This is an optimization exercise on Yosys and OpenROAD, whose aim is small area, not a production implementation. Function was checked by simulation only, so behaviour that the tests miss may differ from the original. The series may have gaps, and a smaller design here may also do less where the tests do not look. No driver is modelled on the clock port, so clocking that relies on it looks cheaper here than on a real chip.

$ cat config.mk
export PLATFORM = sky130hd
export DESIGN_NAME = pupil_pipeline
export DESIGN_NICKNAME = pupil_pipeline
export VERILOG_FILES = /design/flow/design.v
export SDC_FILE = /design/flow/constraint.sdc
export NUM_CORES = 4
export LEC_CHECK = 0
export CAP_MARGIN = 20
export CORE_MARGIN = 2
export CORE_UTILIZATION = 45
export PLACE_DENSITY = 0.6
export SLEW_MARGIN = 20
$ cat constraint.sdc
create_clock -name core_clock -period 8.0 [get_ports {clk}]
set_input_delay 1.6000 -clock core_clock [delete_from_list [all_inputs] [get_ports {clk}]]
set_output_delay 1.6000 -clock core_clock [all_outputs]
set_load 0.01 [all_outputs]
$ cat design.v
module line_buffer #
	(
	parameter clock_cycles = 317,
	parameter data_width = 8
	)
	(
	input [data_width-1:0] 	data_in,
	input 			clock_enable,
	input 			clock,
	output [data_width-1:0] data_out,
	output reg line_valid
	);
   reg [clock_cycles*data_width-1:0] shift_reg;
   always @(posedge clock)
      if (clock_enable)
         shift_reg <= {shift_reg[(clock_cycles-1)*data_width-1:0], data_in};
   assign data_out = shift_reg[clock_cycles*data_width-1 -: data_width];
   always @(posedge clock)
      line_valid <= clock_enable;
endmodule
module sliding_window #(
	parameter data_width= 8,
	parameter clock_cycle = 317
	)
	(
	input 		clk,
	input 		rst_n,
	input		data_in_valid,
	input  [data_width-1:0] data_in,
	output	  reg  data_out_valid,
	output reg [data_width-1:0] P1,
	output reg [data_width-1:0] P2,
	output reg [data_width-1:0] P3,
	output reg [data_width-1:0] P4,
	output reg [data_width-1:0] P5,
	output reg [data_width-1:0] P6,
	output reg [data_width-1:0] P7,
	output reg [data_width-1:0] P8,
	output reg [data_width-1:0] P9
   );
	reg v8, v7, v6, v5, v4, v3, v2;
	wire v9 = data_out_valid;
	wire lv1, lv2;
	wire [data_width-1:0] line1_out, line2_out;
	always @(posedge clk)
		if (!rst_n) begin
			data_out_valid <= 1'b0;
			v8 <= 1'b0; v7 <= 1'b0; v6 <= 1'b0; v5 <= 1'b0;
			v4 <= 1'b0; v3 <= 1'b0; v2 <= 1'b0;
			P9 <= 0; P8 <= 0; P7 <= 0; P6 <= 0; P5 <= 0;
			P4 <= 0; P3 <= 0; P2 <= 0; P1 <= 0;
		end else begin
			data_out_valid <= data_in_valid;
			v8 <= v9;  v7 <= v8;
			v6 <= lv1; v5 <= v6; v4 <= v5;
			v3 <= lv2; v2 <= v3;
			P9 <= data_in_valid ? data_in : {data_width{1'b0}};
			P8 <= v9  ? P9 : {data_width{1'b0}};
			P7 <= v8  ? P8 : {data_width{1'b0}};
			P6 <= lv1 ? line1_out : {data_width{1'b0}};
			P5 <= v6  ? P6 : {data_width{1'b0}};
			P4 <= v5  ? P5 : {data_width{1'b0}};
			P3 <= lv2 ? line2_out : {data_width{1'b0}};
			P2 <= v3  ? P3 : {data_width{1'b0}};
			P1 <= v2  ? P2 : {data_width{1'b0}};
		end
	line_buffer #(.clock_cycles(clock_cycle), .data_width(data_width)) buffer_1 (
		.data_in(P7), .clock_enable(v7), .clock(clk),
		.data_out(line1_out), .line_valid(lv1));
	line_buffer #(.clock_cycles(clock_cycle), .data_width(data_width)) buffer_2 (
		.data_in(P4), .clock_enable(v4), .clock(clk),
		.data_out(line2_out), .line_valid(lv2));
endmodule
module double_threshold#(
	parameter data_width = 8,
	parameter line_width = 637
	)
	(
	input clock,
	input rst_n,
	input data_valid,
	input [data_width-1:0] data_in,
	output reg data_out_valid,
	output reg data_out
	);
	function [4:0] pix_code(input [7:0] p);
		pix_code = (p > 8'd25) ? 5'd26 : p[4:0];
	endfunction
	reg [4:0] dly_data;
	reg dly0, dly1;
	wire ex_valid = data_valid | dly1;
	always @(posedge clock)
		if (!rst_n) begin
			dly0 <= 1'b0;
			dly1 <= 1'b0;
			dly_data <= 5'd0;
		end else begin
			dly0 <= data_valid;
			dly1 <= dly0;
			dly_data <= pix_code(data_in);
		end
	reg [4:0] q9, q8, q7;
	reg v8, v7, v6, v5;
	wire v9 = data_out_valid;
	always @(posedge clock) begin
		q9 <= dly_data;
		q8 <= q9;
		q7 <= q8;
	end
	wire [4:0] line1_out;
	wire lv1;
	line_buffer #(.clock_cycles(line_width), .data_width(5)) buffer_1 (
		.data_in(q7), .clock_enable(v7), .clock(clock),
		.data_out(line1_out), .line_valid(lv1));
	reg [4:0] q6, q5;
	always @(posedge clock) begin
		q6 <= line1_out;
		q5 <= q6;
	end
	always @(posedge clock)
		if (!rst_n) begin
			data_out_valid <= 1'b0;
			v8 <= 1'b0; v7 <= 1'b0; v6 <= 1'b0; v5 <= 1'b0;
		end else begin
			data_out_valid <= ex_valid;
			v8 <= v9; v7 <= v8;
			v6 <= lv1; v5 <= v6;
		end
	reg [7:0] T_in;
	reg [4:0] H_T;
	always @(posedge clock)
		if (!rst_n)
			T_in <= 8'd0;
		else if (data_valid) begin
			T_in <= (data_in > T_in) ? data_in : T_in;
			H_T <= T_in / 8'd10;
		end
	wire hit = q5 > H_T;
	always @(posedge clock)
		if (!rst_n)
			data_out <= 1'b0;
		else if (data_out_valid)
			data_out <= v5 & hit;
endmodule
module logic_OR #(
	                 parameter data_width= 8,
	                 parameter clock_cycle = 317
	              )
	            ( input clock, input rst_n, input data_valid, input data_in,
	              output reg out_hi, output reg out_lo, output data_out_valid );
	reg dly_data;
	reg dly0, dly1;
	wire ex_valid = data_valid | dly1;
	always @(posedge clock)
		if (!rst_n) begin
			dly0 <= 1'b0;
			dly1 <= 1'b0;
			dly_data <= 1'b0;
		end else begin
			dly0 <= data_valid;
			dly1 <= dly0;
			dly_data <= data_in;
		end
	wire P1, P2, P3, P4, P5, P6, P7, P8, P9;
	wire window_valid;
	assign data_out_valid = window_valid;
	sliding_window #(.data_width(1), .clock_cycle(clock_cycle)) image_window_nms (
		.clk(clock), .rst_n(rst_n), .data_in_valid(ex_valid), .data_in(dly_data),
		.data_out_valid(window_valid),
		.P1(P1), .P2(P2), .P3(P3), .P4(P4), .P5(P5), .P6(P6), .P7(P7), .P8(P8), .P9(P9));
	wire any = P1 | P2 | P3 | P4 | P5 | P6 | P7 | P8 | P9;
	always @(posedge clock)
		if (!rst_n) begin
			out_hi <= 1'b0;
			out_lo <= 1'b1;
		end else if (window_valid) begin
			out_hi <= any;
			out_lo <= any;
		end
endmodule
module dilation #(
	                 parameter data_width= 8,
	                 parameter clock_cycle = 317
	              )
	            ( input clock, input rst_n, input data_valid, input [1:0] data_in,
	              output reg [1:0] data_out, output data_out_valid );
	reg [1:0] dly_data;
	reg dly0, dly1;
	wire ex_valid = data_valid | dly1;
	always @(posedge clock)
		if (!rst_n) begin
			dly0 <= 1'b0;
			dly1 <= 1'b0;
			dly_data <= 2'b00;
		end else begin
			dly0 <= data_valid;
			dly1 <= dly0;
			dly_data <= data_in;
		end
	wire [1:0] P1, P2, P3, P4, P5, P6, P7, P8, P9;
	wire window_valid;
	assign data_out_valid = window_valid;
	sliding_window #(.data_width(2), .clock_cycle(clock_cycle)) image_window_nms (
		.clk(clock), .rst_n(rst_n), .data_in_valid(ex_valid), .data_in(dly_data),
		.data_out_valid(window_valid),
		.P1(P1), .P2(P2), .P3(P3), .P4(P4), .P5(P5), .P6(P6), .P7(P7), .P8(P8), .P9(P9));
	always @(posedge clock)
		if (!rst_n)
			data_out <= 2'b01;
		else if (window_valid)
			data_out <= P1 | P2 | P3 | P4 | P5 | P6 | P7 | P8 | P9;
endmodule
module erosion #(
	                 parameter data_width= 8,
	                 parameter clock_cycle = 317
	              )
	            ( input clock, input rst_n, input data_valid, input [1:0] data_in,
	              output reg [1:0] data_out, output data_out_valid );
	reg [1:0] dly_data;
	reg dly0, dly1;
	wire ex_valid = data_valid | dly1;
	always @(posedge clock)
		if (!rst_n) begin
			dly0 <= 1'b0;
			dly1 <= 1'b0;
			dly_data <= 2'b00;
		end else begin
			dly0 <= data_valid;
			dly1 <= dly0;
			dly_data <= data_in;
		end
	wire [1:0] P1, P2, P3, P4, P5, P6, P7, P8, P9;
	wire window_valid;
	assign data_out_valid = window_valid;
	sliding_window #(.data_width(2), .clock_cycle(clock_cycle)) image_window_nms (
		.clk(clock), .rst_n(rst_n), .data_in_valid(ex_valid), .data_in(dly_data),
		.data_out_valid(window_valid),
		.P1(P1), .P2(P2), .P3(P3), .P4(P4), .P5(P5), .P6(P6), .P7(P7), .P8(P8), .P9(P9));
	always @(posedge clock)
		if (!rst_n)
			data_out <= 2'b01;
		else if (window_valid)
			data_out <= P1 & P2 & P3 & P4 & P5 & P6 & P7 & P8 & P9;
endmodule
module morphology_operation #(
                  parameter clock_cycle = 317,
					parameter data_width = 8
             )(
									  input clock,
									  input rst_n, input data_valid,
									  input [1:0] data_in,
									  output [1:0] data_out,
									  output data_out_valid
									);
wire [1:0] closed_dilated_data;
wire closed_dilate_valid;
dilation #(.data_width(8), .clock_cycle(clock_cycle)) closed_dilation_dut (
	.clock(clock), .rst_n(rst_n), .data_valid(data_valid), .data_in(data_in),
	.data_out(closed_dilated_data), .data_out_valid(closed_dilate_valid));
erosion #(.data_width(8), .clock_cycle(clock_cycle)) erode_dut (
	.clock(clock), .rst_n(rst_n), .data_valid(closed_dilate_valid),
	.data_in(closed_dilated_data), .data_out(data_out),
	.data_out_valid(data_out_valid));
endmodule
module pupil_pipeline #(
	parameter IMG_WIDTH = 320
	)
	(
	input        clk,
	input        rst_n,
	input        pix_valid,
	input  [7:0] pix_in,
	output       out_valid,
	output [7:0] out_pixel
	);
wire threshold_bit;
wire th_valid;
double_threshold #(
	.data_width (8),
	.line_width (2*IMG_WIDTH-3)
	)
	double_thresh_dut
	(
	.clock(clk),
	.rst_n(rst_n),
	.data_valid(pix_valid),
	.data_in(pix_in),
	.data_out_valid(th_valid),
	.data_out(threshold_bit)
	);
wire or_hi, or_lo;
wire logical_or_out_valid;
logic_OR #(
	.data_width (8),
	.clock_cycle(IMG_WIDTH-3)
	)
	OR_dut( .clock(clk),
	.rst_n(rst_n),
	.data_valid(th_valid),
	.data_in(threshold_bit),
	.out_hi(or_hi),
	.out_lo(or_lo),
	.data_out_valid(logical_or_out_valid)
	);
wire [1:0] closed;
morphology_operation #(
	.data_width (8),
	.clock_cycle(IMG_WIDTH-3)
	)
	morp_closing( .clock(clk),
	.rst_n(rst_n),
	.data_valid(logical_or_out_valid),
	.data_in({or_hi, or_lo}),
	.data_out(closed),
	.data_out_valid(out_valid)
	);
assign out_pixel = {{7{closed[1]}}, closed[0]};
endmodule
$ cat run.sh
#!/bin/bash
# synth_recipe.tcl (not shown) runs the flow's synth.tcl, then flattens the netlist and writes it again
# the make line also repeats each setting of config.mk as NAME=value (left out here)
make -C /OpenROAD-flow-scripts/flow DESIGN_CONFIG=/design/flow/config.mk WORK_HOME=/design/flow/orfs CLKGATE_MAP_FILE= SYNTH_SCRIPT=/design/flow/synth_recipe.tcl finish
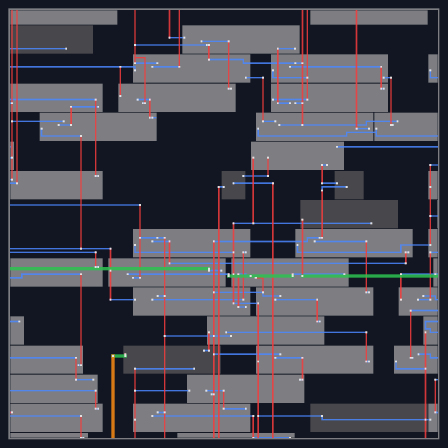
Fig. 1. Zoomed window (run 1).
Window x 311 to 351, y 179 to 219 µm. Cells in gray, sequential cells in the stronger gray; small squares are vias.
[metal 4] orange
[metal 2] red
[metal 1] blue
[metal 3] green
most frequent: edfxtp_1 (26), clkbuf_16 (3)
netlist names of flops here include: `double_thresh_dut.buffer_1.shift_reg` (26), `OR_dut.dly1` (1)
sequential cells in the window: 27
cells with their middle in the window: 33

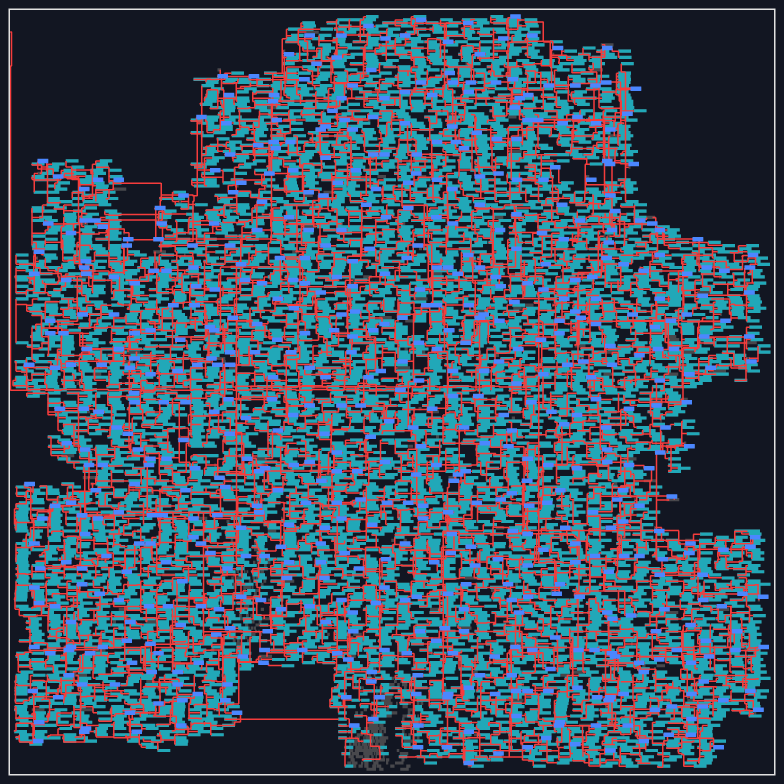
Fig. 2. Clock wires, drivers and flops (run 1).
[clock drivers] blue | count: 631
[clock wires] red | length: 71.7 mm
[flip-flops] cyan | count: 6,493
routed clock nets: 632
source-to-sink clock delay at the later pin of the worst-skew pair: 1.01 ns

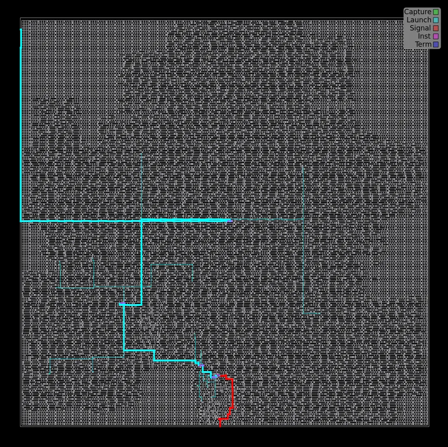
Fig. 3. Critical path on the layout (run 1).
Finished Core Util: 51.7%
post-route setup TNS: 0 ns
non-filler cells in the finished layout: 13,600
final worst slack: 4.29 ns

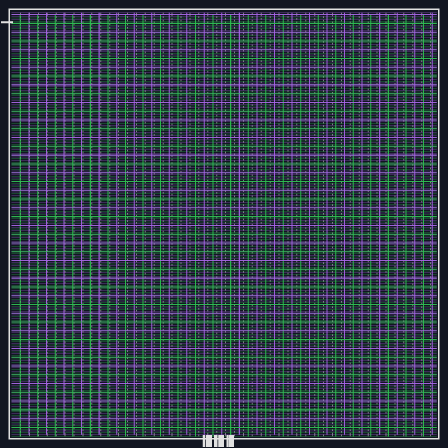
Fig. 4. Power grid (run 1).
Pins as bars on the die edge. Tap cells in gray.
[VDD] purple
[VSS] green
met1 rails: 242
met5 straps: 48
rows: 241
met4 straps: 48
signal pins: 20

==> impl_metrics.xml, run 1 <==
<?xml version="1.0" encoding="UTF-8"?>
<metrics>
  <group name="clock_network">
    <metric name="cts_hold_buffers" unit="">0</metric>
    <metric name="clk_root_buffer_cell" unit="">clkbuf_16</metric>
    <metric name="cts.repair_timing.setup_buffer_count" unit="">0</metric>
    <metric name="tritoncts_num_sinks" unit="">6493</metric>
  </group>
  <group name="drt">
    <metric name="detail_route.wirelength.met1" unit="µm">120000</metric>
    <metric name="dr.first_iter.drc_count" unit="">6673</metric>
    <metric name="via_cell_ratio" unit="">4.62</metric>
    <metric name="met2_wirelength" unit="µm">86900</metric>
    <metric name="highest_layer" unit="">met4</metric>
    <metric name="wirelength" unit="µm">223000</metric>
    <metric name="dr_wl_met3" unit="µm">9450</metric>
  </group>
  <group name="synth">
    <metric name="ys_top_cells_by_area" unit="">edfxtp_1 98%, dfxtp_1 1.4%, and3_1 0.13%, and2_1 0.12%, ha_1 0.083%</metric>
    <metric name="mappedNetlistArea" unit="µm²">195000</metric>
    <metric name="synthMostInstantiatedCell" unit="">edfxtp_1</metric>
    <metric name="synth_xor_area_share" unit="%">0</metric>
    <metric name="post_synth_mux_area_share" unit="%">0.0410</metric>
    <metric name="synth_adder_area_share" unit="%">0.0885</metric>
    <metric name="synth_largest_area_cell" unit="">edfxtp_1</metric>
    <metric name="synth_common_cells" unit="">6,360 x edfxtp_1, 133 x dfxtp_1, 40 x and3_1</metric>
    <metric name="synth_enable_flop_cells" unit="">6360</metric>
    <metric name="synth_compound_area_share" unit="%">0.161</metric>
    <metric name="syn_warnings" unit="">9</metric>
    <metric name="netlist-cell-type-count" unit="">42</metric>
    <metric name="syn_avg_cell_area" unit="µm²">29.0</metric>
  </group>
  <group name="setup_path">
    <metric name="critical_path.top_delay_family" unit="">buffers and inverters</metric>
    <metric name="reg2reg_slack" unit="ns">4.91</metric>
    <metric name="cp_data_arrival_time" unit="ns">2.11</metric>
    <metric name="crit-reg2reg-capture" unit="">double_thresh_dut.buffer_1.shift_reg[3087]</metric>
    <metric name="critPathRequiredTime" unit="ns">6.40</metric>
    <metric name="cp_num_cells" unit="">1</metric>
    <metric name="worstPathCellList" unit="">clkdlybuf4s50_1</metric>
    <metric name="critical_path_start_end_classification" unit="">register to output pin</metric>
    <metric name="r2r-start" unit="">OR_dut.dly1</metric>
  </group>
  <group name="cells_and_area">
    <metric name="sequential_fraction_of_total_cell_area" unit="%">86.8</metric>
    <metric name="final.signal_buffer_count" unit="">75</metric>
    <metric name="layout-drive-gt1-share" unit="%">11.7</metric>
    <metric name="layout.cells.most_common" unit="">edfxtp_1</metric>
    <metric name="multiInputGateArea" unit="µm²">1410</metric>
    <metric name="final.signal_inverter_count" unit="">16</metric>
    <metric name="top_area_cell_class" unit="">registers</metric>
    <metric name="share_of_cell_area_taken_by_multi_input_logic_gates" unit="%">0.630</metric>
  </group>
  <group name="sta">
    <metric name="timing.hold.ws" unit="ns">0.326</metric>
    <metric name="layout_min_cycle_time" unit="ns">3.71</metric>
    <metric name="rsz_0062_raised_after_global_routing" unit="">no</metric>
    <metric name="final_max_slew_viol_count" unit="">0</metric>
  </group>
  <group name="placement">
    <metric name="port_buffer_count" unit="">19</metric>
    <metric name="dpl.cell_count" unit="">12500</metric>
    <metric name="hpwlAfterDp" unit="µm">84100</metric>
    <metric name="dp_worst_setup_slack" unit="ns">4.08</metric>
  </group>
  <group name="status">
    <metric name="outcome" unit="">timing/DRC/antenna clean</metric>
  </group>
  <group name="global_route">
    <metric name="grt_most_used_layer" unit="">met1</metric>
    <metric name="grtUsageTotal" unit="%">9.75</metric>
  </group>
  <group name="die">
    <metric name="top_level_ports" unit="">20</metric>
    <metric name="horizontal_extent_of_the_die" unit="µm">663</metric>
  </group>
  <group name="hold_path">
    <metric name="hold_path_class" unit="">register to register</metric>
    <metric name="hold_start" unit="">double_thresh_dut.q9[1]</metric>
    <metric name="worst_hold_path.endpoint" unit="">double_thresh_dut.q8[1]</metric>
    <metric name="holdPathStages" unit="">0</metric>
  </group>
</metrics>
==> inputs of run 2 (changes only) <==
--- a/design.v
+++ b/design.v
@@ -7,13 +7,15 @@
 	input [data_width-1:0] 	data_in,
 	input 			clock_enable,
+	input 			clock_enable_n,
 	input 			clock,
 	output [data_width-1:0] data_out,
 	output reg line_valid
 	);
-   reg [clock_cycles*data_width-1:0] shift_reg;
+   localparam W = clock_cycles*data_width;
+   reg  [W-1:0] shift_reg;
+   wire [W-1:0] shift_in = {shift_reg[W-data_width-1:0], data_in};
    always @(posedge clock)
-      if (clock_enable)
-         shift_reg <= {shift_reg[(clock_cycles-1)*data_width-1:0], data_in};
-   assign data_out = shift_reg[clock_cycles*data_width-1 -: data_width];
+      shift_reg <= ({W{clock_enable}} & shift_in) | ({W{clock_enable_n}} & shift_reg);
+   assign data_out = shift_reg[W-1 -: data_width];
    always @(posedge clock)
       line_valid <= clock_enable;
@@ -40,4 +42,5 @@
    );
 	reg v8, v7, v6, v5, v4, v3, v2;
+	reg n7, n4;    
 	wire v9 = data_out_valid;
 	wire lv1, lv2;
@@ -48,4 +51,5 @@
 			v8 <= 1'b0; v7 <= 1'b0; v6 <= 1'b0; v5 <= 1'b0;
 			v4 <= 1'b0; v3 <= 1'b0; v2 <= 1'b0;
+			n7 <= 1'b1; n4 <= 1'b1;
 			P9 <= 0; P8 <= 0; P7 <= 0; P6 <= 0; P5 <= 0;
 			P4 <= 0; P3 <= 0; P2 <= 0; P1 <= 0;
@@ -55,4 +59,5 @@
 			v6 <= lv1; v5 <= v6; v4 <= v5;
 			v3 <= lv2; v2 <= v3;
+			n7 <= ~v8; n4 <= ~v5;
 			P9 <= data_in_valid ? data_in : {data_width{1'b0}};
 			P8 <= v9  ? P9 : {data_width{1'b0}};
@@ -66,8 +71,8 @@
 		end
 	line_buffer #(.clock_cycles(clock_cycle), .data_width(data_width)) buffer_1 (
-		.data_in(P7), .clock_enable(v7), .clock(clk),
+		.data_in(P7), .clock_enable(v7), .clock_enable_n(n7), .clock(clk),
 		.data_out(line1_out), .line_valid(lv1));
 	line_buffer #(.clock_cycles(clock_cycle), .data_width(data_width)) buffer_2 (
-		.data_in(P4), .clock_enable(v4), .clock(clk),
+		.data_in(P4), .clock_enable(v4), .clock_enable_n(n4), .clock(clk),
 		.data_out(line2_out), .line_valid(lv2));
 endmodule
@@ -102,4 +107,5 @@
 	reg [4:0] q9, q8, q7;
 	reg v8, v7, v6, v5;
+	reg n7;    
 	wire v9 = data_out_valid;
 	always @(posedge clock) begin
@@ -111,5 +117,5 @@
 	wire lv1;
 	line_buffer #(.clock_cycles(line_width), .data_width(5)) buffer_1 (
-		.data_in(q7), .clock_enable(v7), .clock(clock),
+		.data_in(q7), .clock_enable(v7), .clock_enable_n(n7), .clock(clock),
 		.data_out(line1_out), .line_valid(lv1));
 	reg [4:0] q6, q5;
@@ -122,7 +128,8 @@
 			data_out_valid <= 1'b0;
 			v8 <= 1'b0; v7 <= 1'b0; v6 <= 1'b0; v5 <= 1'b0;
+			n7 <= 1'b1;
 		end else begin
 			data_out_valid <= ex_valid;
-			v8 <= v9; v7 <= v8;
+			v8 <= v9; v7 <= v8; n7 <= ~v8;
 			v6 <= lv1; v5 <= v6;
 		end
--- a/config.mk
+++ b/config.mk
@@ -9,4 +9,6 @@
 export CORE_MARGIN = 2
 export CORE_UTILIZATION = 45
+export CTS_CLUSTER_DIAMETER = 100
+export CTS_CLUSTER_SIZE = 30
 export PLACE_DENSITY = 0.6
 export SLEW_MARGIN = 20
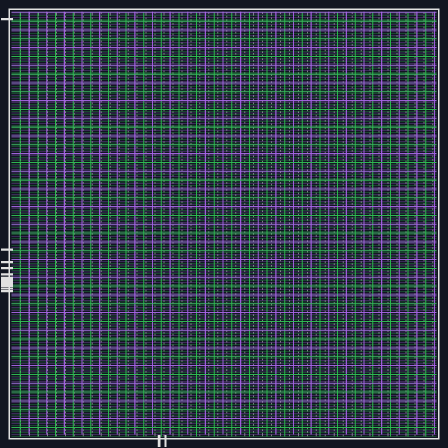
Fig. 5. Power grid (run 2).
Pins as bars on the die edge. Tap cells in gray.
[VDD] purple
[VSS] green
signal pins: 20
tap cells: 5,687
met5 straps: 48
height of the die: 659 µm
horizontal extent of the die: 659 µm

==> run 2 against run 1 <==
Net effect: sequential cell count grew 7; critical path depth unchanged; wire length grew 23%; synthesized cell count increased by 120%; critical path type unchanged.
==> impl_metrics.xml, run 2 <==
<?xml version="1.0" encoding="UTF-8"?>
<metrics>
  <group name="synth">
    <metric name="synth_enable_flop_cells" unit="">5</metric>
    <metric name="mappedNetlistArea" unit="µm²">193000</metric>
    <metric name="synth_xor_area_share" unit="%">0.0181</metric>
    <metric name="post_synth_mux_area_share" unit="%">0</metric>
    <metric name="synthMostInstantiatedCell" unit="">dfxtp_1</metric>
    <metric name="simple_gate_fraction_of_synth_area" unit="%">0.452</metric>
    <metric name="syn_warnings" unit="">9</metric>
    <metric name="yosys_most_used_dff" unit="">dfxtp_1</metric>
    <metric name="synth_common_cells" unit="">6,495 x dfxtp_1, 6,355 x a22o_1, 1,168 x clkbuf_1</metric>
    <metric name="ys_top_cells_by_area" unit="">dfxtp_1 67%, a22o_1 29%, clkbuf_1 2.3%, buf_2 0.38%, buf_1 0.22%</metric>
    <metric name="syn_avg_cell_area" unit="µm²">13.3</metric>
    <metric name="synth_seq_area_share" unit="%">67.4</metric>
    <metric name="largest_family_of_logic_cells_by_synthesized_area" unit="">compound AO/OA/AOI/OAI gates</metric>
    <metric name="synth_adder_area_share" unit="%">0.0894</metric>
    <metric name="synth_largest_area_cell" unit="">dfxtp_1</metric>
    <metric name="netlist-cell-type-count" unit="">49</metric>
    <metric name="syn-num-nets" unit="">14600</metric>
    <metric name="synth_compound_area_share" unit="%">29.1</metric>
    <metric name="synthDominantCellAreaShare" unit="%">67.3</metric>
  </group>
  <group name="placement">
    <metric name="dp_worst_setup_slack" unit="ns">3.70</metric>
    <metric name="routabilityCongestion" unit="">0.669</metric>
    <metric name="port_buffer_count" unit="">19</metric>
    <metric name="hpwlAfterDp" unit="µm">129000</metric>
    <metric name="dpl.cell_count" unit="">18900</metric>
    <metric name="place_area" unit="µm²">196000</metric>
  </group>
  <group name="global_route">
    <metric name="first_pass_grt_wire_length" unit="µm">482000</metric>
    <metric name="first_global_vias" unit="">101000</metric>
    <metric name="grtUsageTotal" unit="%">12.1</metric>
    <metric name="gr_met2_demand_resource" unit="%">18.6</metric>
    <metric name="antenna_found_initial" unit="">2</metric>
    <metric name="grt_start_max_net_pins" unit="">261</metric>
    <metric name="grt_most_used_layer" unit="">met2</metric>
    <metric name="global_route.usage.met1" unit="%">17.9</metric>
  </group>
  <group name="setup_path">
    <metric name="crit_slowest_cell" unit="">clkdlybuf4s50_1</metric>
    <metric name="critPathCapture" unit="">out_valid</metric>
    <metric name="reg2reg_slack" unit="ns">5.15</metric>
    <metric name="critPathRequiredTime" unit="ns">6.40</metric>
    <metric name="critical_path.top_delay_family" unit="">buffers and inverters</metric>
    <metric name="r2r-start" unit="">OR_dut.dly1</metric>
    <metric name="crit-reg2reg-capture" unit="">double_thresh_dut.buffer_1.shift_reg[650]</metric>
    <metric name="worstPathCellList" unit="">clkdlybuf4s50_1</metric>
    <metric name="reg2reg_depth" unit="">3</metric>
    <metric name="critical_path_start_end_classification" unit="">register to output pin</metric>
    <metric name="critical_path.max_fanout" unit="">8</metric>
    <metric name="worst_setup_path_start_kind" unit="">register</metric>
    <metric name="cp_data_arrival_time" unit="ns">2.15</metric>
    <metric name="cp_num_cells" unit="">1</metric>
    <metric name="crit_buf_inv" unit="">1</metric>
  </group>
  <group name="drt">
    <metric name="met2_wirelength" unit="µm">110000</metric>
    <metric name="drt.antenna.violating_nets" unit="">0</metric>
    <metric name="wirelength" unit="µm">275000</metric>
    <metric name="vias" unit="">106000</metric>
    <metric name="dr_wl_met3" unit="µm">7400</metric>
    <metric name="highest_layer" unit="">met4</metric>
    <metric name="drc" unit="">0</metric>
    <metric name="detail_route.wirelength.met1" unit="µm">152000</metric>
    <metric name="via_cell_ratio" unit="">5.55</metric>
    <metric name="dr.first_iter.drc_count" unit="">7641</metric>
  </group>
  <group name="cells_and_area">
    <metric name="multiInputCombCellCount" unit="">6595</metric>
    <metric name="layout-drive-gt1-share" unit="%">2.81</metric>
    <metric name="clock_area_share" unit="%">3.17</metric>
    <metric name="share_of_cell_area_taken_by_multi_input_logic_gates" unit="%">28.3</metric>
    <metric name="final_cell_mix" unit="">6,481 x dfxtp_1, 6,355 x a22o_1, 244 x clkbuf_16, 53 x buf_4, 40 x and3_1</metric>
    <metric name="nonClkBufAreaFrac" unit="%">0.679</metric>
    <metric name="multiInputGateArea" unit="µm²">57200</metric>
    <metric name="num-clock-buffers" unit="">253</metric>
    <metric name="fillerInstances" unit="">37700</metric>
    <metric name="layout.cells.most_common" unit="">dfxtp_1</metric>
    <metric name="fin_area" unit="µm²">202000</metric>
    <metric name="final.signal_inverter_count" unit="">26</metric>
    <metric name="top_area_cell_class" unit="">registers</metric>
    <metric name="sequential_fraction_of_total_cell_area" unit="%">64.3</metric>
    <metric name="final.signal_buffer_count" unit="">112</metric>
  </group>
  <group name="sta">
    <metric name="maxClockFrequency" unit="MHz">267</metric>
    <metric name="finalWorstSetupSlack" unit="ns">4.25</metric>
    <metric name="final_max_slew_viol_count" unit="">0</metric>
    <metric name="timing.clock.skew" unit="ns">0.0354</metric>
    <metric name="timing.hold.ws" unit="ns">0.339</metric>
    <metric name="timing.slew.headroom" unit="%">24.4</metric>
    <metric name="part_of_the_cycle_the_worst_path_needs" unit="%">46.8</metric>
    <metric name="tns" unit="ns">0</metric>
    <metric name="rsz_0062_raised_after_global_routing" unit="">no</metric>
    <metric name="finalHoldViolCount" unit="">0</metric>
  </group>
  <group name="hold_path">
    <metric name="worst_hold_path.endpoint" unit="">double_thresh_dut.q8[3]</metric>
    <metric name="holdPathStages" unit="">0</metric>
    <metric name="hold_start" unit="">double_thresh_dut.q9[3]</metric>
    <metric name="hold_path_class" unit="">register to register</metric>
  </group>
  <group name="die">
    <metric name="top_level_ports" unit="">20</metric>
    <metric name="placeableCoreArea" unit="µm²">427000</metric>
    <metric name="fp.dieArea" unit="µm²">434000</metric>
    <metric name="initial_utilization" unit="%">45.2</metric>
  </group>
  <group name="clock_network">
    <metric name="htree_levels" unit="">4</metric>
    <metric name="cts_hold_buffers" unit="">0</metric>
    <metric name="ctsLongestPathBuffers" unit="">4</metric>
    <metric name="clk_root_buffer_cell" unit="">clkbuf_16</metric>
    <metric name="cts.repair_timing.setup_buffer_count" unit="">0</metric>
    <metric name="source_to_sink_clock_delay_at_the_later_pin_of_the_worst_skew_pair" unit="ns">0.98</metric>
    <metric name="worst_setup_hold_path_clk_slew" unit="ns">0.11</metric>
    <metric name="tritoncts_num_sinks" unit="">6500</metric>
    <metric name="number_of_instances_resized_during_post_cts_repair" unit="">0</metric>
  </group>
  <group name="status">
    <metric name="outcome" unit="">timing/DRC/antenna clean</metric>
  </group>
</metrics>
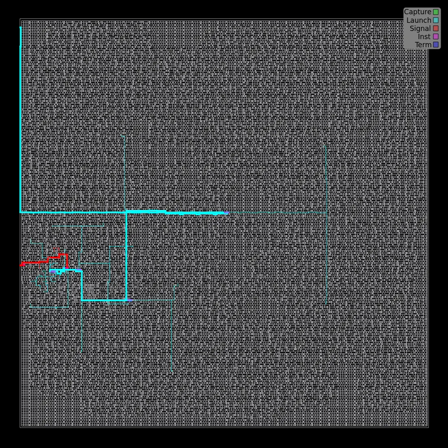
Fig. 6. Critical path on the layout (run 2).
shortest clock period the worst path allows after layout: 3.75 ns
Finished Core Util: 47.4%
non-filler cells in the finished layout: 19,200

==> inputs of run 3 (changes only) <==
==> config.mk (replaced) <==
export PLATFORM = sky130hd
export DESIGN_NAME = pupil_pipeline
export DESIGN_NICKNAME = pupil_pipeline
export VERILOG_FILES = /design/flow/design.v
export SDC_FILE = /design/flow/constraint.sdc
export NUM_CORES = 4
export LEC_CHECK = 0
export CAP_MARGIN = 5
export CORE_MARGIN = 2
export CORE_UTILIZATION = 70
export CTS_CLUSTER_DIAMETER = 100
export CTS_CLUSTER_SIZE = 33
export PLACE_DENSITY = 0.8
export SLEW_MARGIN = 5
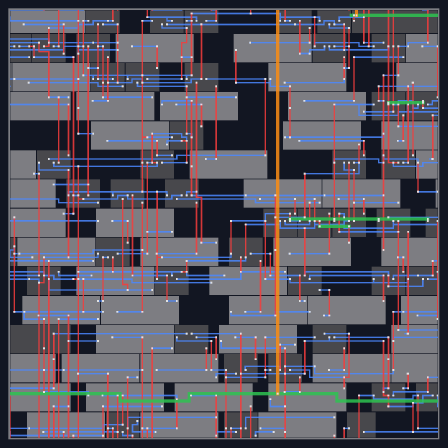
Fig. 7. Zoomed window (run 3).
Window x 245 to 285, y 139 to 179 µm. Cells in gray, sequential cells in the stronger gray; small squares are vias.
[metal 1] blue
[metal 3] green
[metal 4] orange
[metal 2] red
most frequent: dfxtp_1 (44), a22o_1 (42), clkbuf_16 (2)
cells with their middle in the window: 89
sequential cells in the window: 44
netlist names of flops here include: `morp_closing.closed_dilation_dut.image_window_nms.buffer_2.shift_reg` (30), `morp_closing.erode_dut.image_window_nms.buffer_1.shift_reg` (14)

==> run 3 against run 2 <==
Net effect: still clean on timing, DRC and antenna; core utilization grew 25 points; fmax up 4.3%; sequential cell count stayed put; clock skew grew 0.016 ns; die area decreased by 36%; synthesized cell count is the same; critical endpoint unchanged; largest cell class unchanged; highest routed layer unchanged.
==> impl_metrics.xml, run 3 <==
<?xml version="1.0" encoding="UTF-8"?>
<metrics>
  <group name="die">
    <metric name="placeableCoreArea" unit="µm²">274000</metric>
  </group>
  <group name="setup_path">
    <metric name="critical_path.max_fanout" unit="">8</metric>
    <metric name="cp_data_arrival_time" unit="ns">1.99</metric>
    <metric name="critPathCapture" unit="">out_valid</metric>
    <metric name="reg2reg_slack" unit="ns">4.99</metric>
    <metric name="crit_slowest_cell" unit="">clkdlybuf4s50_1</metric>
  </group>
  <group name="cells_and_area">
    <metric name="num-clock-buffers" unit="">235</metric>
    <metric name="fillerInstances" unit="">18000</metric>
    <metric name="multiInputCombCellCount" unit="">6595</metric>
    <metric name="share_of_cell_area_taken_by_multi_input_logic_gates" unit="%">28.7</metric>
    <metric name="final.signal_inverter_count" unit="">26</metric>
    <metric name="layout.cells.most_common" unit="">dfxtp_1</metric>
  </group>
  <group name="sta">
    <metric name="finalWorstSetupSlack" unit="ns">4.41</metric>
    <metric name="layout_min_cycle_time" unit="ns">3.59</metric>
    <metric name="timing.hold.ws" unit="ns">0.330</metric>
    <metric name="final_max_slew_viol_count" unit="">0</metric>
    <metric name="rsz_0062_raised_after_global_routing" unit="">no</metric>
    <metric name="part_of_the_cycle_the_worst_path_needs" unit="%">44.9</metric>
  </group>
  <group name="drt">
    <metric name="wirelength" unit="µm">283000</metric>
    <metric name="drt.antenna.violating_nets" unit="">0</metric>
    <metric name="detail_route.wirelength.met1" unit="µm">144000</metric>
    <metric name="met2_wirelength" unit="µm">128000</metric>
    <metric name="drc" unit="">0</metric>
    <metric name="via_cell_ratio" unit="">6.29</metric>
  </group>
  <group name="clock_network">
    <metric name="cts_hold_buffers" unit="">0</metric>
    <metric name="ctsLongestPathBuffers" unit="">4</metric>
    <metric name="tritoncts_num_sinks" unit="">6500</metric>
    <metric name="number_of_instances_resized_during_post_cts_repair" unit="">0</metric>
    <metric name="htree_levels" unit="">4</metric>
  </group>
  <group name="synth">
    <metric name="mappedNetlistArea" unit="µm²">193000</metric>
    <metric name="synth_seq_area_share" unit="%">67.4</metric>
    <metric name="largest_family_of_logic_cells_by_synthesized_area" unit="">compound AO/OA/AOI/OAI gates</metric>
    <metric name="syn_warnings" unit="">9</metric>
    <metric name="synthDominantCellAreaShare" unit="%">67.3</metric>
    <metric name="syn-num-nets" unit="">14600</metric>
  </group>
  <group name="global_route">
    <metric name="grt_most_used_layer" unit="">met2</metric>
    <metric name="grt_start_max_net_pins" unit="">288</metric>
  </group>
  <group name="hold_path">
    <metric name="worst_hold_path.endpoint" unit="">double_thresh_dut.q9[2]</metric>
    <metric name="hold_path_class" unit="">register to register</metric>
  </group>
  <group name="placement">
    <metric name="hpwlAfterDp" unit="µm">149000</metric>
  </group>
  <group name="status">
    <metric name="outcome" unit="">timing/DRC/antenna clean</metric>
  </group>
</metrics>
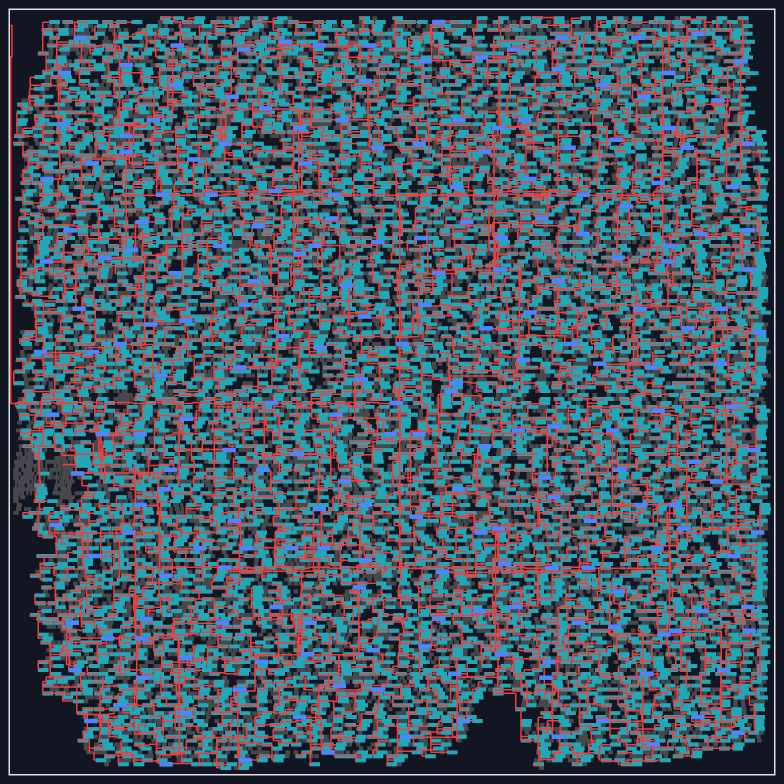
Fig. 8. Clock wires, drivers and flops (run 3).
[clock drivers] blue | count: 219
[clock wires] red | length: 53.5 mm
[flip-flops] cyan | count: 6,500
flops lie: widely spread
routed clock nets: 220
largest clock skew in the final design: 0.0509 ns

==> inputs of run 4 (changes only) <==
--- a/config.mk
+++ b/config.mk
@@ -8,7 +8,7 @@
 export CAP_MARGIN = 5
 export CORE_MARGIN = 2
-export CORE_UTILIZATION = 70
+export CORE_UTILIZATION = 80
 export CTS_CLUSTER_DIAMETER = 100
 export CTS_CLUSTER_SIZE = 33
-export PLACE_DENSITY = 0.8
+export PLACE_DENSITY = 0.9
 export SLEW_MARGIN = 5
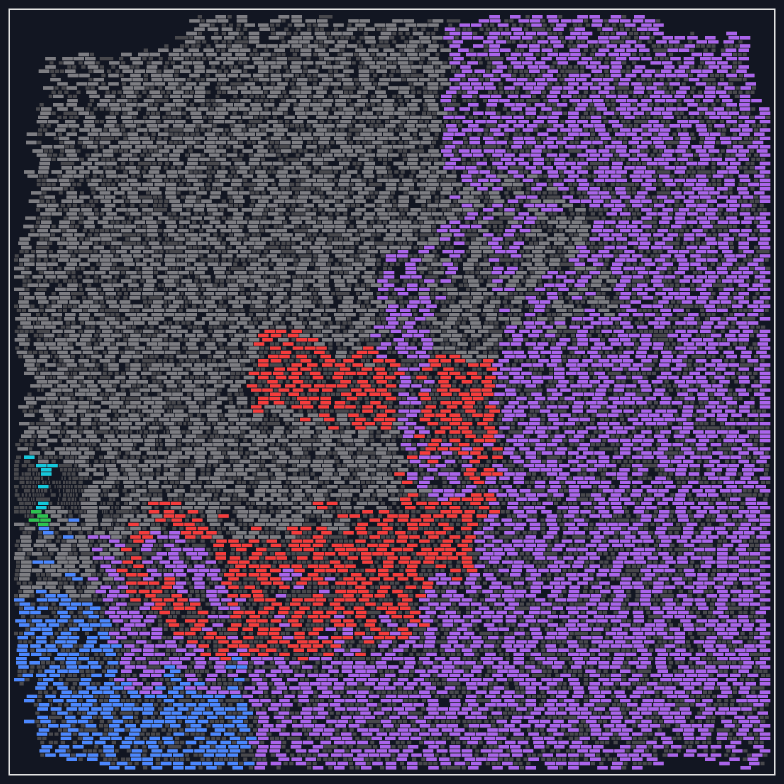
Fig. 9. Sequential cells colored by netlist name (run 4).
Other sequential cells in the stronger gray, the rest of the logic in the fainter gray.
[`double_thresh_dut.dly_data`] green | flops: 5
[`double_thresh_dut.T_in`] cyan | flops: 8 | where: west
[`double_thresh_dut.buffer_1.shift_reg`] purple | flops: 3,185
[`OR_dut.image_window_nms.buffer_1.shift_reg`] blue | flops: 317 | where: south-west
[`morp_closing.erode_dut.image_window_nms.buffer_1.shift_reg`] red | flops: 634

==> run 4 against run 3 <==
Net effect: still clean; clock-buffer cell count is 1 lower; setup slack lost 0.15 ns; non-clock buffer count grew 7; critical endpoint unchanged; largest cell class unchanged; highest routed layer unchanged.
==> impl_metrics.xml, run 4 <==
<?xml version="1.0" encoding="UTF-8"?>
<metrics>
  <group name="setup_path">
    <metric name="critical_path.max_fanout" unit="">8</metric>
    <metric name="crit_slowest_cell" unit="">dfxtp_1</metric>
    <metric name="reg2reg_slack" unit="ns">4.67</metric>
    <metric name="critPathCapture" unit="">out_valid</metric>
    <metric name="cp_data_arrival_time" unit="ns">2.14</metric>
  </group>
  <group name="cells_and_area">
    <metric name="final.signal_buffer_count" unit="">105</metric>
    <metric name="sequential_fraction_of_total_cell_area" unit="%">65.7</metric>
    <metric name="final.signal_inverter_count" unit="">26</metric>
    <metric name="fin_area" unit="µm²">198000</metric>
    <metric name="antennaDiodeCount" unit="">2</metric>
    <metric name="multiInputGateArea" unit="µm²">57200</metric>
    <metric name="layout-drive-gt1-share" unit="%">2.46</metric>
    <metric name="num-clock-buffers" unit="">234</metric>
    <metric name="fillerInstances" unit="">12600</metric>
    <metric name="share_of_cell_area_taken_by_multi_input_logic_gates" unit="%">28.8</metric>
    <metric name="multiInputCombCellCount" unit="">6595</metric>
    <metric name="layout.cells.most_common" unit="">dfxtp_1</metric>
  </group>
  <group name="die">
    <metric name="floorplan.rows" unit="">180</metric>
    <metric name="floorplan.tapcells" unit="">3185</metric>
    <metric name="placeableCoreArea" unit="µm²">240000</metric>
  </group>
  <group name="status">
    <metric name="outcome" unit="">timing/DRC/antenna clean</metric>
  </group>
  <group name="clock_network">
    <metric name="tritoncts_num_sinks" unit="">6500</metric>
    <metric name="htree_levels" unit="">4</metric>
    <metric name="cts_buffers" unit="">214</metric>
    <metric name="cts_hold_buffers" unit="">0</metric>
    <metric name="ctsLongestPathBuffers" unit="">3</metric>
    <metric name="number_of_instances_resized_during_post_cts_repair" unit="">0</metric>
  </group>
  <group name="synth">
    <metric name="synthDominantCellAreaShare" unit="%">67.3</metric>
    <metric name="synth_seq_area_share" unit="%">67.4</metric>
    <metric name="syn-num-nets" unit="">14600</metric>
    <metric name="syn_warnings" unit="">9</metric>
    <metric name="synth_largest_area_cell" unit="">dfxtp_1</metric>
    <metric name="largest_family_of_logic_cells_by_synthesized_area" unit="">compound AO/OA/AOI/OAI gates</metric>
    <metric name="async_reset_ff_share" unit="%">0</metric>
    <metric name="mappedNetlistArea" unit="µm²">193000</metric>
    <metric name="ys_top_cells_by_area" unit="">dfxtp_1 67%, a22o_1 29%, clkbuf_1 2.3%, buf_2 0.38%, buf_1 0.22%</metric>
  </group>
  <group name="sta">
    <metric name="rsz_0062_raised_after_global_routing" unit="">no</metric>
    <metric name="worst-slew-pin-transition" unit="ns">1.28</metric>
    <metric name="timing.clock.skew" unit="ns">0.0271</metric>
    <metric name="finalWorstSetupSlack" unit="ns">4.26</metric>
    <metric name="finalHoldViolCount" unit="">0</metric>
    <metric name="timing.final.setup_violations" unit="">0</metric>
    <metric name="final_max_slew_viol_count" unit="">0</metric>
    <metric name="layout_min_cycle_time" unit="ns">3.74</metric>
    <metric name="part_of_the_cycle_the_worst_path_needs" unit="%">46.8</metric>
    <metric name="timing.hold.ws" unit="ns">0.328</metric>
  </group>
  <group name="drt">
    <metric name="detailedRoute.firstPassIterationCount" unit="">6</metric>
    <metric name="via_cell_ratio" unit="">6.53</metric>
    <metric name="drt.antenna.violating_nets" unit="">0</metric>
    <metric name="detail_route.wirelength.met1" unit="µm">146000</metric>
    <metric name="dr.first_iter.drc_count" unit="">9183</metric>
    <metric name="wirelength" unit="µm">299000</metric>
    <metric name="wl_per_cell" unit="µm">18.0</metric>
    <metric name="met2_wirelength" unit="µm">142000</metric>
    <metric name="vias" unit="">109000</metric>
    <metric name="drc" unit="">0</metric>
  </group>
  <group name="global_route">
    <metric name="first_pass_grt_wire_length" unit="µm">508000</metric>
    <metric name="grt_most_used_layer" unit="">met2</metric>
    <metric name="grt_start_max_net_pins" unit="">311</metric>
  </group>
  <group name="placement">
    <metric name="hpwlAfterDp" unit="µm">160000</metric>
    <metric name="dpl.cell_count" unit="">16400</metric>
  </group>
  <group name="hold_path">
    <metric name="hold_path_class" unit="">register to register</metric>
    <metric name="worst_hold_path.endpoint" unit="">double_thresh_dut.q9[4]</metric>
  </group>
</metrics>
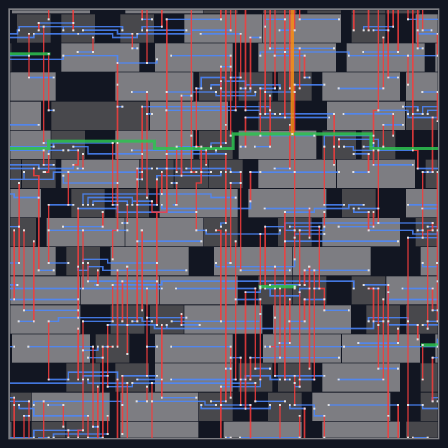
Fig. 10. Zoomed window (run 4).
Window x 228 to 268, y 129 to 169 µm. Cells in gray, sequential cells in the stronger gray; small squares are vias.

==> inputs of run 5 (changes only) <==
--- a/config.mk
+++ b/config.mk
@@ -6,9 +6,9 @@
 export NUM_CORES = 4
 export LEC_CHECK = 0
-export CAP_MARGIN = 5
+export CAP_MARGIN = 0
 export CORE_MARGIN = 2
 export CORE_UTILIZATION = 80
 export CTS_CLUSTER_DIAMETER = 100
-export CTS_CLUSTER_SIZE = 33
+export CTS_CLUSTER_SIZE = 34
 export PLACE_DENSITY = 0.9
-export SLEW_MARGIN = 5
+export SLEW_MARGIN = 0
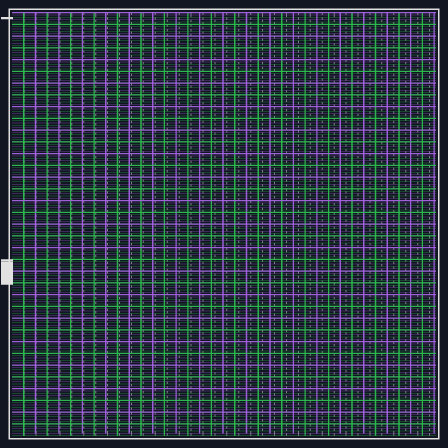
Fig. 11. Power grid (run 5).
Pins as bars on the die edge. Tap cells in gray.
[VSS] green
[VDD] purple
met1 rails: 181
met5 straps: 36
signal pins: 20

==> run 5 against run 4 <==
Net effect: die area did not move; synthesized cell count is the same; synthesized area stayed put; core utilization hardly changed; non-clock buffer count is 1 lower; final cell count barely moved; via count barely moved; first-iteration DRC count down 2.5%; critical path type unchanged; largest cell class unchanged.
==> impl_metrics.xml, run 5 <==
<?xml version="1.0" encoding="UTF-8"?>
<metrics>
  <group name="drt">
    <metric name="drt.antenna.violating_nets" unit="">0</metric>
    <metric name="detail_route.wirelength.met1" unit="µm">145000</metric>
    <metric name="via_cell_ratio" unit="">6.53</metric>
    <metric name="dr.first_iter.drc_count" unit="">8949</metric>
    <metric name="vias" unit="">109000</metric>
    <metric name="wl_per_cell" unit="µm">17.9</metric>
    <metric name="detailedRoute.firstPassIterationCount" unit="">7</metric>
  </group>
  <group name="synth">
    <metric name="synthDominantCellAreaShare" unit="%">67.3</metric>
    <metric name="synth_largest_area_cell" unit="">dfxtp_1</metric>
    <metric name="mappedNetlistArea" unit="µm²">193000</metric>
    <metric name="synth_seq_area_share" unit="%">67.4</metric>
    <metric name="async_reset_ff_share" unit="%">0</metric>
    <metric name="largest_family_of_logic_cells_by_synthesized_area" unit="">compound AO/OA/AOI/OAI gates</metric>
    <metric name="ys_top_cells_by_area" unit="">dfxtp_1 67%, a22o_1 29%, clkbuf_1 2.3%, buf_2 0.38%, buf_1 0.22%</metric>
  </group>
  <group name="setup_path">
    <metric name="crit_slowest_cell" unit="">clkdlybuf4s50_1</metric>
    <metric name="critPathCapture" unit="">out_valid</metric>
    <metric name="critical_path.max_fanout" unit="">8</metric>
  </group>
  <group name="clock_network">
    <metric name="ctsLongestPathBuffers" unit="">3</metric>
    <metric name="tritoncts_num_sinks" unit="">6500</metric>
    <metric name="cts_buffers" unit="">209</metric>
    <metric name="number_of_instances_resized_during_post_cts_repair" unit="">0</metric>
    <metric name="htree_levels" unit="">4</metric>
    <metric name="cts_hold_buffers" unit="">0</metric>
  </group>
  <group name="cells_and_area">
    <metric name="fin_area" unit="µm²">198000</metric>
    <metric name="share_of_cell_area_taken_by_multi_input_logic_gates" unit="%">28.9</metric>
    <metric name="final.signal_buffer_count" unit="">104</metric>
    <metric name="layout-drive-gt1-share" unit="%">2.44</metric>
    <metric name="num-clock-buffers" unit="">228</metric>
    <metric name="layout.cells.most_common" unit="">dfxtp_1</metric>
    <metric name="fillerInstances" unit="">12500</metric>
    <metric name="multiInputGateArea" unit="µm²">57200</metric>
    <metric name="antennaDiodeCount" unit="">3</metric>
    <metric name="sequential_fraction_of_total_cell_area" unit="%">65.7</metric>
  </group>
  <group name="sta">
    <metric name="timing.clock.skew" unit="ns">0.0313</metric>
    <metric name="part_of_the_cycle_the_worst_path_needs" unit="%">46.2</metric>
    <metric name="timing.final.setup_violations" unit="">0</metric>
  </group>
  <group name="hold_path">
    <metric name="worst_hold_path.endpoint" unit="">double_thresh_dut.q9[4]</metric>
    <metric name="hold_path_class" unit="">register to register</metric>
  </group>
  <group name="status">
    <metric name="outcome" unit="">timing/DRC/antenna clean</metric>
  </group>
  <group name="placement">
    <metric name="dpl.cell_count" unit="">16400</metric>
    <metric name="hpwlAfterDp" unit="µm">160000</metric>
  </group>
  <group name="global_route">
    <metric name="first_pass_grt_wire_length" unit="µm">506000</metric>
  </group>
  <group name="die">
    <metric name="placeableCoreArea" unit="µm²">240000</metric>
  </group>
</metrics>
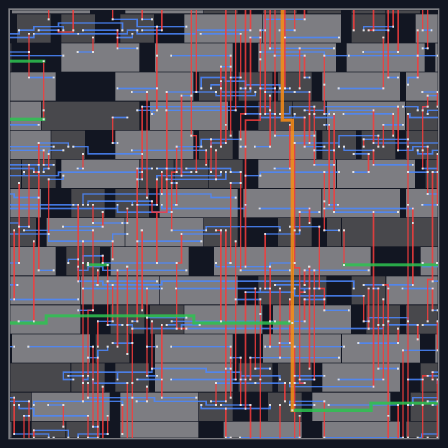
Fig. 12. Zoomed window (run 5).
Window x 228 to 268, y 129 to 169 µm. Cells in gray, sequential cells in the stronger gray; small squares are vias.

==> inputs of run 6 (changes only) <==
--- a/design.v
+++ b/design.v
@@ -31,4 +31,5 @@
 	input  [data_width-1:0] data_in,
 	output	  reg  data_out_valid,
+	output [9:1] V,
 	output reg [data_width-1:0] P1,
 	output reg [data_width-1:0] P2,
@@ -41,8 +42,9 @@
 	output reg [data_width-1:0] P9
    );
-	reg v8, v7, v6, v5, v4, v3, v2;
+	reg v8, v7, v6, v5, v4, v3, v2, v1;
 	reg n7, n4;    
 	wire v9 = data_out_valid;
 	wire lv1, lv2;
+	assign V = {v9, v8, v7, v6, v5, v4, v3, v2, v1};
 	wire [data_width-1:0] line1_out, line2_out;
 	always @(posedge clk)
@@ -50,24 +52,24 @@
 			data_out_valid <= 1'b0;
 			v8 <= 1'b0; v7 <= 1'b0; v6 <= 1'b0; v5 <= 1'b0;
-			v4 <= 1'b0; v3 <= 1'b0; v2 <= 1'b0;
+			v4 <= 1'b0; v3 <= 1'b0; v2 <= 1'b0; v1 <= 1'b0;
 			n7 <= 1'b1; n4 <= 1'b1;
-			P9 <= 0; P8 <= 0; P7 <= 0; P6 <= 0; P5 <= 0;
-			P4 <= 0; P3 <= 0; P2 <= 0; P1 <= 0;
 		end else begin
 			data_out_valid <= data_in_valid;
 			v8 <= v9;  v7 <= v8;
 			v6 <= lv1; v5 <= v6; v4 <= v5;
-			v3 <= lv2; v2 <= v3;
+			v3 <= lv2; v2 <= v3; v1 <= v2;
 			n7 <= ~v8; n4 <= ~v5;
-			P9 <= data_in_valid ? data_in : {data_width{1'b0}};
-			P8 <= v9  ? P9 : {data_width{1'b0}};
-			P7 <= v8  ? P8 : {data_width{1'b0}};
-			P6 <= lv1 ? line1_out : {data_width{1'b0}};
-			P5 <= v6  ? P6 : {data_width{1'b0}};
-			P4 <= v5  ? P5 : {data_width{1'b0}};
-			P3 <= lv2 ? line2_out : {data_width{1'b0}};
-			P2 <= v3  ? P3 : {data_width{1'b0}};
-			P1 <= v2  ? P2 : {data_width{1'b0}};
 		end
+	always @(posedge clk) begin
+		P9 <= data_in;
+		P8 <= P9;
+		P7 <= P8;
+		P6 <= line1_out;
+		P5 <= P6;
+		P4 <= P5;
+		P3 <= line2_out;
+		P2 <= P3;
+		P1 <= P2;
+	end
 	line_buffer #(.clock_cycles(clock_cycle), .data_width(data_width)) buffer_1 (
 		.data_in(P7), .clock_enable(v7), .clock_enable_n(n7), .clock(clk),
@@ -134,12 +136,13 @@
 			v6 <= lv1; v5 <= v6;
 		end
-	reg [7:0] T_in;
+	reg [4:0] T_q;    
 	reg [4:0] H_T;
+	wire [4:0] pix_q = data_in / 8'd10;
 	always @(posedge clock)
 		if (!rst_n)
-			T_in <= 8'd0;
+			T_q <= 5'd0;
 		else if (data_valid) begin
-			T_in <= (data_in > T_in) ? data_in : T_in;
-			H_T <= T_in / 8'd10;
+			T_q <= (pix_q > T_q) ? pix_q : T_q;
+			H_T <= T_q;
 		end
 	wire hit = q5 > H_T;
@@ -171,10 +174,12 @@
 	wire P1, P2, P3, P4, P5, P6, P7, P8, P9;
 	wire window_valid;
+	wire [9:1] V;
 	assign data_out_valid = window_valid;
 	sliding_window #(.data_width(1), .clock_cycle(clock_cycle)) image_window_nms (
 		.clk(clock), .rst_n(rst_n), .data_in_valid(ex_valid), .data_in(dly_data),
-		.data_out_valid(window_valid),
+		.data_out_valid(window_valid), .V(V),
 		.P1(P1), .P2(P2), .P3(P3), .P4(P4), .P5(P5), .P6(P6), .P7(P7), .P8(P8), .P9(P9));
-	wire any = P1 | P2 | P3 | P4 | P5 | P6 | P7 | P8 | P9;
+	wire any = (V[1] & P1) | (V[2] & P2) | (V[3] & P3) | (V[4] & P4) | (V[5] & P5) |
+	           (V[6] & P6) | (V[7] & P7) | (V[8] & P8) | (V[9] & P9);
 	always @(posedge clock)
 		if (!rst_n) begin
@@ -207,8 +212,9 @@
 	wire [1:0] P1, P2, P3, P4, P5, P6, P7, P8, P9;
 	wire window_valid;
+	wire [9:1] V;
 	assign data_out_valid = window_valid;
 	sliding_window #(.data_width(2), .clock_cycle(clock_cycle)) image_window_nms (
 		.clk(clock), .rst_n(rst_n), .data_in_valid(ex_valid), .data_in(dly_data),
-		.data_out_valid(window_valid),
+		.data_out_valid(window_valid), .V(V),
 		.P1(P1), .P2(P2), .P3(P3), .P4(P4), .P5(P5), .P6(P6), .P7(P7), .P8(P8), .P9(P9));
 	always @(posedge clock)
@@ -216,5 +222,7 @@
 			data_out <= 2'b01;
 		else if (window_valid)
-			data_out <= P1 | P2 | P3 | P4 | P5 | P6 | P7 | P8 | P9;
+			data_out <= ({2{V[1]}} & P1) | ({2{V[2]}} & P2) | ({2{V[3]}} & P3) |
+			            ({2{V[4]}} & P4) | ({2{V[5]}} & P5) | ({2{V[6]}} & P6) |
+			            ({2{V[7]}} & P7) | ({2{V[8]}} & P8) | ({2{V[9]}} & P9);
 endmodule
 module erosion #(
@@ -239,8 +247,9 @@
 	wire [1:0] P1, P2, P3, P4, P5, P6, P7, P8, P9;
 	wire window_valid;
+	wire [9:1] V;
 	assign data_out_valid = window_valid;
 	sliding_window #(.data_width(2), .clock_cycle(clock_cycle)) image_window_nms (
 		.clk(clock), .rst_n(rst_n), .data_in_valid(ex_valid), .data_in(dly_data),
-		.data_out_valid(window_valid),
+		.data_out_valid(window_valid), .V(V),
 		.P1(P1), .P2(P2), .P3(P3), .P4(P4), .P5(P5), .P6(P6), .P7(P7), .P8(P8), .P9(P9));
 	always @(posedge clock)
@@ -248,5 +257,5 @@
 			data_out <= 2'b01;
 		else if (window_valid)
-			data_out <= P1 & P2 & P3 & P4 & P5 & P6 & P7 & P8 & P9;
+			data_out <= {2{&V}} & P1 & P2 & P3 & P4 & P5 & P6 & P7 & P8 & P9;
 endmodule
 module morphology_operation #(
--- a/config.mk
+++ b/config.mk
@@ -10,5 +10,5 @@
 export CORE_UTILIZATION = 80
 export CTS_CLUSTER_DIAMETER = 100
-export CTS_CLUSTER_SIZE = 34
+export CTS_CLUSTER_SIZE = 30
 export PLACE_DENSITY = 0.9
 export SLEW_MARGIN = 0
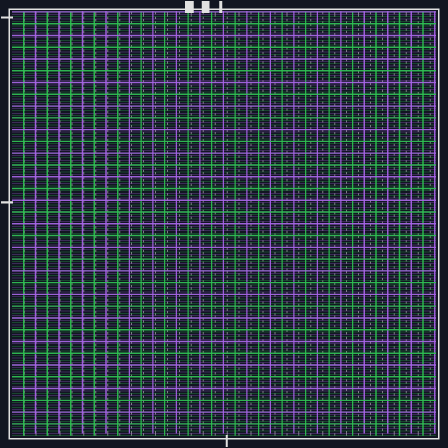
Fig. 13. Power grid (run 6).
Pins as bars on the die edge. Tap cells in gray.
[VSS] green
[VDD] purple
tap cells: 3,185
met1 rails: 181

==> run 6 against run 5 <==
Net effect: die area shrank 0.31%; highest routed layer unchanged; via count shrank 0.38%; synthesized cell count shrank 0.54%; critical path depth grew 12; still clean on timing, DRC and antenna.
==> impl_metrics.xml, run 6 <==
<?xml version="1.0" encoding="UTF-8"?>
<metrics>
  <group name="status">
    <metric name="outcome" unit="">timing/DRC/antenna clean</metric>
  </group>
  <group name="cells_and_area">
    <metric name="final_cell_mix" unit="">6,481 x dfxtp_1, 6,355 x a22o_1, 241 x clkbuf_16, 43 x buf_4, 36 x and2_1</metric>
    <metric name="share_of_cell_area_taken_by_multi_input_logic_gates" unit="%">28.6</metric>
    <metric name="final.signal_buffer_count" unit="">97</metric>
    <metric name="layout.area.seq" unit="µm²">130000</metric>
    <metric name="num-clock-buffers" unit="">248</metric>
    <metric name="antennaDiodeCount" unit="">2</metric>
    <metric name="layout.cells.most_common" unit="">dfxtp_1</metric>
    <metric name="number_of_nets_in_the_layout" unit="">13400</metric>
    <metric name="fillerInstances" unit="">12600</metric>
    <metric name="layout-drive-gt1-share" unit="%">2.55</metric>
    <metric name="sequential_fraction_of_total_cell_area" unit="%">65.6</metric>
    <metric name="multiInputGateArea" unit="µm²">56800</metric>
    <metric name="fin_area" unit="µm²">198000</metric>
  </group>
  <group name="hold_path">
    <metric name="worst_hold_path.endpoint" unit="">double_thresh_dut.q9[1]</metric>
    <metric name="hold_path_class" unit="">register to register</metric>
  </group>
  <group name="setup_path">
    <metric name="cp_slowest_stage_delay" unit="ns">0.60</metric>
    <metric name="worstPathCellList" unit="">clkdlybuf4s50_1 -&gt; nor2b_2 -&gt; a221oi_1 -&gt; a21oi_1 -&gt; maj3_1 -&gt; a211oi_1 -&gt; nor3b_1 -&gt; ha_1 -&gt; nand2_1 -&gt; o221ai_1 -&gt; a21oi_1 -&gt; nand2_1 -&gt; o31a_1</metric>
    <metric name="worst_setup_path_start_kind" unit="">primary input</metric>
    <metric name="reg2reg_depth" unit="">3</metric>
    <metric name="crit_buf_inv" unit="">1</metric>
    <metric name="critical_path.max_fanout" unit="">11</metric>
    <metric name="critPathRequiredTime" unit="ns">8.79</metric>
    <metric name="crit_slowest_cell" unit="">clkdlybuf4s50_1</metric>
    <metric name="critical_path.top_delay_family" unit="">compound AO/OA/AOI/OAI gates</metric>
    <metric name="critPathCapture" unit="">double_thresh_dut.T_q[0]</metric>
  </group>
  <group name="synth">
    <metric name="synth_adder_area_share" unit="%">0.0806</metric>
    <metric name="syn_warnings" unit="">9</metric>
    <metric name="synth_largest_area_cell" unit="">dfxtp_1</metric>
    <metric name="synthDominantCellAreaShare" unit="%">67.5</metric>
    <metric name="mappedNetlistArea" unit="µm²">193000</metric>
    <metric name="syn-num-nets" unit="">14500</metric>
    <metric name="async_reset_ff_share" unit="%">0</metric>
    <metric name="synth_compound_area_share" unit="%">29.1</metric>
    <metric name="synthMostInstantiatedCell" unit="">dfxtp_1</metric>
    <metric name="synth_enable_flop_cells" unit="">5</metric>
    <metric name="synth_seq_cells" unit="">6500</metric>
    <metric name="largest_family_of_logic_cells_by_synthesized_area" unit="">compound AO/OA/AOI/OAI gates</metric>
    <metric name="simple_gate_fraction_of_synth_area" unit="%">0.293</metric>
    <metric name="ys_top_cells_by_area" unit="">dfxtp_1 68%, a22o_1 29%, clkbuf_1 2.7%, and2_1 0.12%, buf_1 0.10%</metric>
    <metric name="synth_seq_area_share" unit="%">67.6</metric>
  </group>
  <group name="clock_network">
    <metric name="number_of_instances_resized_during_post_cts_repair" unit="">0</metric>
    <metric name="ctsLongestPathBuffers" unit="">3</metric>
    <metric name="htree_levels" unit="">4</metric>
    <metric name="cts_buffers" unit="">234</metric>
    <metric name="tritoncts_num_sinks" unit="">6500</metric>
    <metric name="cts_hold_buffers" unit="">0</metric>
  </group>
  <group name="sta">
    <metric name="timing.slew.headroom" unit="%">15.0</metric>
    <metric name="timing.final.setup_violations" unit="">0</metric>
    <metric name="rsz_0062_raised_after_global_routing" unit="">no</metric>
    <metric name="worst-slew-pin-transition" unit="ns">1.28</metric>
    <metric name="timing.hold.ws" unit="ns">0.333</metric>
    <metric name="timing.clock.skew" unit="ns">0.0303</metric>
    <metric name="part_of_the_cycle_the_worst_path_needs" unit="%">55.7</metric>
    <metric name="finalHoldViolCount" unit="">0</metric>
  </group>
  <group name="drt">
    <metric name="dr_wl_met3" unit="µm">6580</metric>
    <metric name="wirelength" unit="µm">299000</metric>
    <metric name="drt.antenna.violating_nets" unit="">0</metric>
    <metric name="via_cell_ratio" unit="">6.53</metric>
    <metric name="vias" unit="">108000</metric>
    <metric name="detailedRoute.firstPassIterationCount" unit="">6</metric>
    <metric name="dr.first_iter.drc_count" unit="">8821</metric>
    <metric name="detail_route.wirelength.met1" unit="µm">145000</metric>
    <metric name="wl_per_cell" unit="µm">18.1</metric>
  </group>
  <group name="global_route">
    <metric name="first_global_vias" unit="">104000</metric>
    <metric name="grt_start_max_net_pins" unit="">321</metric>
    <metric name="grt_most_used_layer" unit="">met2</metric>
    <metric name="grtUsageTotal" unit="%">23.5</metric>
    <metric name="globalRouteMet3Util" unit="%">2.41</metric>
    <metric name="first_pass_grt_wire_length" unit="µm">510000</metric>
  </group>
  <group name="placement">
    <metric name="hpwlAfterDp" unit="µm">158000</metric>
    <metric name="dpl.cell_count" unit="">16300</metric>
  </group>
  <group name="die">
    <metric name="floorplan.rows" unit="">180</metric>
    <metric name="placeableCoreArea" unit="µm²">240000</metric>
    <metric name="die-height" unit="µm">495</metric>
  </group>
</metrics>
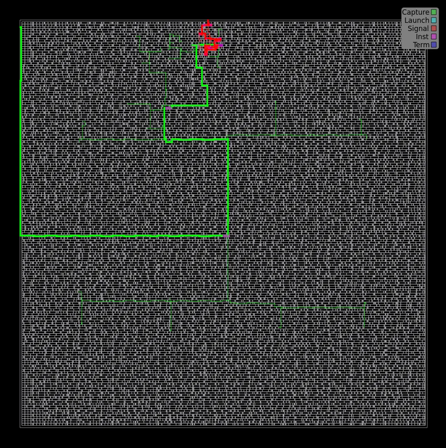
Fig. 14. Critical path on the layout (run 6).
final worst slack: 3.54 ns
non-filler cells in the finished layout: 16,600

==> inputs of run 7 (changes only) <==
--- a/config.mk
+++ b/config.mk
@@ -10,5 +10,5 @@
 export CORE_UTILIZATION = 80
 export CTS_CLUSTER_DIAMETER = 100
-export CTS_CLUSTER_SIZE = 30
+export CTS_CLUSTER_SIZE = 32
 export PLACE_DENSITY = 0.9
 export SLEW_MARGIN = 0
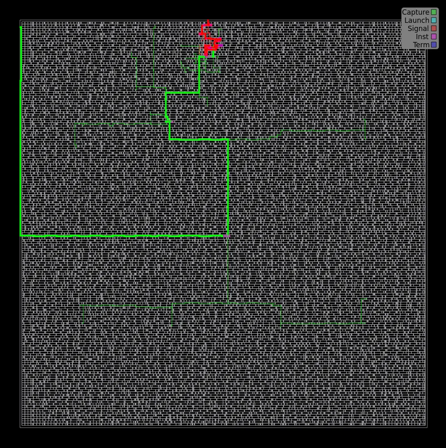
Fig. 15. Critical path on the layout (run 7).
final worst slack: 3.54 ns
shortest clock period the worst path allows after layout: 4.46 ns

==> run 7 against run 6 <==
Net effect: fmax about the same; sequential cell count did not move; critical endpoint unchanged; register-to-register slack about the same; still clean; setup slack worse by 0.0028 ns; clock skew fell by 0.0090 ns; final area down 0.14%; critical path type unchanged; largest cell class unchanged.
==> impl_metrics.xml, run 7 <==
<?xml version="1.0" encoding="UTF-8"?>
<metrics>
  <group name="status">
    <metric name="outcome" unit="">timing/DRC/antenna clean</metric>
  </group>
  <group name="synth">
    <metric name="synthDominantCellAreaShare" unit="%">67.5</metric>
    <metric name="synth_compound_area_share" unit="%">29.1</metric>
    <metric name="synth_seq_area_share" unit="%">67.6</metric>
    <metric name="mappedNetlistArea" unit="µm²">193000</metric>
    <metric name="synthMostInstantiatedCell" unit="">dfxtp_1</metric>
    <metric name="synth_largest_area_cell" unit="">dfxtp_1</metric>
    <metric name="synth_seq_cells" unit="">6500</metric>
    <metric name="simple_gate_fraction_of_synth_area" unit="%">0.293</metric>
    <metric name="largest_family_of_logic_cells_by_synthesized_area" unit="">compound AO/OA/AOI/OAI gates</metric>
    <metric name="syn_warnings" unit="">9</metric>
    <metric name="syn-num-nets" unit="">14500</metric>
  </group>
  <group name="sta">
    <metric name="timing.slew.headroom" unit="%">7.67</metric>
    <metric name="timing.final.setup_violations" unit="">0</metric>
    <metric name="part_of_the_cycle_the_worst_path_needs" unit="%">55.7</metric>
    <metric name="timing.hold.ws" unit="ns">0.331</metric>
    <metric name="worst-slew-pin-transition" unit="ns">1.39</metric>
    <metric name="rsz_0062_raised_after_global_routing" unit="">no</metric>
    <metric name="timing.clock.skew" unit="ns">0.0213</metric>
    <metric name="finalHoldViolCount" unit="">0</metric>
  </group>
  <group name="setup_path">
    <metric name="critPathRequiredTime" unit="ns">8.78</metric>
    <metric name="reg2reg_depth" unit="">3</metric>
    <metric name="critPathCapture" unit="">double_thresh_dut.T_q[0]</metric>
    <metric name="crit_buf_inv" unit="">1</metric>
    <metric name="cp_slowest_stage_delay" unit="ns">0.59</metric>
    <metric name="crit_slowest_cell" unit="">clkdlybuf4s50_1</metric>
    <metric name="worst_setup_path_start_kind" unit="">primary input</metric>
    <metric name="worstPathCellList" unit="">clkdlybuf4s50_1 -&gt; nor2b_2 -&gt; a221oi_1 -&gt; a21oi_1 -&gt; maj3_1 -&gt; a211oi_1 -&gt; nor3b_1 -&gt; ha_1 -&gt; nand2_1 -&gt; o221ai_1 -&gt; a21oi_1 -&gt; nand2_1 -&gt; o31a_1</metric>
    <metric name="critical_path.top_delay_family" unit="">compound AO/OA/AOI/OAI gates</metric>
  </group>
  <group name="global_route">
    <metric name="grt_most_used_layer" unit="">met2</metric>
    <metric name="first_pass_grt_wire_length" unit="µm">508000</metric>
    <metric name="first_global_vias" unit="">104000</metric>
    <metric name="globalRouteMet3Util" unit="%">2.38</metric>
    <metric name="grt_start_max_net_pins" unit="">321</metric>
  </group>
  <group name="hold_path">
    <metric name="hold_path_class" unit="">register to register</metric>
    <metric name="worst_hold_path.endpoint" unit="">double_thresh_dut.q9[1]</metric>
  </group>
  <group name="cells_and_area">
    <metric name="fin_area" unit="µm²">198000</metric>
    <metric name="layout.cells.most_common" unit="">dfxtp_1</metric>
    <metric name="sequential_fraction_of_total_cell_area" unit="%">65.7</metric>
    <metric name="final-instance-count-excl-fill" unit="">16600</metric>
    <metric name="final_cell_mix" unit="">6,481 x dfxtp_1, 6,355 x a22o_1, 227 x clkbuf_16, 43 x buf_4, 36 x and2_1</metric>
    <metric name="share_of_cell_area_taken_by_multi_input_logic_gates" unit="%">28.7</metric>
    <metric name="num-clock-buffers" unit="">234</metric>
    <metric name="number_of_nets_in_the_layout" unit="">13400</metric>
  </group>
  <group name="drt">
    <metric name="dr.first_iter.drc_count" unit="">8908</metric>
    <metric name="dr_wl_met3" unit="µm">6770</metric>
    <metric name="drt.antenna.violating_nets" unit="">0</metric>
    <metric name="detailedRoute.firstPassIterationCount" unit="">5</metric>
    <metric name="via_cell_ratio" unit="">6.52</metric>
    <metric name="wirelength" unit="µm">298000</metric>
    <metric name="vias" unit="">108000</metric>
    <metric name="detail_route.wirelength.met1" unit="µm">144000</metric>
  </group>
  <group name="placement">
    <metric name="hpwlAfterDp" unit="µm">158000</metric>
    <metric name="dpl.cell_count" unit="">16300</metric>
  </group>
  <group name="clock_network">
    <metric name="tritoncts_num_sinks" unit="">6500</metric>
    <metric name="cts_buffers" unit="">221</metric>
    <metric name="cts_hold_buffers" unit="">0</metric>
    <metric name="htree_levels" unit="">4</metric>
    <metric name="ctsLongestPathBuffers" unit="">3</metric>
    <metric name="number_of_instances_resized_during_post_cts_repair" unit="">0</metric>
  </group>
  <group name="die">
    <metric name="floorplan.rows" unit="">180</metric>
    <metric name="placeableCoreArea" unit="µm²">240000</metric>
  </group>
</metrics>
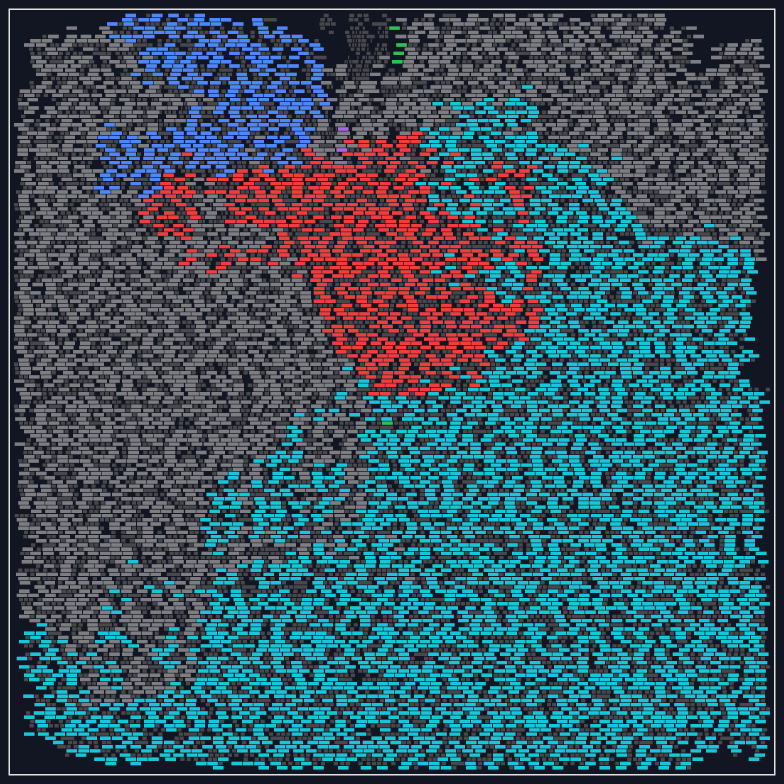
Fig. 16. Sequential cells colored by netlist name (run 7).
Other sequential cells in the stronger gray, the rest of the logic in the fainter gray.
sequential cell area: 130,000 µm²
Finished Core Util: 82.6%

==> inputs of run 8 (changes only) <==
--- a/config.mk
+++ b/config.mk
@@ -10,5 +10,5 @@
 export CORE_UTILIZATION = 80
 export CTS_CLUSTER_DIAMETER = 100
-export CTS_CLUSTER_SIZE = 32
+export CTS_CLUSTER_SIZE = 33
 export PLACE_DENSITY = 0.9
 export SLEW_MARGIN = 0
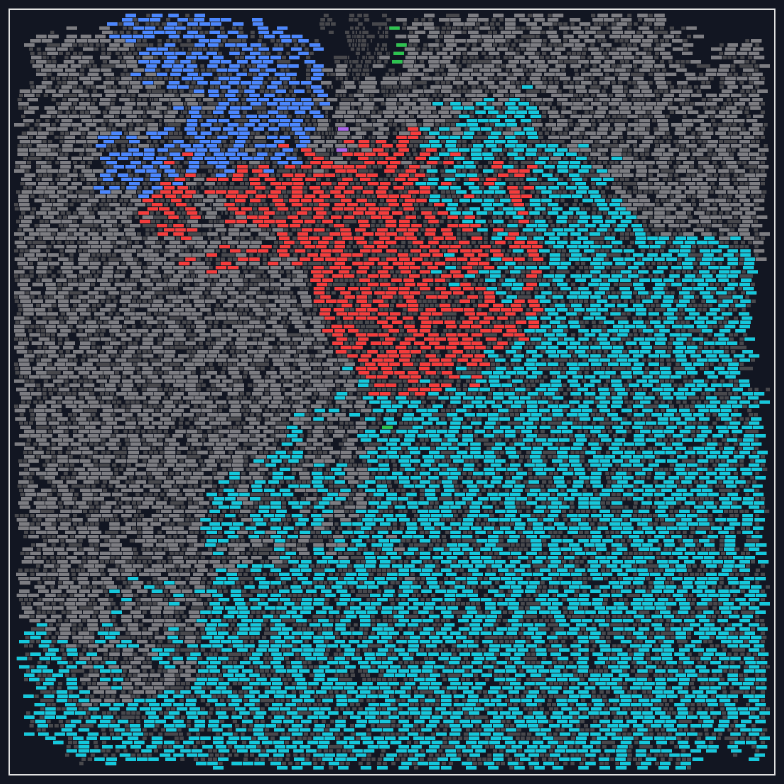
Fig. 17. Sequential cells colored by netlist name (run 8).
Other sequential cells in the stronger gray, the rest of the logic in the fainter gray.
sequential fraction of total cell area: 65.8%
Finished Core Util: 82.6%

==> run 8 against run 7 <==
Net effect: clock skew up 0.012 ns; core utilization about the same; setup slack worse by 0.017 ns; critical path depth unchanged; synthesized cell count unchanged; via count about the same; non-clock buffer count unchanged; sequential cell count unchanged; sequential share of layout area about the same; worst hold slack worse by 0.0051 ns; wire length down 0.38%; highest routed layer unchanged.
==> impl_metrics.xml, run 8 <==
<?xml version="1.0" encoding="UTF-8"?>
<metrics>
  <group name="status">
    <metric name="outcome" unit="">timing/DRC/antenna clean</metric>
  </group>
  <group name="synth">
    <metric name="synth_common_cells" unit="">6,495 x dfxtp_1, 6,355 x a22o_1, 1,369 x clkbuf_1</metric>
    <metric name="synth_seq_area_share" unit="%">67.6</metric>
    <metric name="syn-num-nets" unit="">14500</metric>
    <metric name="synthDominantCellAreaShare" unit="%">67.5</metric>
    <metric name="simple_gate_fraction_of_synth_area" unit="%">0.293</metric>
    <metric name="syn_warnings" unit="">9</metric>
    <metric name="synth_xor_area_share" unit="%">0.0136</metric>
    <metric name="largest_family_of_logic_cells_by_synthesized_area" unit="">compound AO/OA/AOI/OAI gates</metric>
    <metric name="synthMostInstantiatedCell" unit="">dfxtp_1</metric>
    <metric name="synth_seq_cells" unit="">6500</metric>
    <metric name="synth_compound_area_share" unit="%">29.1</metric>
  </group>
  <group name="drt">
    <metric name="wirelength" unit="µm">297000</metric>
    <metric name="dr.first_iter.drc_count" unit="">8836</metric>
    <metric name="detail_route.wirelength.met1" unit="µm">145000</metric>
    <metric name="dr_wl_met3" unit="µm">6680</metric>
    <metric name="drt.antenna.violating_nets" unit="">0</metric>
    <metric name="detailedRoute.firstPassIterationCount" unit="">7</metric>
    <metric name="vias" unit="">108000</metric>
    <metric name="via_cell_ratio" unit="">6.52</metric>
  </group>
  <group name="sta">
    <metric name="finalHoldViolCount" unit="">0</metric>
    <metric name="timing.hold.ws" unit="ns">0.326</metric>
    <metric name="part_of_the_cycle_the_worst_path_needs" unit="%">56.0</metric>
    <metric name="timing.slew.headroom" unit="%">13.6</metric>
    <metric name="timing.clock.skew" unit="ns">0.0334</metric>
    <metric name="maxClockFrequency" unit="MHz">223</metric>
    <metric name="rsz_0062_raised_after_global_routing" unit="">no</metric>
    <metric name="worst-slew-pin-transition" unit="ns">1.30</metric>
  </group>
  <group name="global_route">
    <metric name="gr_met2_demand_resource" unit="%">37.7</metric>
    <metric name="grt_start_max_net_pins" unit="">321</metric>
    <metric name="first_global_vias" unit="">103000</metric>
    <metric name="globalRouteMet3Util" unit="%">2.30</metric>
    <metric name="grt_most_used_layer" unit="">met2</metric>
  </group>
  <group name="setup_path">
    <metric name="critPathRequiredTime" unit="ns">8.78</metric>
    <metric name="crit_buf_inv" unit="">1</metric>
    <metric name="cp_slowest_stage_delay" unit="ns">0.60</metric>
    <metric name="reg2reg_depth" unit="">3</metric>
    <metric name="crit_slowest_cell" unit="">clkdlybuf4s50_1</metric>
    <metric name="critical_path.top_delay_family" unit="">compound AO/OA/AOI/OAI gates</metric>
    <metric name="worst_setup_path_start_kind" unit="">primary input</metric>
    <metric name="critPathCapture" unit="">double_thresh_dut.T_q[0]</metric>
    <metric name="worstPathCellList" unit="">clkdlybuf4s50_1 -&gt; nor2b_2 -&gt; a221oi_1 -&gt; a21oi_1 -&gt; maj3_1 -&gt; a211oi_1 -&gt; nor3b_1 -&gt; ha_1 -&gt; nand2_1 -&gt; o221ai_1 -&gt; a21oi_1 -&gt; nand2_1 -&gt; o31a_1</metric>
  </group>
  <group name="placement">
    <metric name="hpwlAfterDp" unit="µm">158000</metric>
    <metric name="dpl.cell_count" unit="">16300</metric>
  </group>
  <group name="cells_and_area">
    <metric name="layout.cells.most_common" unit="">dfxtp_1</metric>
    <metric name="layout.area.seq" unit="µm²">130000</metric>
    <metric name="number_of_nets_in_the_layout" unit="">13400</metric>
    <metric name="fin_area" unit="µm²">198000</metric>
    <metric name="share_of_cell_area_taken_by_multi_input_logic_gates" unit="%">28.7</metric>
    <metric name="final_cell_mix" unit="">6,481 x dfxtp_1, 6,355 x a22o_1, 223 x clkbuf_16, 43 x buf_4, 36 x and2_1</metric>
    <metric name="num-clock-buffers" unit="">232</metric>
  </group>
  <group name="die">
    <metric name="fp.dieArea" unit="µm²">245000</metric>
    <metric name="placeableCoreArea" unit="µm²">240000</metric>
    <metric name="floorplan.rows" unit="">180</metric>
  </group>
  <group name="hold_path">
    <metric name="hold_path_class" unit="">register to register</metric>
    <metric name="worst_hold_path.endpoint" unit="">double_thresh_dut.q9[1]</metric>
  </group>
  <group name="clock_network">
    <metric name="ctsLongestPathBuffers" unit="">3</metric>
    <metric name="cts_hold_buffers" unit="">0</metric>
    <metric name="tritoncts_num_sinks" unit="">6500</metric>
    <metric name="number_of_instances_resized_during_post_cts_repair" unit="">0</metric>
    <metric name="cts_buffers" unit="">215</metric>
    <metric name="htree_levels" unit="">4</metric>
  </group>
</metrics>
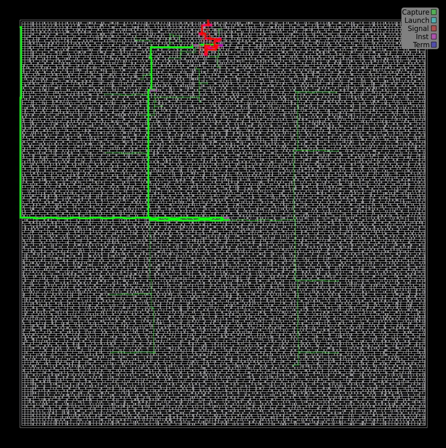
Fig. 18. Critical path on the layout (run 8).
shortest clock period the worst path allows after layout: 4.48 ns
final worst slack: 3.52 ns
non-filler cells in the finished layout: 16,600

==> inputs of run 9 (changes only) <==
--- a/config.mk
+++ b/config.mk
@@ -8,7 +8,7 @@
 export CAP_MARGIN = 0
 export CORE_MARGIN = 2
-export CORE_UTILIZATION = 80
+export CORE_UTILIZATION = 75
 export CTS_CLUSTER_DIAMETER = 100
 export CTS_CLUSTER_SIZE = 33
-export PLACE_DENSITY = 0.9
+export PLACE_DENSITY = 0.85
 export SLEW_MARGIN = 0
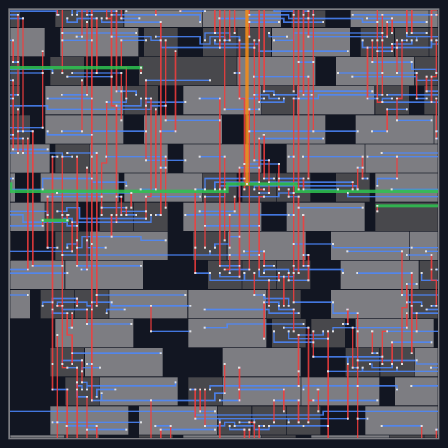
Fig. 19. Zoomed window (run 9).
Window x 235 to 275, y 133 to 173 µm. Cells in gray, sequential cells in the stronger gray; small squares are vias.
[metal 3] green
[metal 1] blue
[metal 2] red
[metal 4] orange
cells with their middle in the window: 89
sequential cells in the window: 45
most frequent: dfxtp_1 (45), a22o_1 (42), clkbuf_16 (2)
netlist names of flops here include: `double_thresh_dut.buffer_1.shift_reg` (45)

==> run 9 against run 8 <==
Net effect: synthesized area unchanged; critical endpoint is now double_thresh_dut.T_q[1]; critical path type unchanged.
==> impl_metrics.xml, run 9 <==
<?xml version="1.0" encoding="UTF-8"?>
<metrics>
  <group name="status">
    <metric name="outcome" unit="">timing/DRC/antenna clean</metric>
  </group>
  <group name="global_route">
    <metric name="grt_start_max_net_pins" unit="">288</metric>
    <metric name="first_global_vias" unit="">102000</metric>
    <metric name="gr_met2_demand_resource" unit="%">33.1</metric>
    <metric name="grt_most_used_layer" unit="">met2</metric>
    <metric name="globalRouteMet3Util" unit="%">2.31</metric>
  </group>
  <group name="sta">
    <metric name="timing.hold.ws" unit="ns">0.332</metric>
    <metric name="timing.slew.headroom" unit="%">9.77</metric>
    <metric name="finalWorstSetupSlack" unit="ns">3.45</metric>
    <metric name="timing.clock.skew" unit="ns">0.0384</metric>
    <metric name="layout_min_cycle_time" unit="ns">4.55</metric>
    <metric name="rsz_0062_raised_after_global_routing" unit="">no</metric>
    <metric name="maxClockFrequency" unit="MHz">220</metric>
    <metric name="part_of_the_cycle_the_worst_path_needs" unit="%">56.9</metric>
    <metric name="worst-slew-pin-transition" unit="ns">1.35</metric>
  </group>
  <group name="synth">
    <metric name="synth_compound_area_share" unit="%">29.1</metric>
    <metric name="synth_common_cells" unit="">6,495 x dfxtp_1, 6,355 x a22o_1, 1,369 x clkbuf_1</metric>
    <metric name="synthMostInstantiatedCell" unit="">dfxtp_1</metric>
    <metric name="syn-num-nets" unit="">14500</metric>
    <metric name="largest_family_of_logic_cells_by_synthesized_area" unit="">compound AO/OA/AOI/OAI gates</metric>
    <metric name="simple_gate_fraction_of_synth_area" unit="%">0.293</metric>
    <metric name="synthDominantCellAreaShare" unit="%">67.5</metric>
    <metric name="synth_seq_cells" unit="">6500</metric>
    <metric name="syn_warnings" unit="">9</metric>
  </group>
  <group name="drt">
    <metric name="drt.antenna.violating_nets" unit="">0</metric>
    <metric name="dr_wl_met3" unit="µm">6120</metric>
    <metric name="detail_route.wirelength.met1" unit="µm">144000</metric>
    <metric name="wirelength" unit="µm">286000</metric>
    <metric name="dr.first_iter.drc_count" unit="">8774</metric>
    <metric name="detailedRoute.firstPassIterationCount" unit="">5</metric>
    <metric name="vias" unit="">107000</metric>
  </group>
  <group name="clock_network">
    <metric name="number_of_instances_resized_during_post_cts_repair" unit="">0</metric>
    <metric name="cts_hold_buffers" unit="">0</metric>
    <metric name="htree_levels" unit="">4</metric>
  </group>
  <group name="die">
    <metric name="fp.dieArea" unit="µm²">261000</metric>
    <metric name="placeableCoreArea" unit="µm²">255000</metric>
  </group>
  <group name="setup_path">
    <metric name="worst_setup_path_start_kind" unit="">primary input</metric>
    <metric name="crit_slowest_cell" unit="">clkdlybuf4s50_1</metric>
    <metric name="cp_slowest_stage_delay" unit="ns">0.76</metric>
    <metric name="reg2reg_depth" unit="">3</metric>
    <metric name="critPathRequiredTime" unit="ns">8.85</metric>
  </group>
  <group name="hold_path">
    <metric name="worst_hold_path.endpoint" unit="">double_thresh_dut.q7[4]</metric>
    <metric name="hold_path_class" unit="">register to register</metric>
  </group>
  <group name="cells_and_area">
    <metric name="final-instance-count-excl-fill" unit="">16800</metric>
    <metric name="number_of_nets_in_the_layout" unit="">13400</metric>
    <metric name="layout.cells.most_common" unit="">dfxtp_1</metric>
    <metric name="layout.area.seq" unit="µm²">130000</metric>
    <metric name="share_of_cell_area_taken_by_multi_input_logic_gates" unit="%">28.7</metric>
    <metric name="final_cell_mix" unit="">6,481 x dfxtp_1, 6,355 x a22o_1, 220 x clkbuf_16, 45 x buf_4, 36 x and2_1</metric>
  </group>
</metrics>
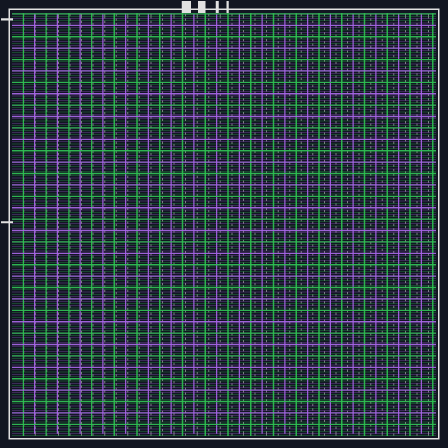
Fig. 20. Power grid (run 9).
Pins as bars on the die edge. Tap cells in gray.
horizontal extent of the die: 511 µm
height of the die: 511 µm

## separate check: timing with driven ports
In the flow no input, the clock included, has a driving cell. The finished layouts below were timed again as built, in two steps.
Step 1 sets driving cells, clkbuf_16 on the clock port and buf_2 on the other inputs (assumed; they add their load-dependent delay and slew).
Step 2, shift: input delay + t, output delay - t, t = (earliest + latest rising clock arrival at the registers) / 2. This alone moves slack from input paths to output paths.
a / b / c = ideal ports / drivers / drivers and shift; a / b = the first two.
run	t (ns)	setup slack, ns	latest minus earliest clock arrival (ns)	slew at the worst register clock pin (ns)	cell pins on the clock port's net
run 1	1.094	4.290 / 4.187 / 3.980	0.056 / 0.056	0.07 / 0.07	1
run 2	1.064	4.253 / 4.151 / 3.794	0.044 / 0.044	0.11 / 0.11	1
run 3	1.006	4.408 / 4.316 / 4.098	0.058 / 0.058	0.12 / 0.12	1
run 4	0.970	4.257 / 4.166 / 4.062	0.035 / 0.035	0.12 / 0.12	1
run 5	0.958	4.301 / 4.210 / 4.049	0.046 / 0.045	0.12 / 0.12	1
run 6	0.982	3.543 / 3.614 / 2.633	0.033 / 0.033	0.11 / 0.11	1
run 7	0.974	3.540 / 3.612 / 2.638	0.028 / 0.027	0.12 / 0.12	1
run 8	0.978	3.523 / 3.590 / 2.612	0.036 / 0.037	0.12 / 0.12	1
run 9	0.985	3.448 / 3.519 / 2.533	0.046 / 0.047	0.12 / 0.12	1
After both steps every run listed still meets setup and hold. For run 9, which loses most, drivers alone change the setup slack by +0.071 ns; drivers and shift together by -0.915 ns.
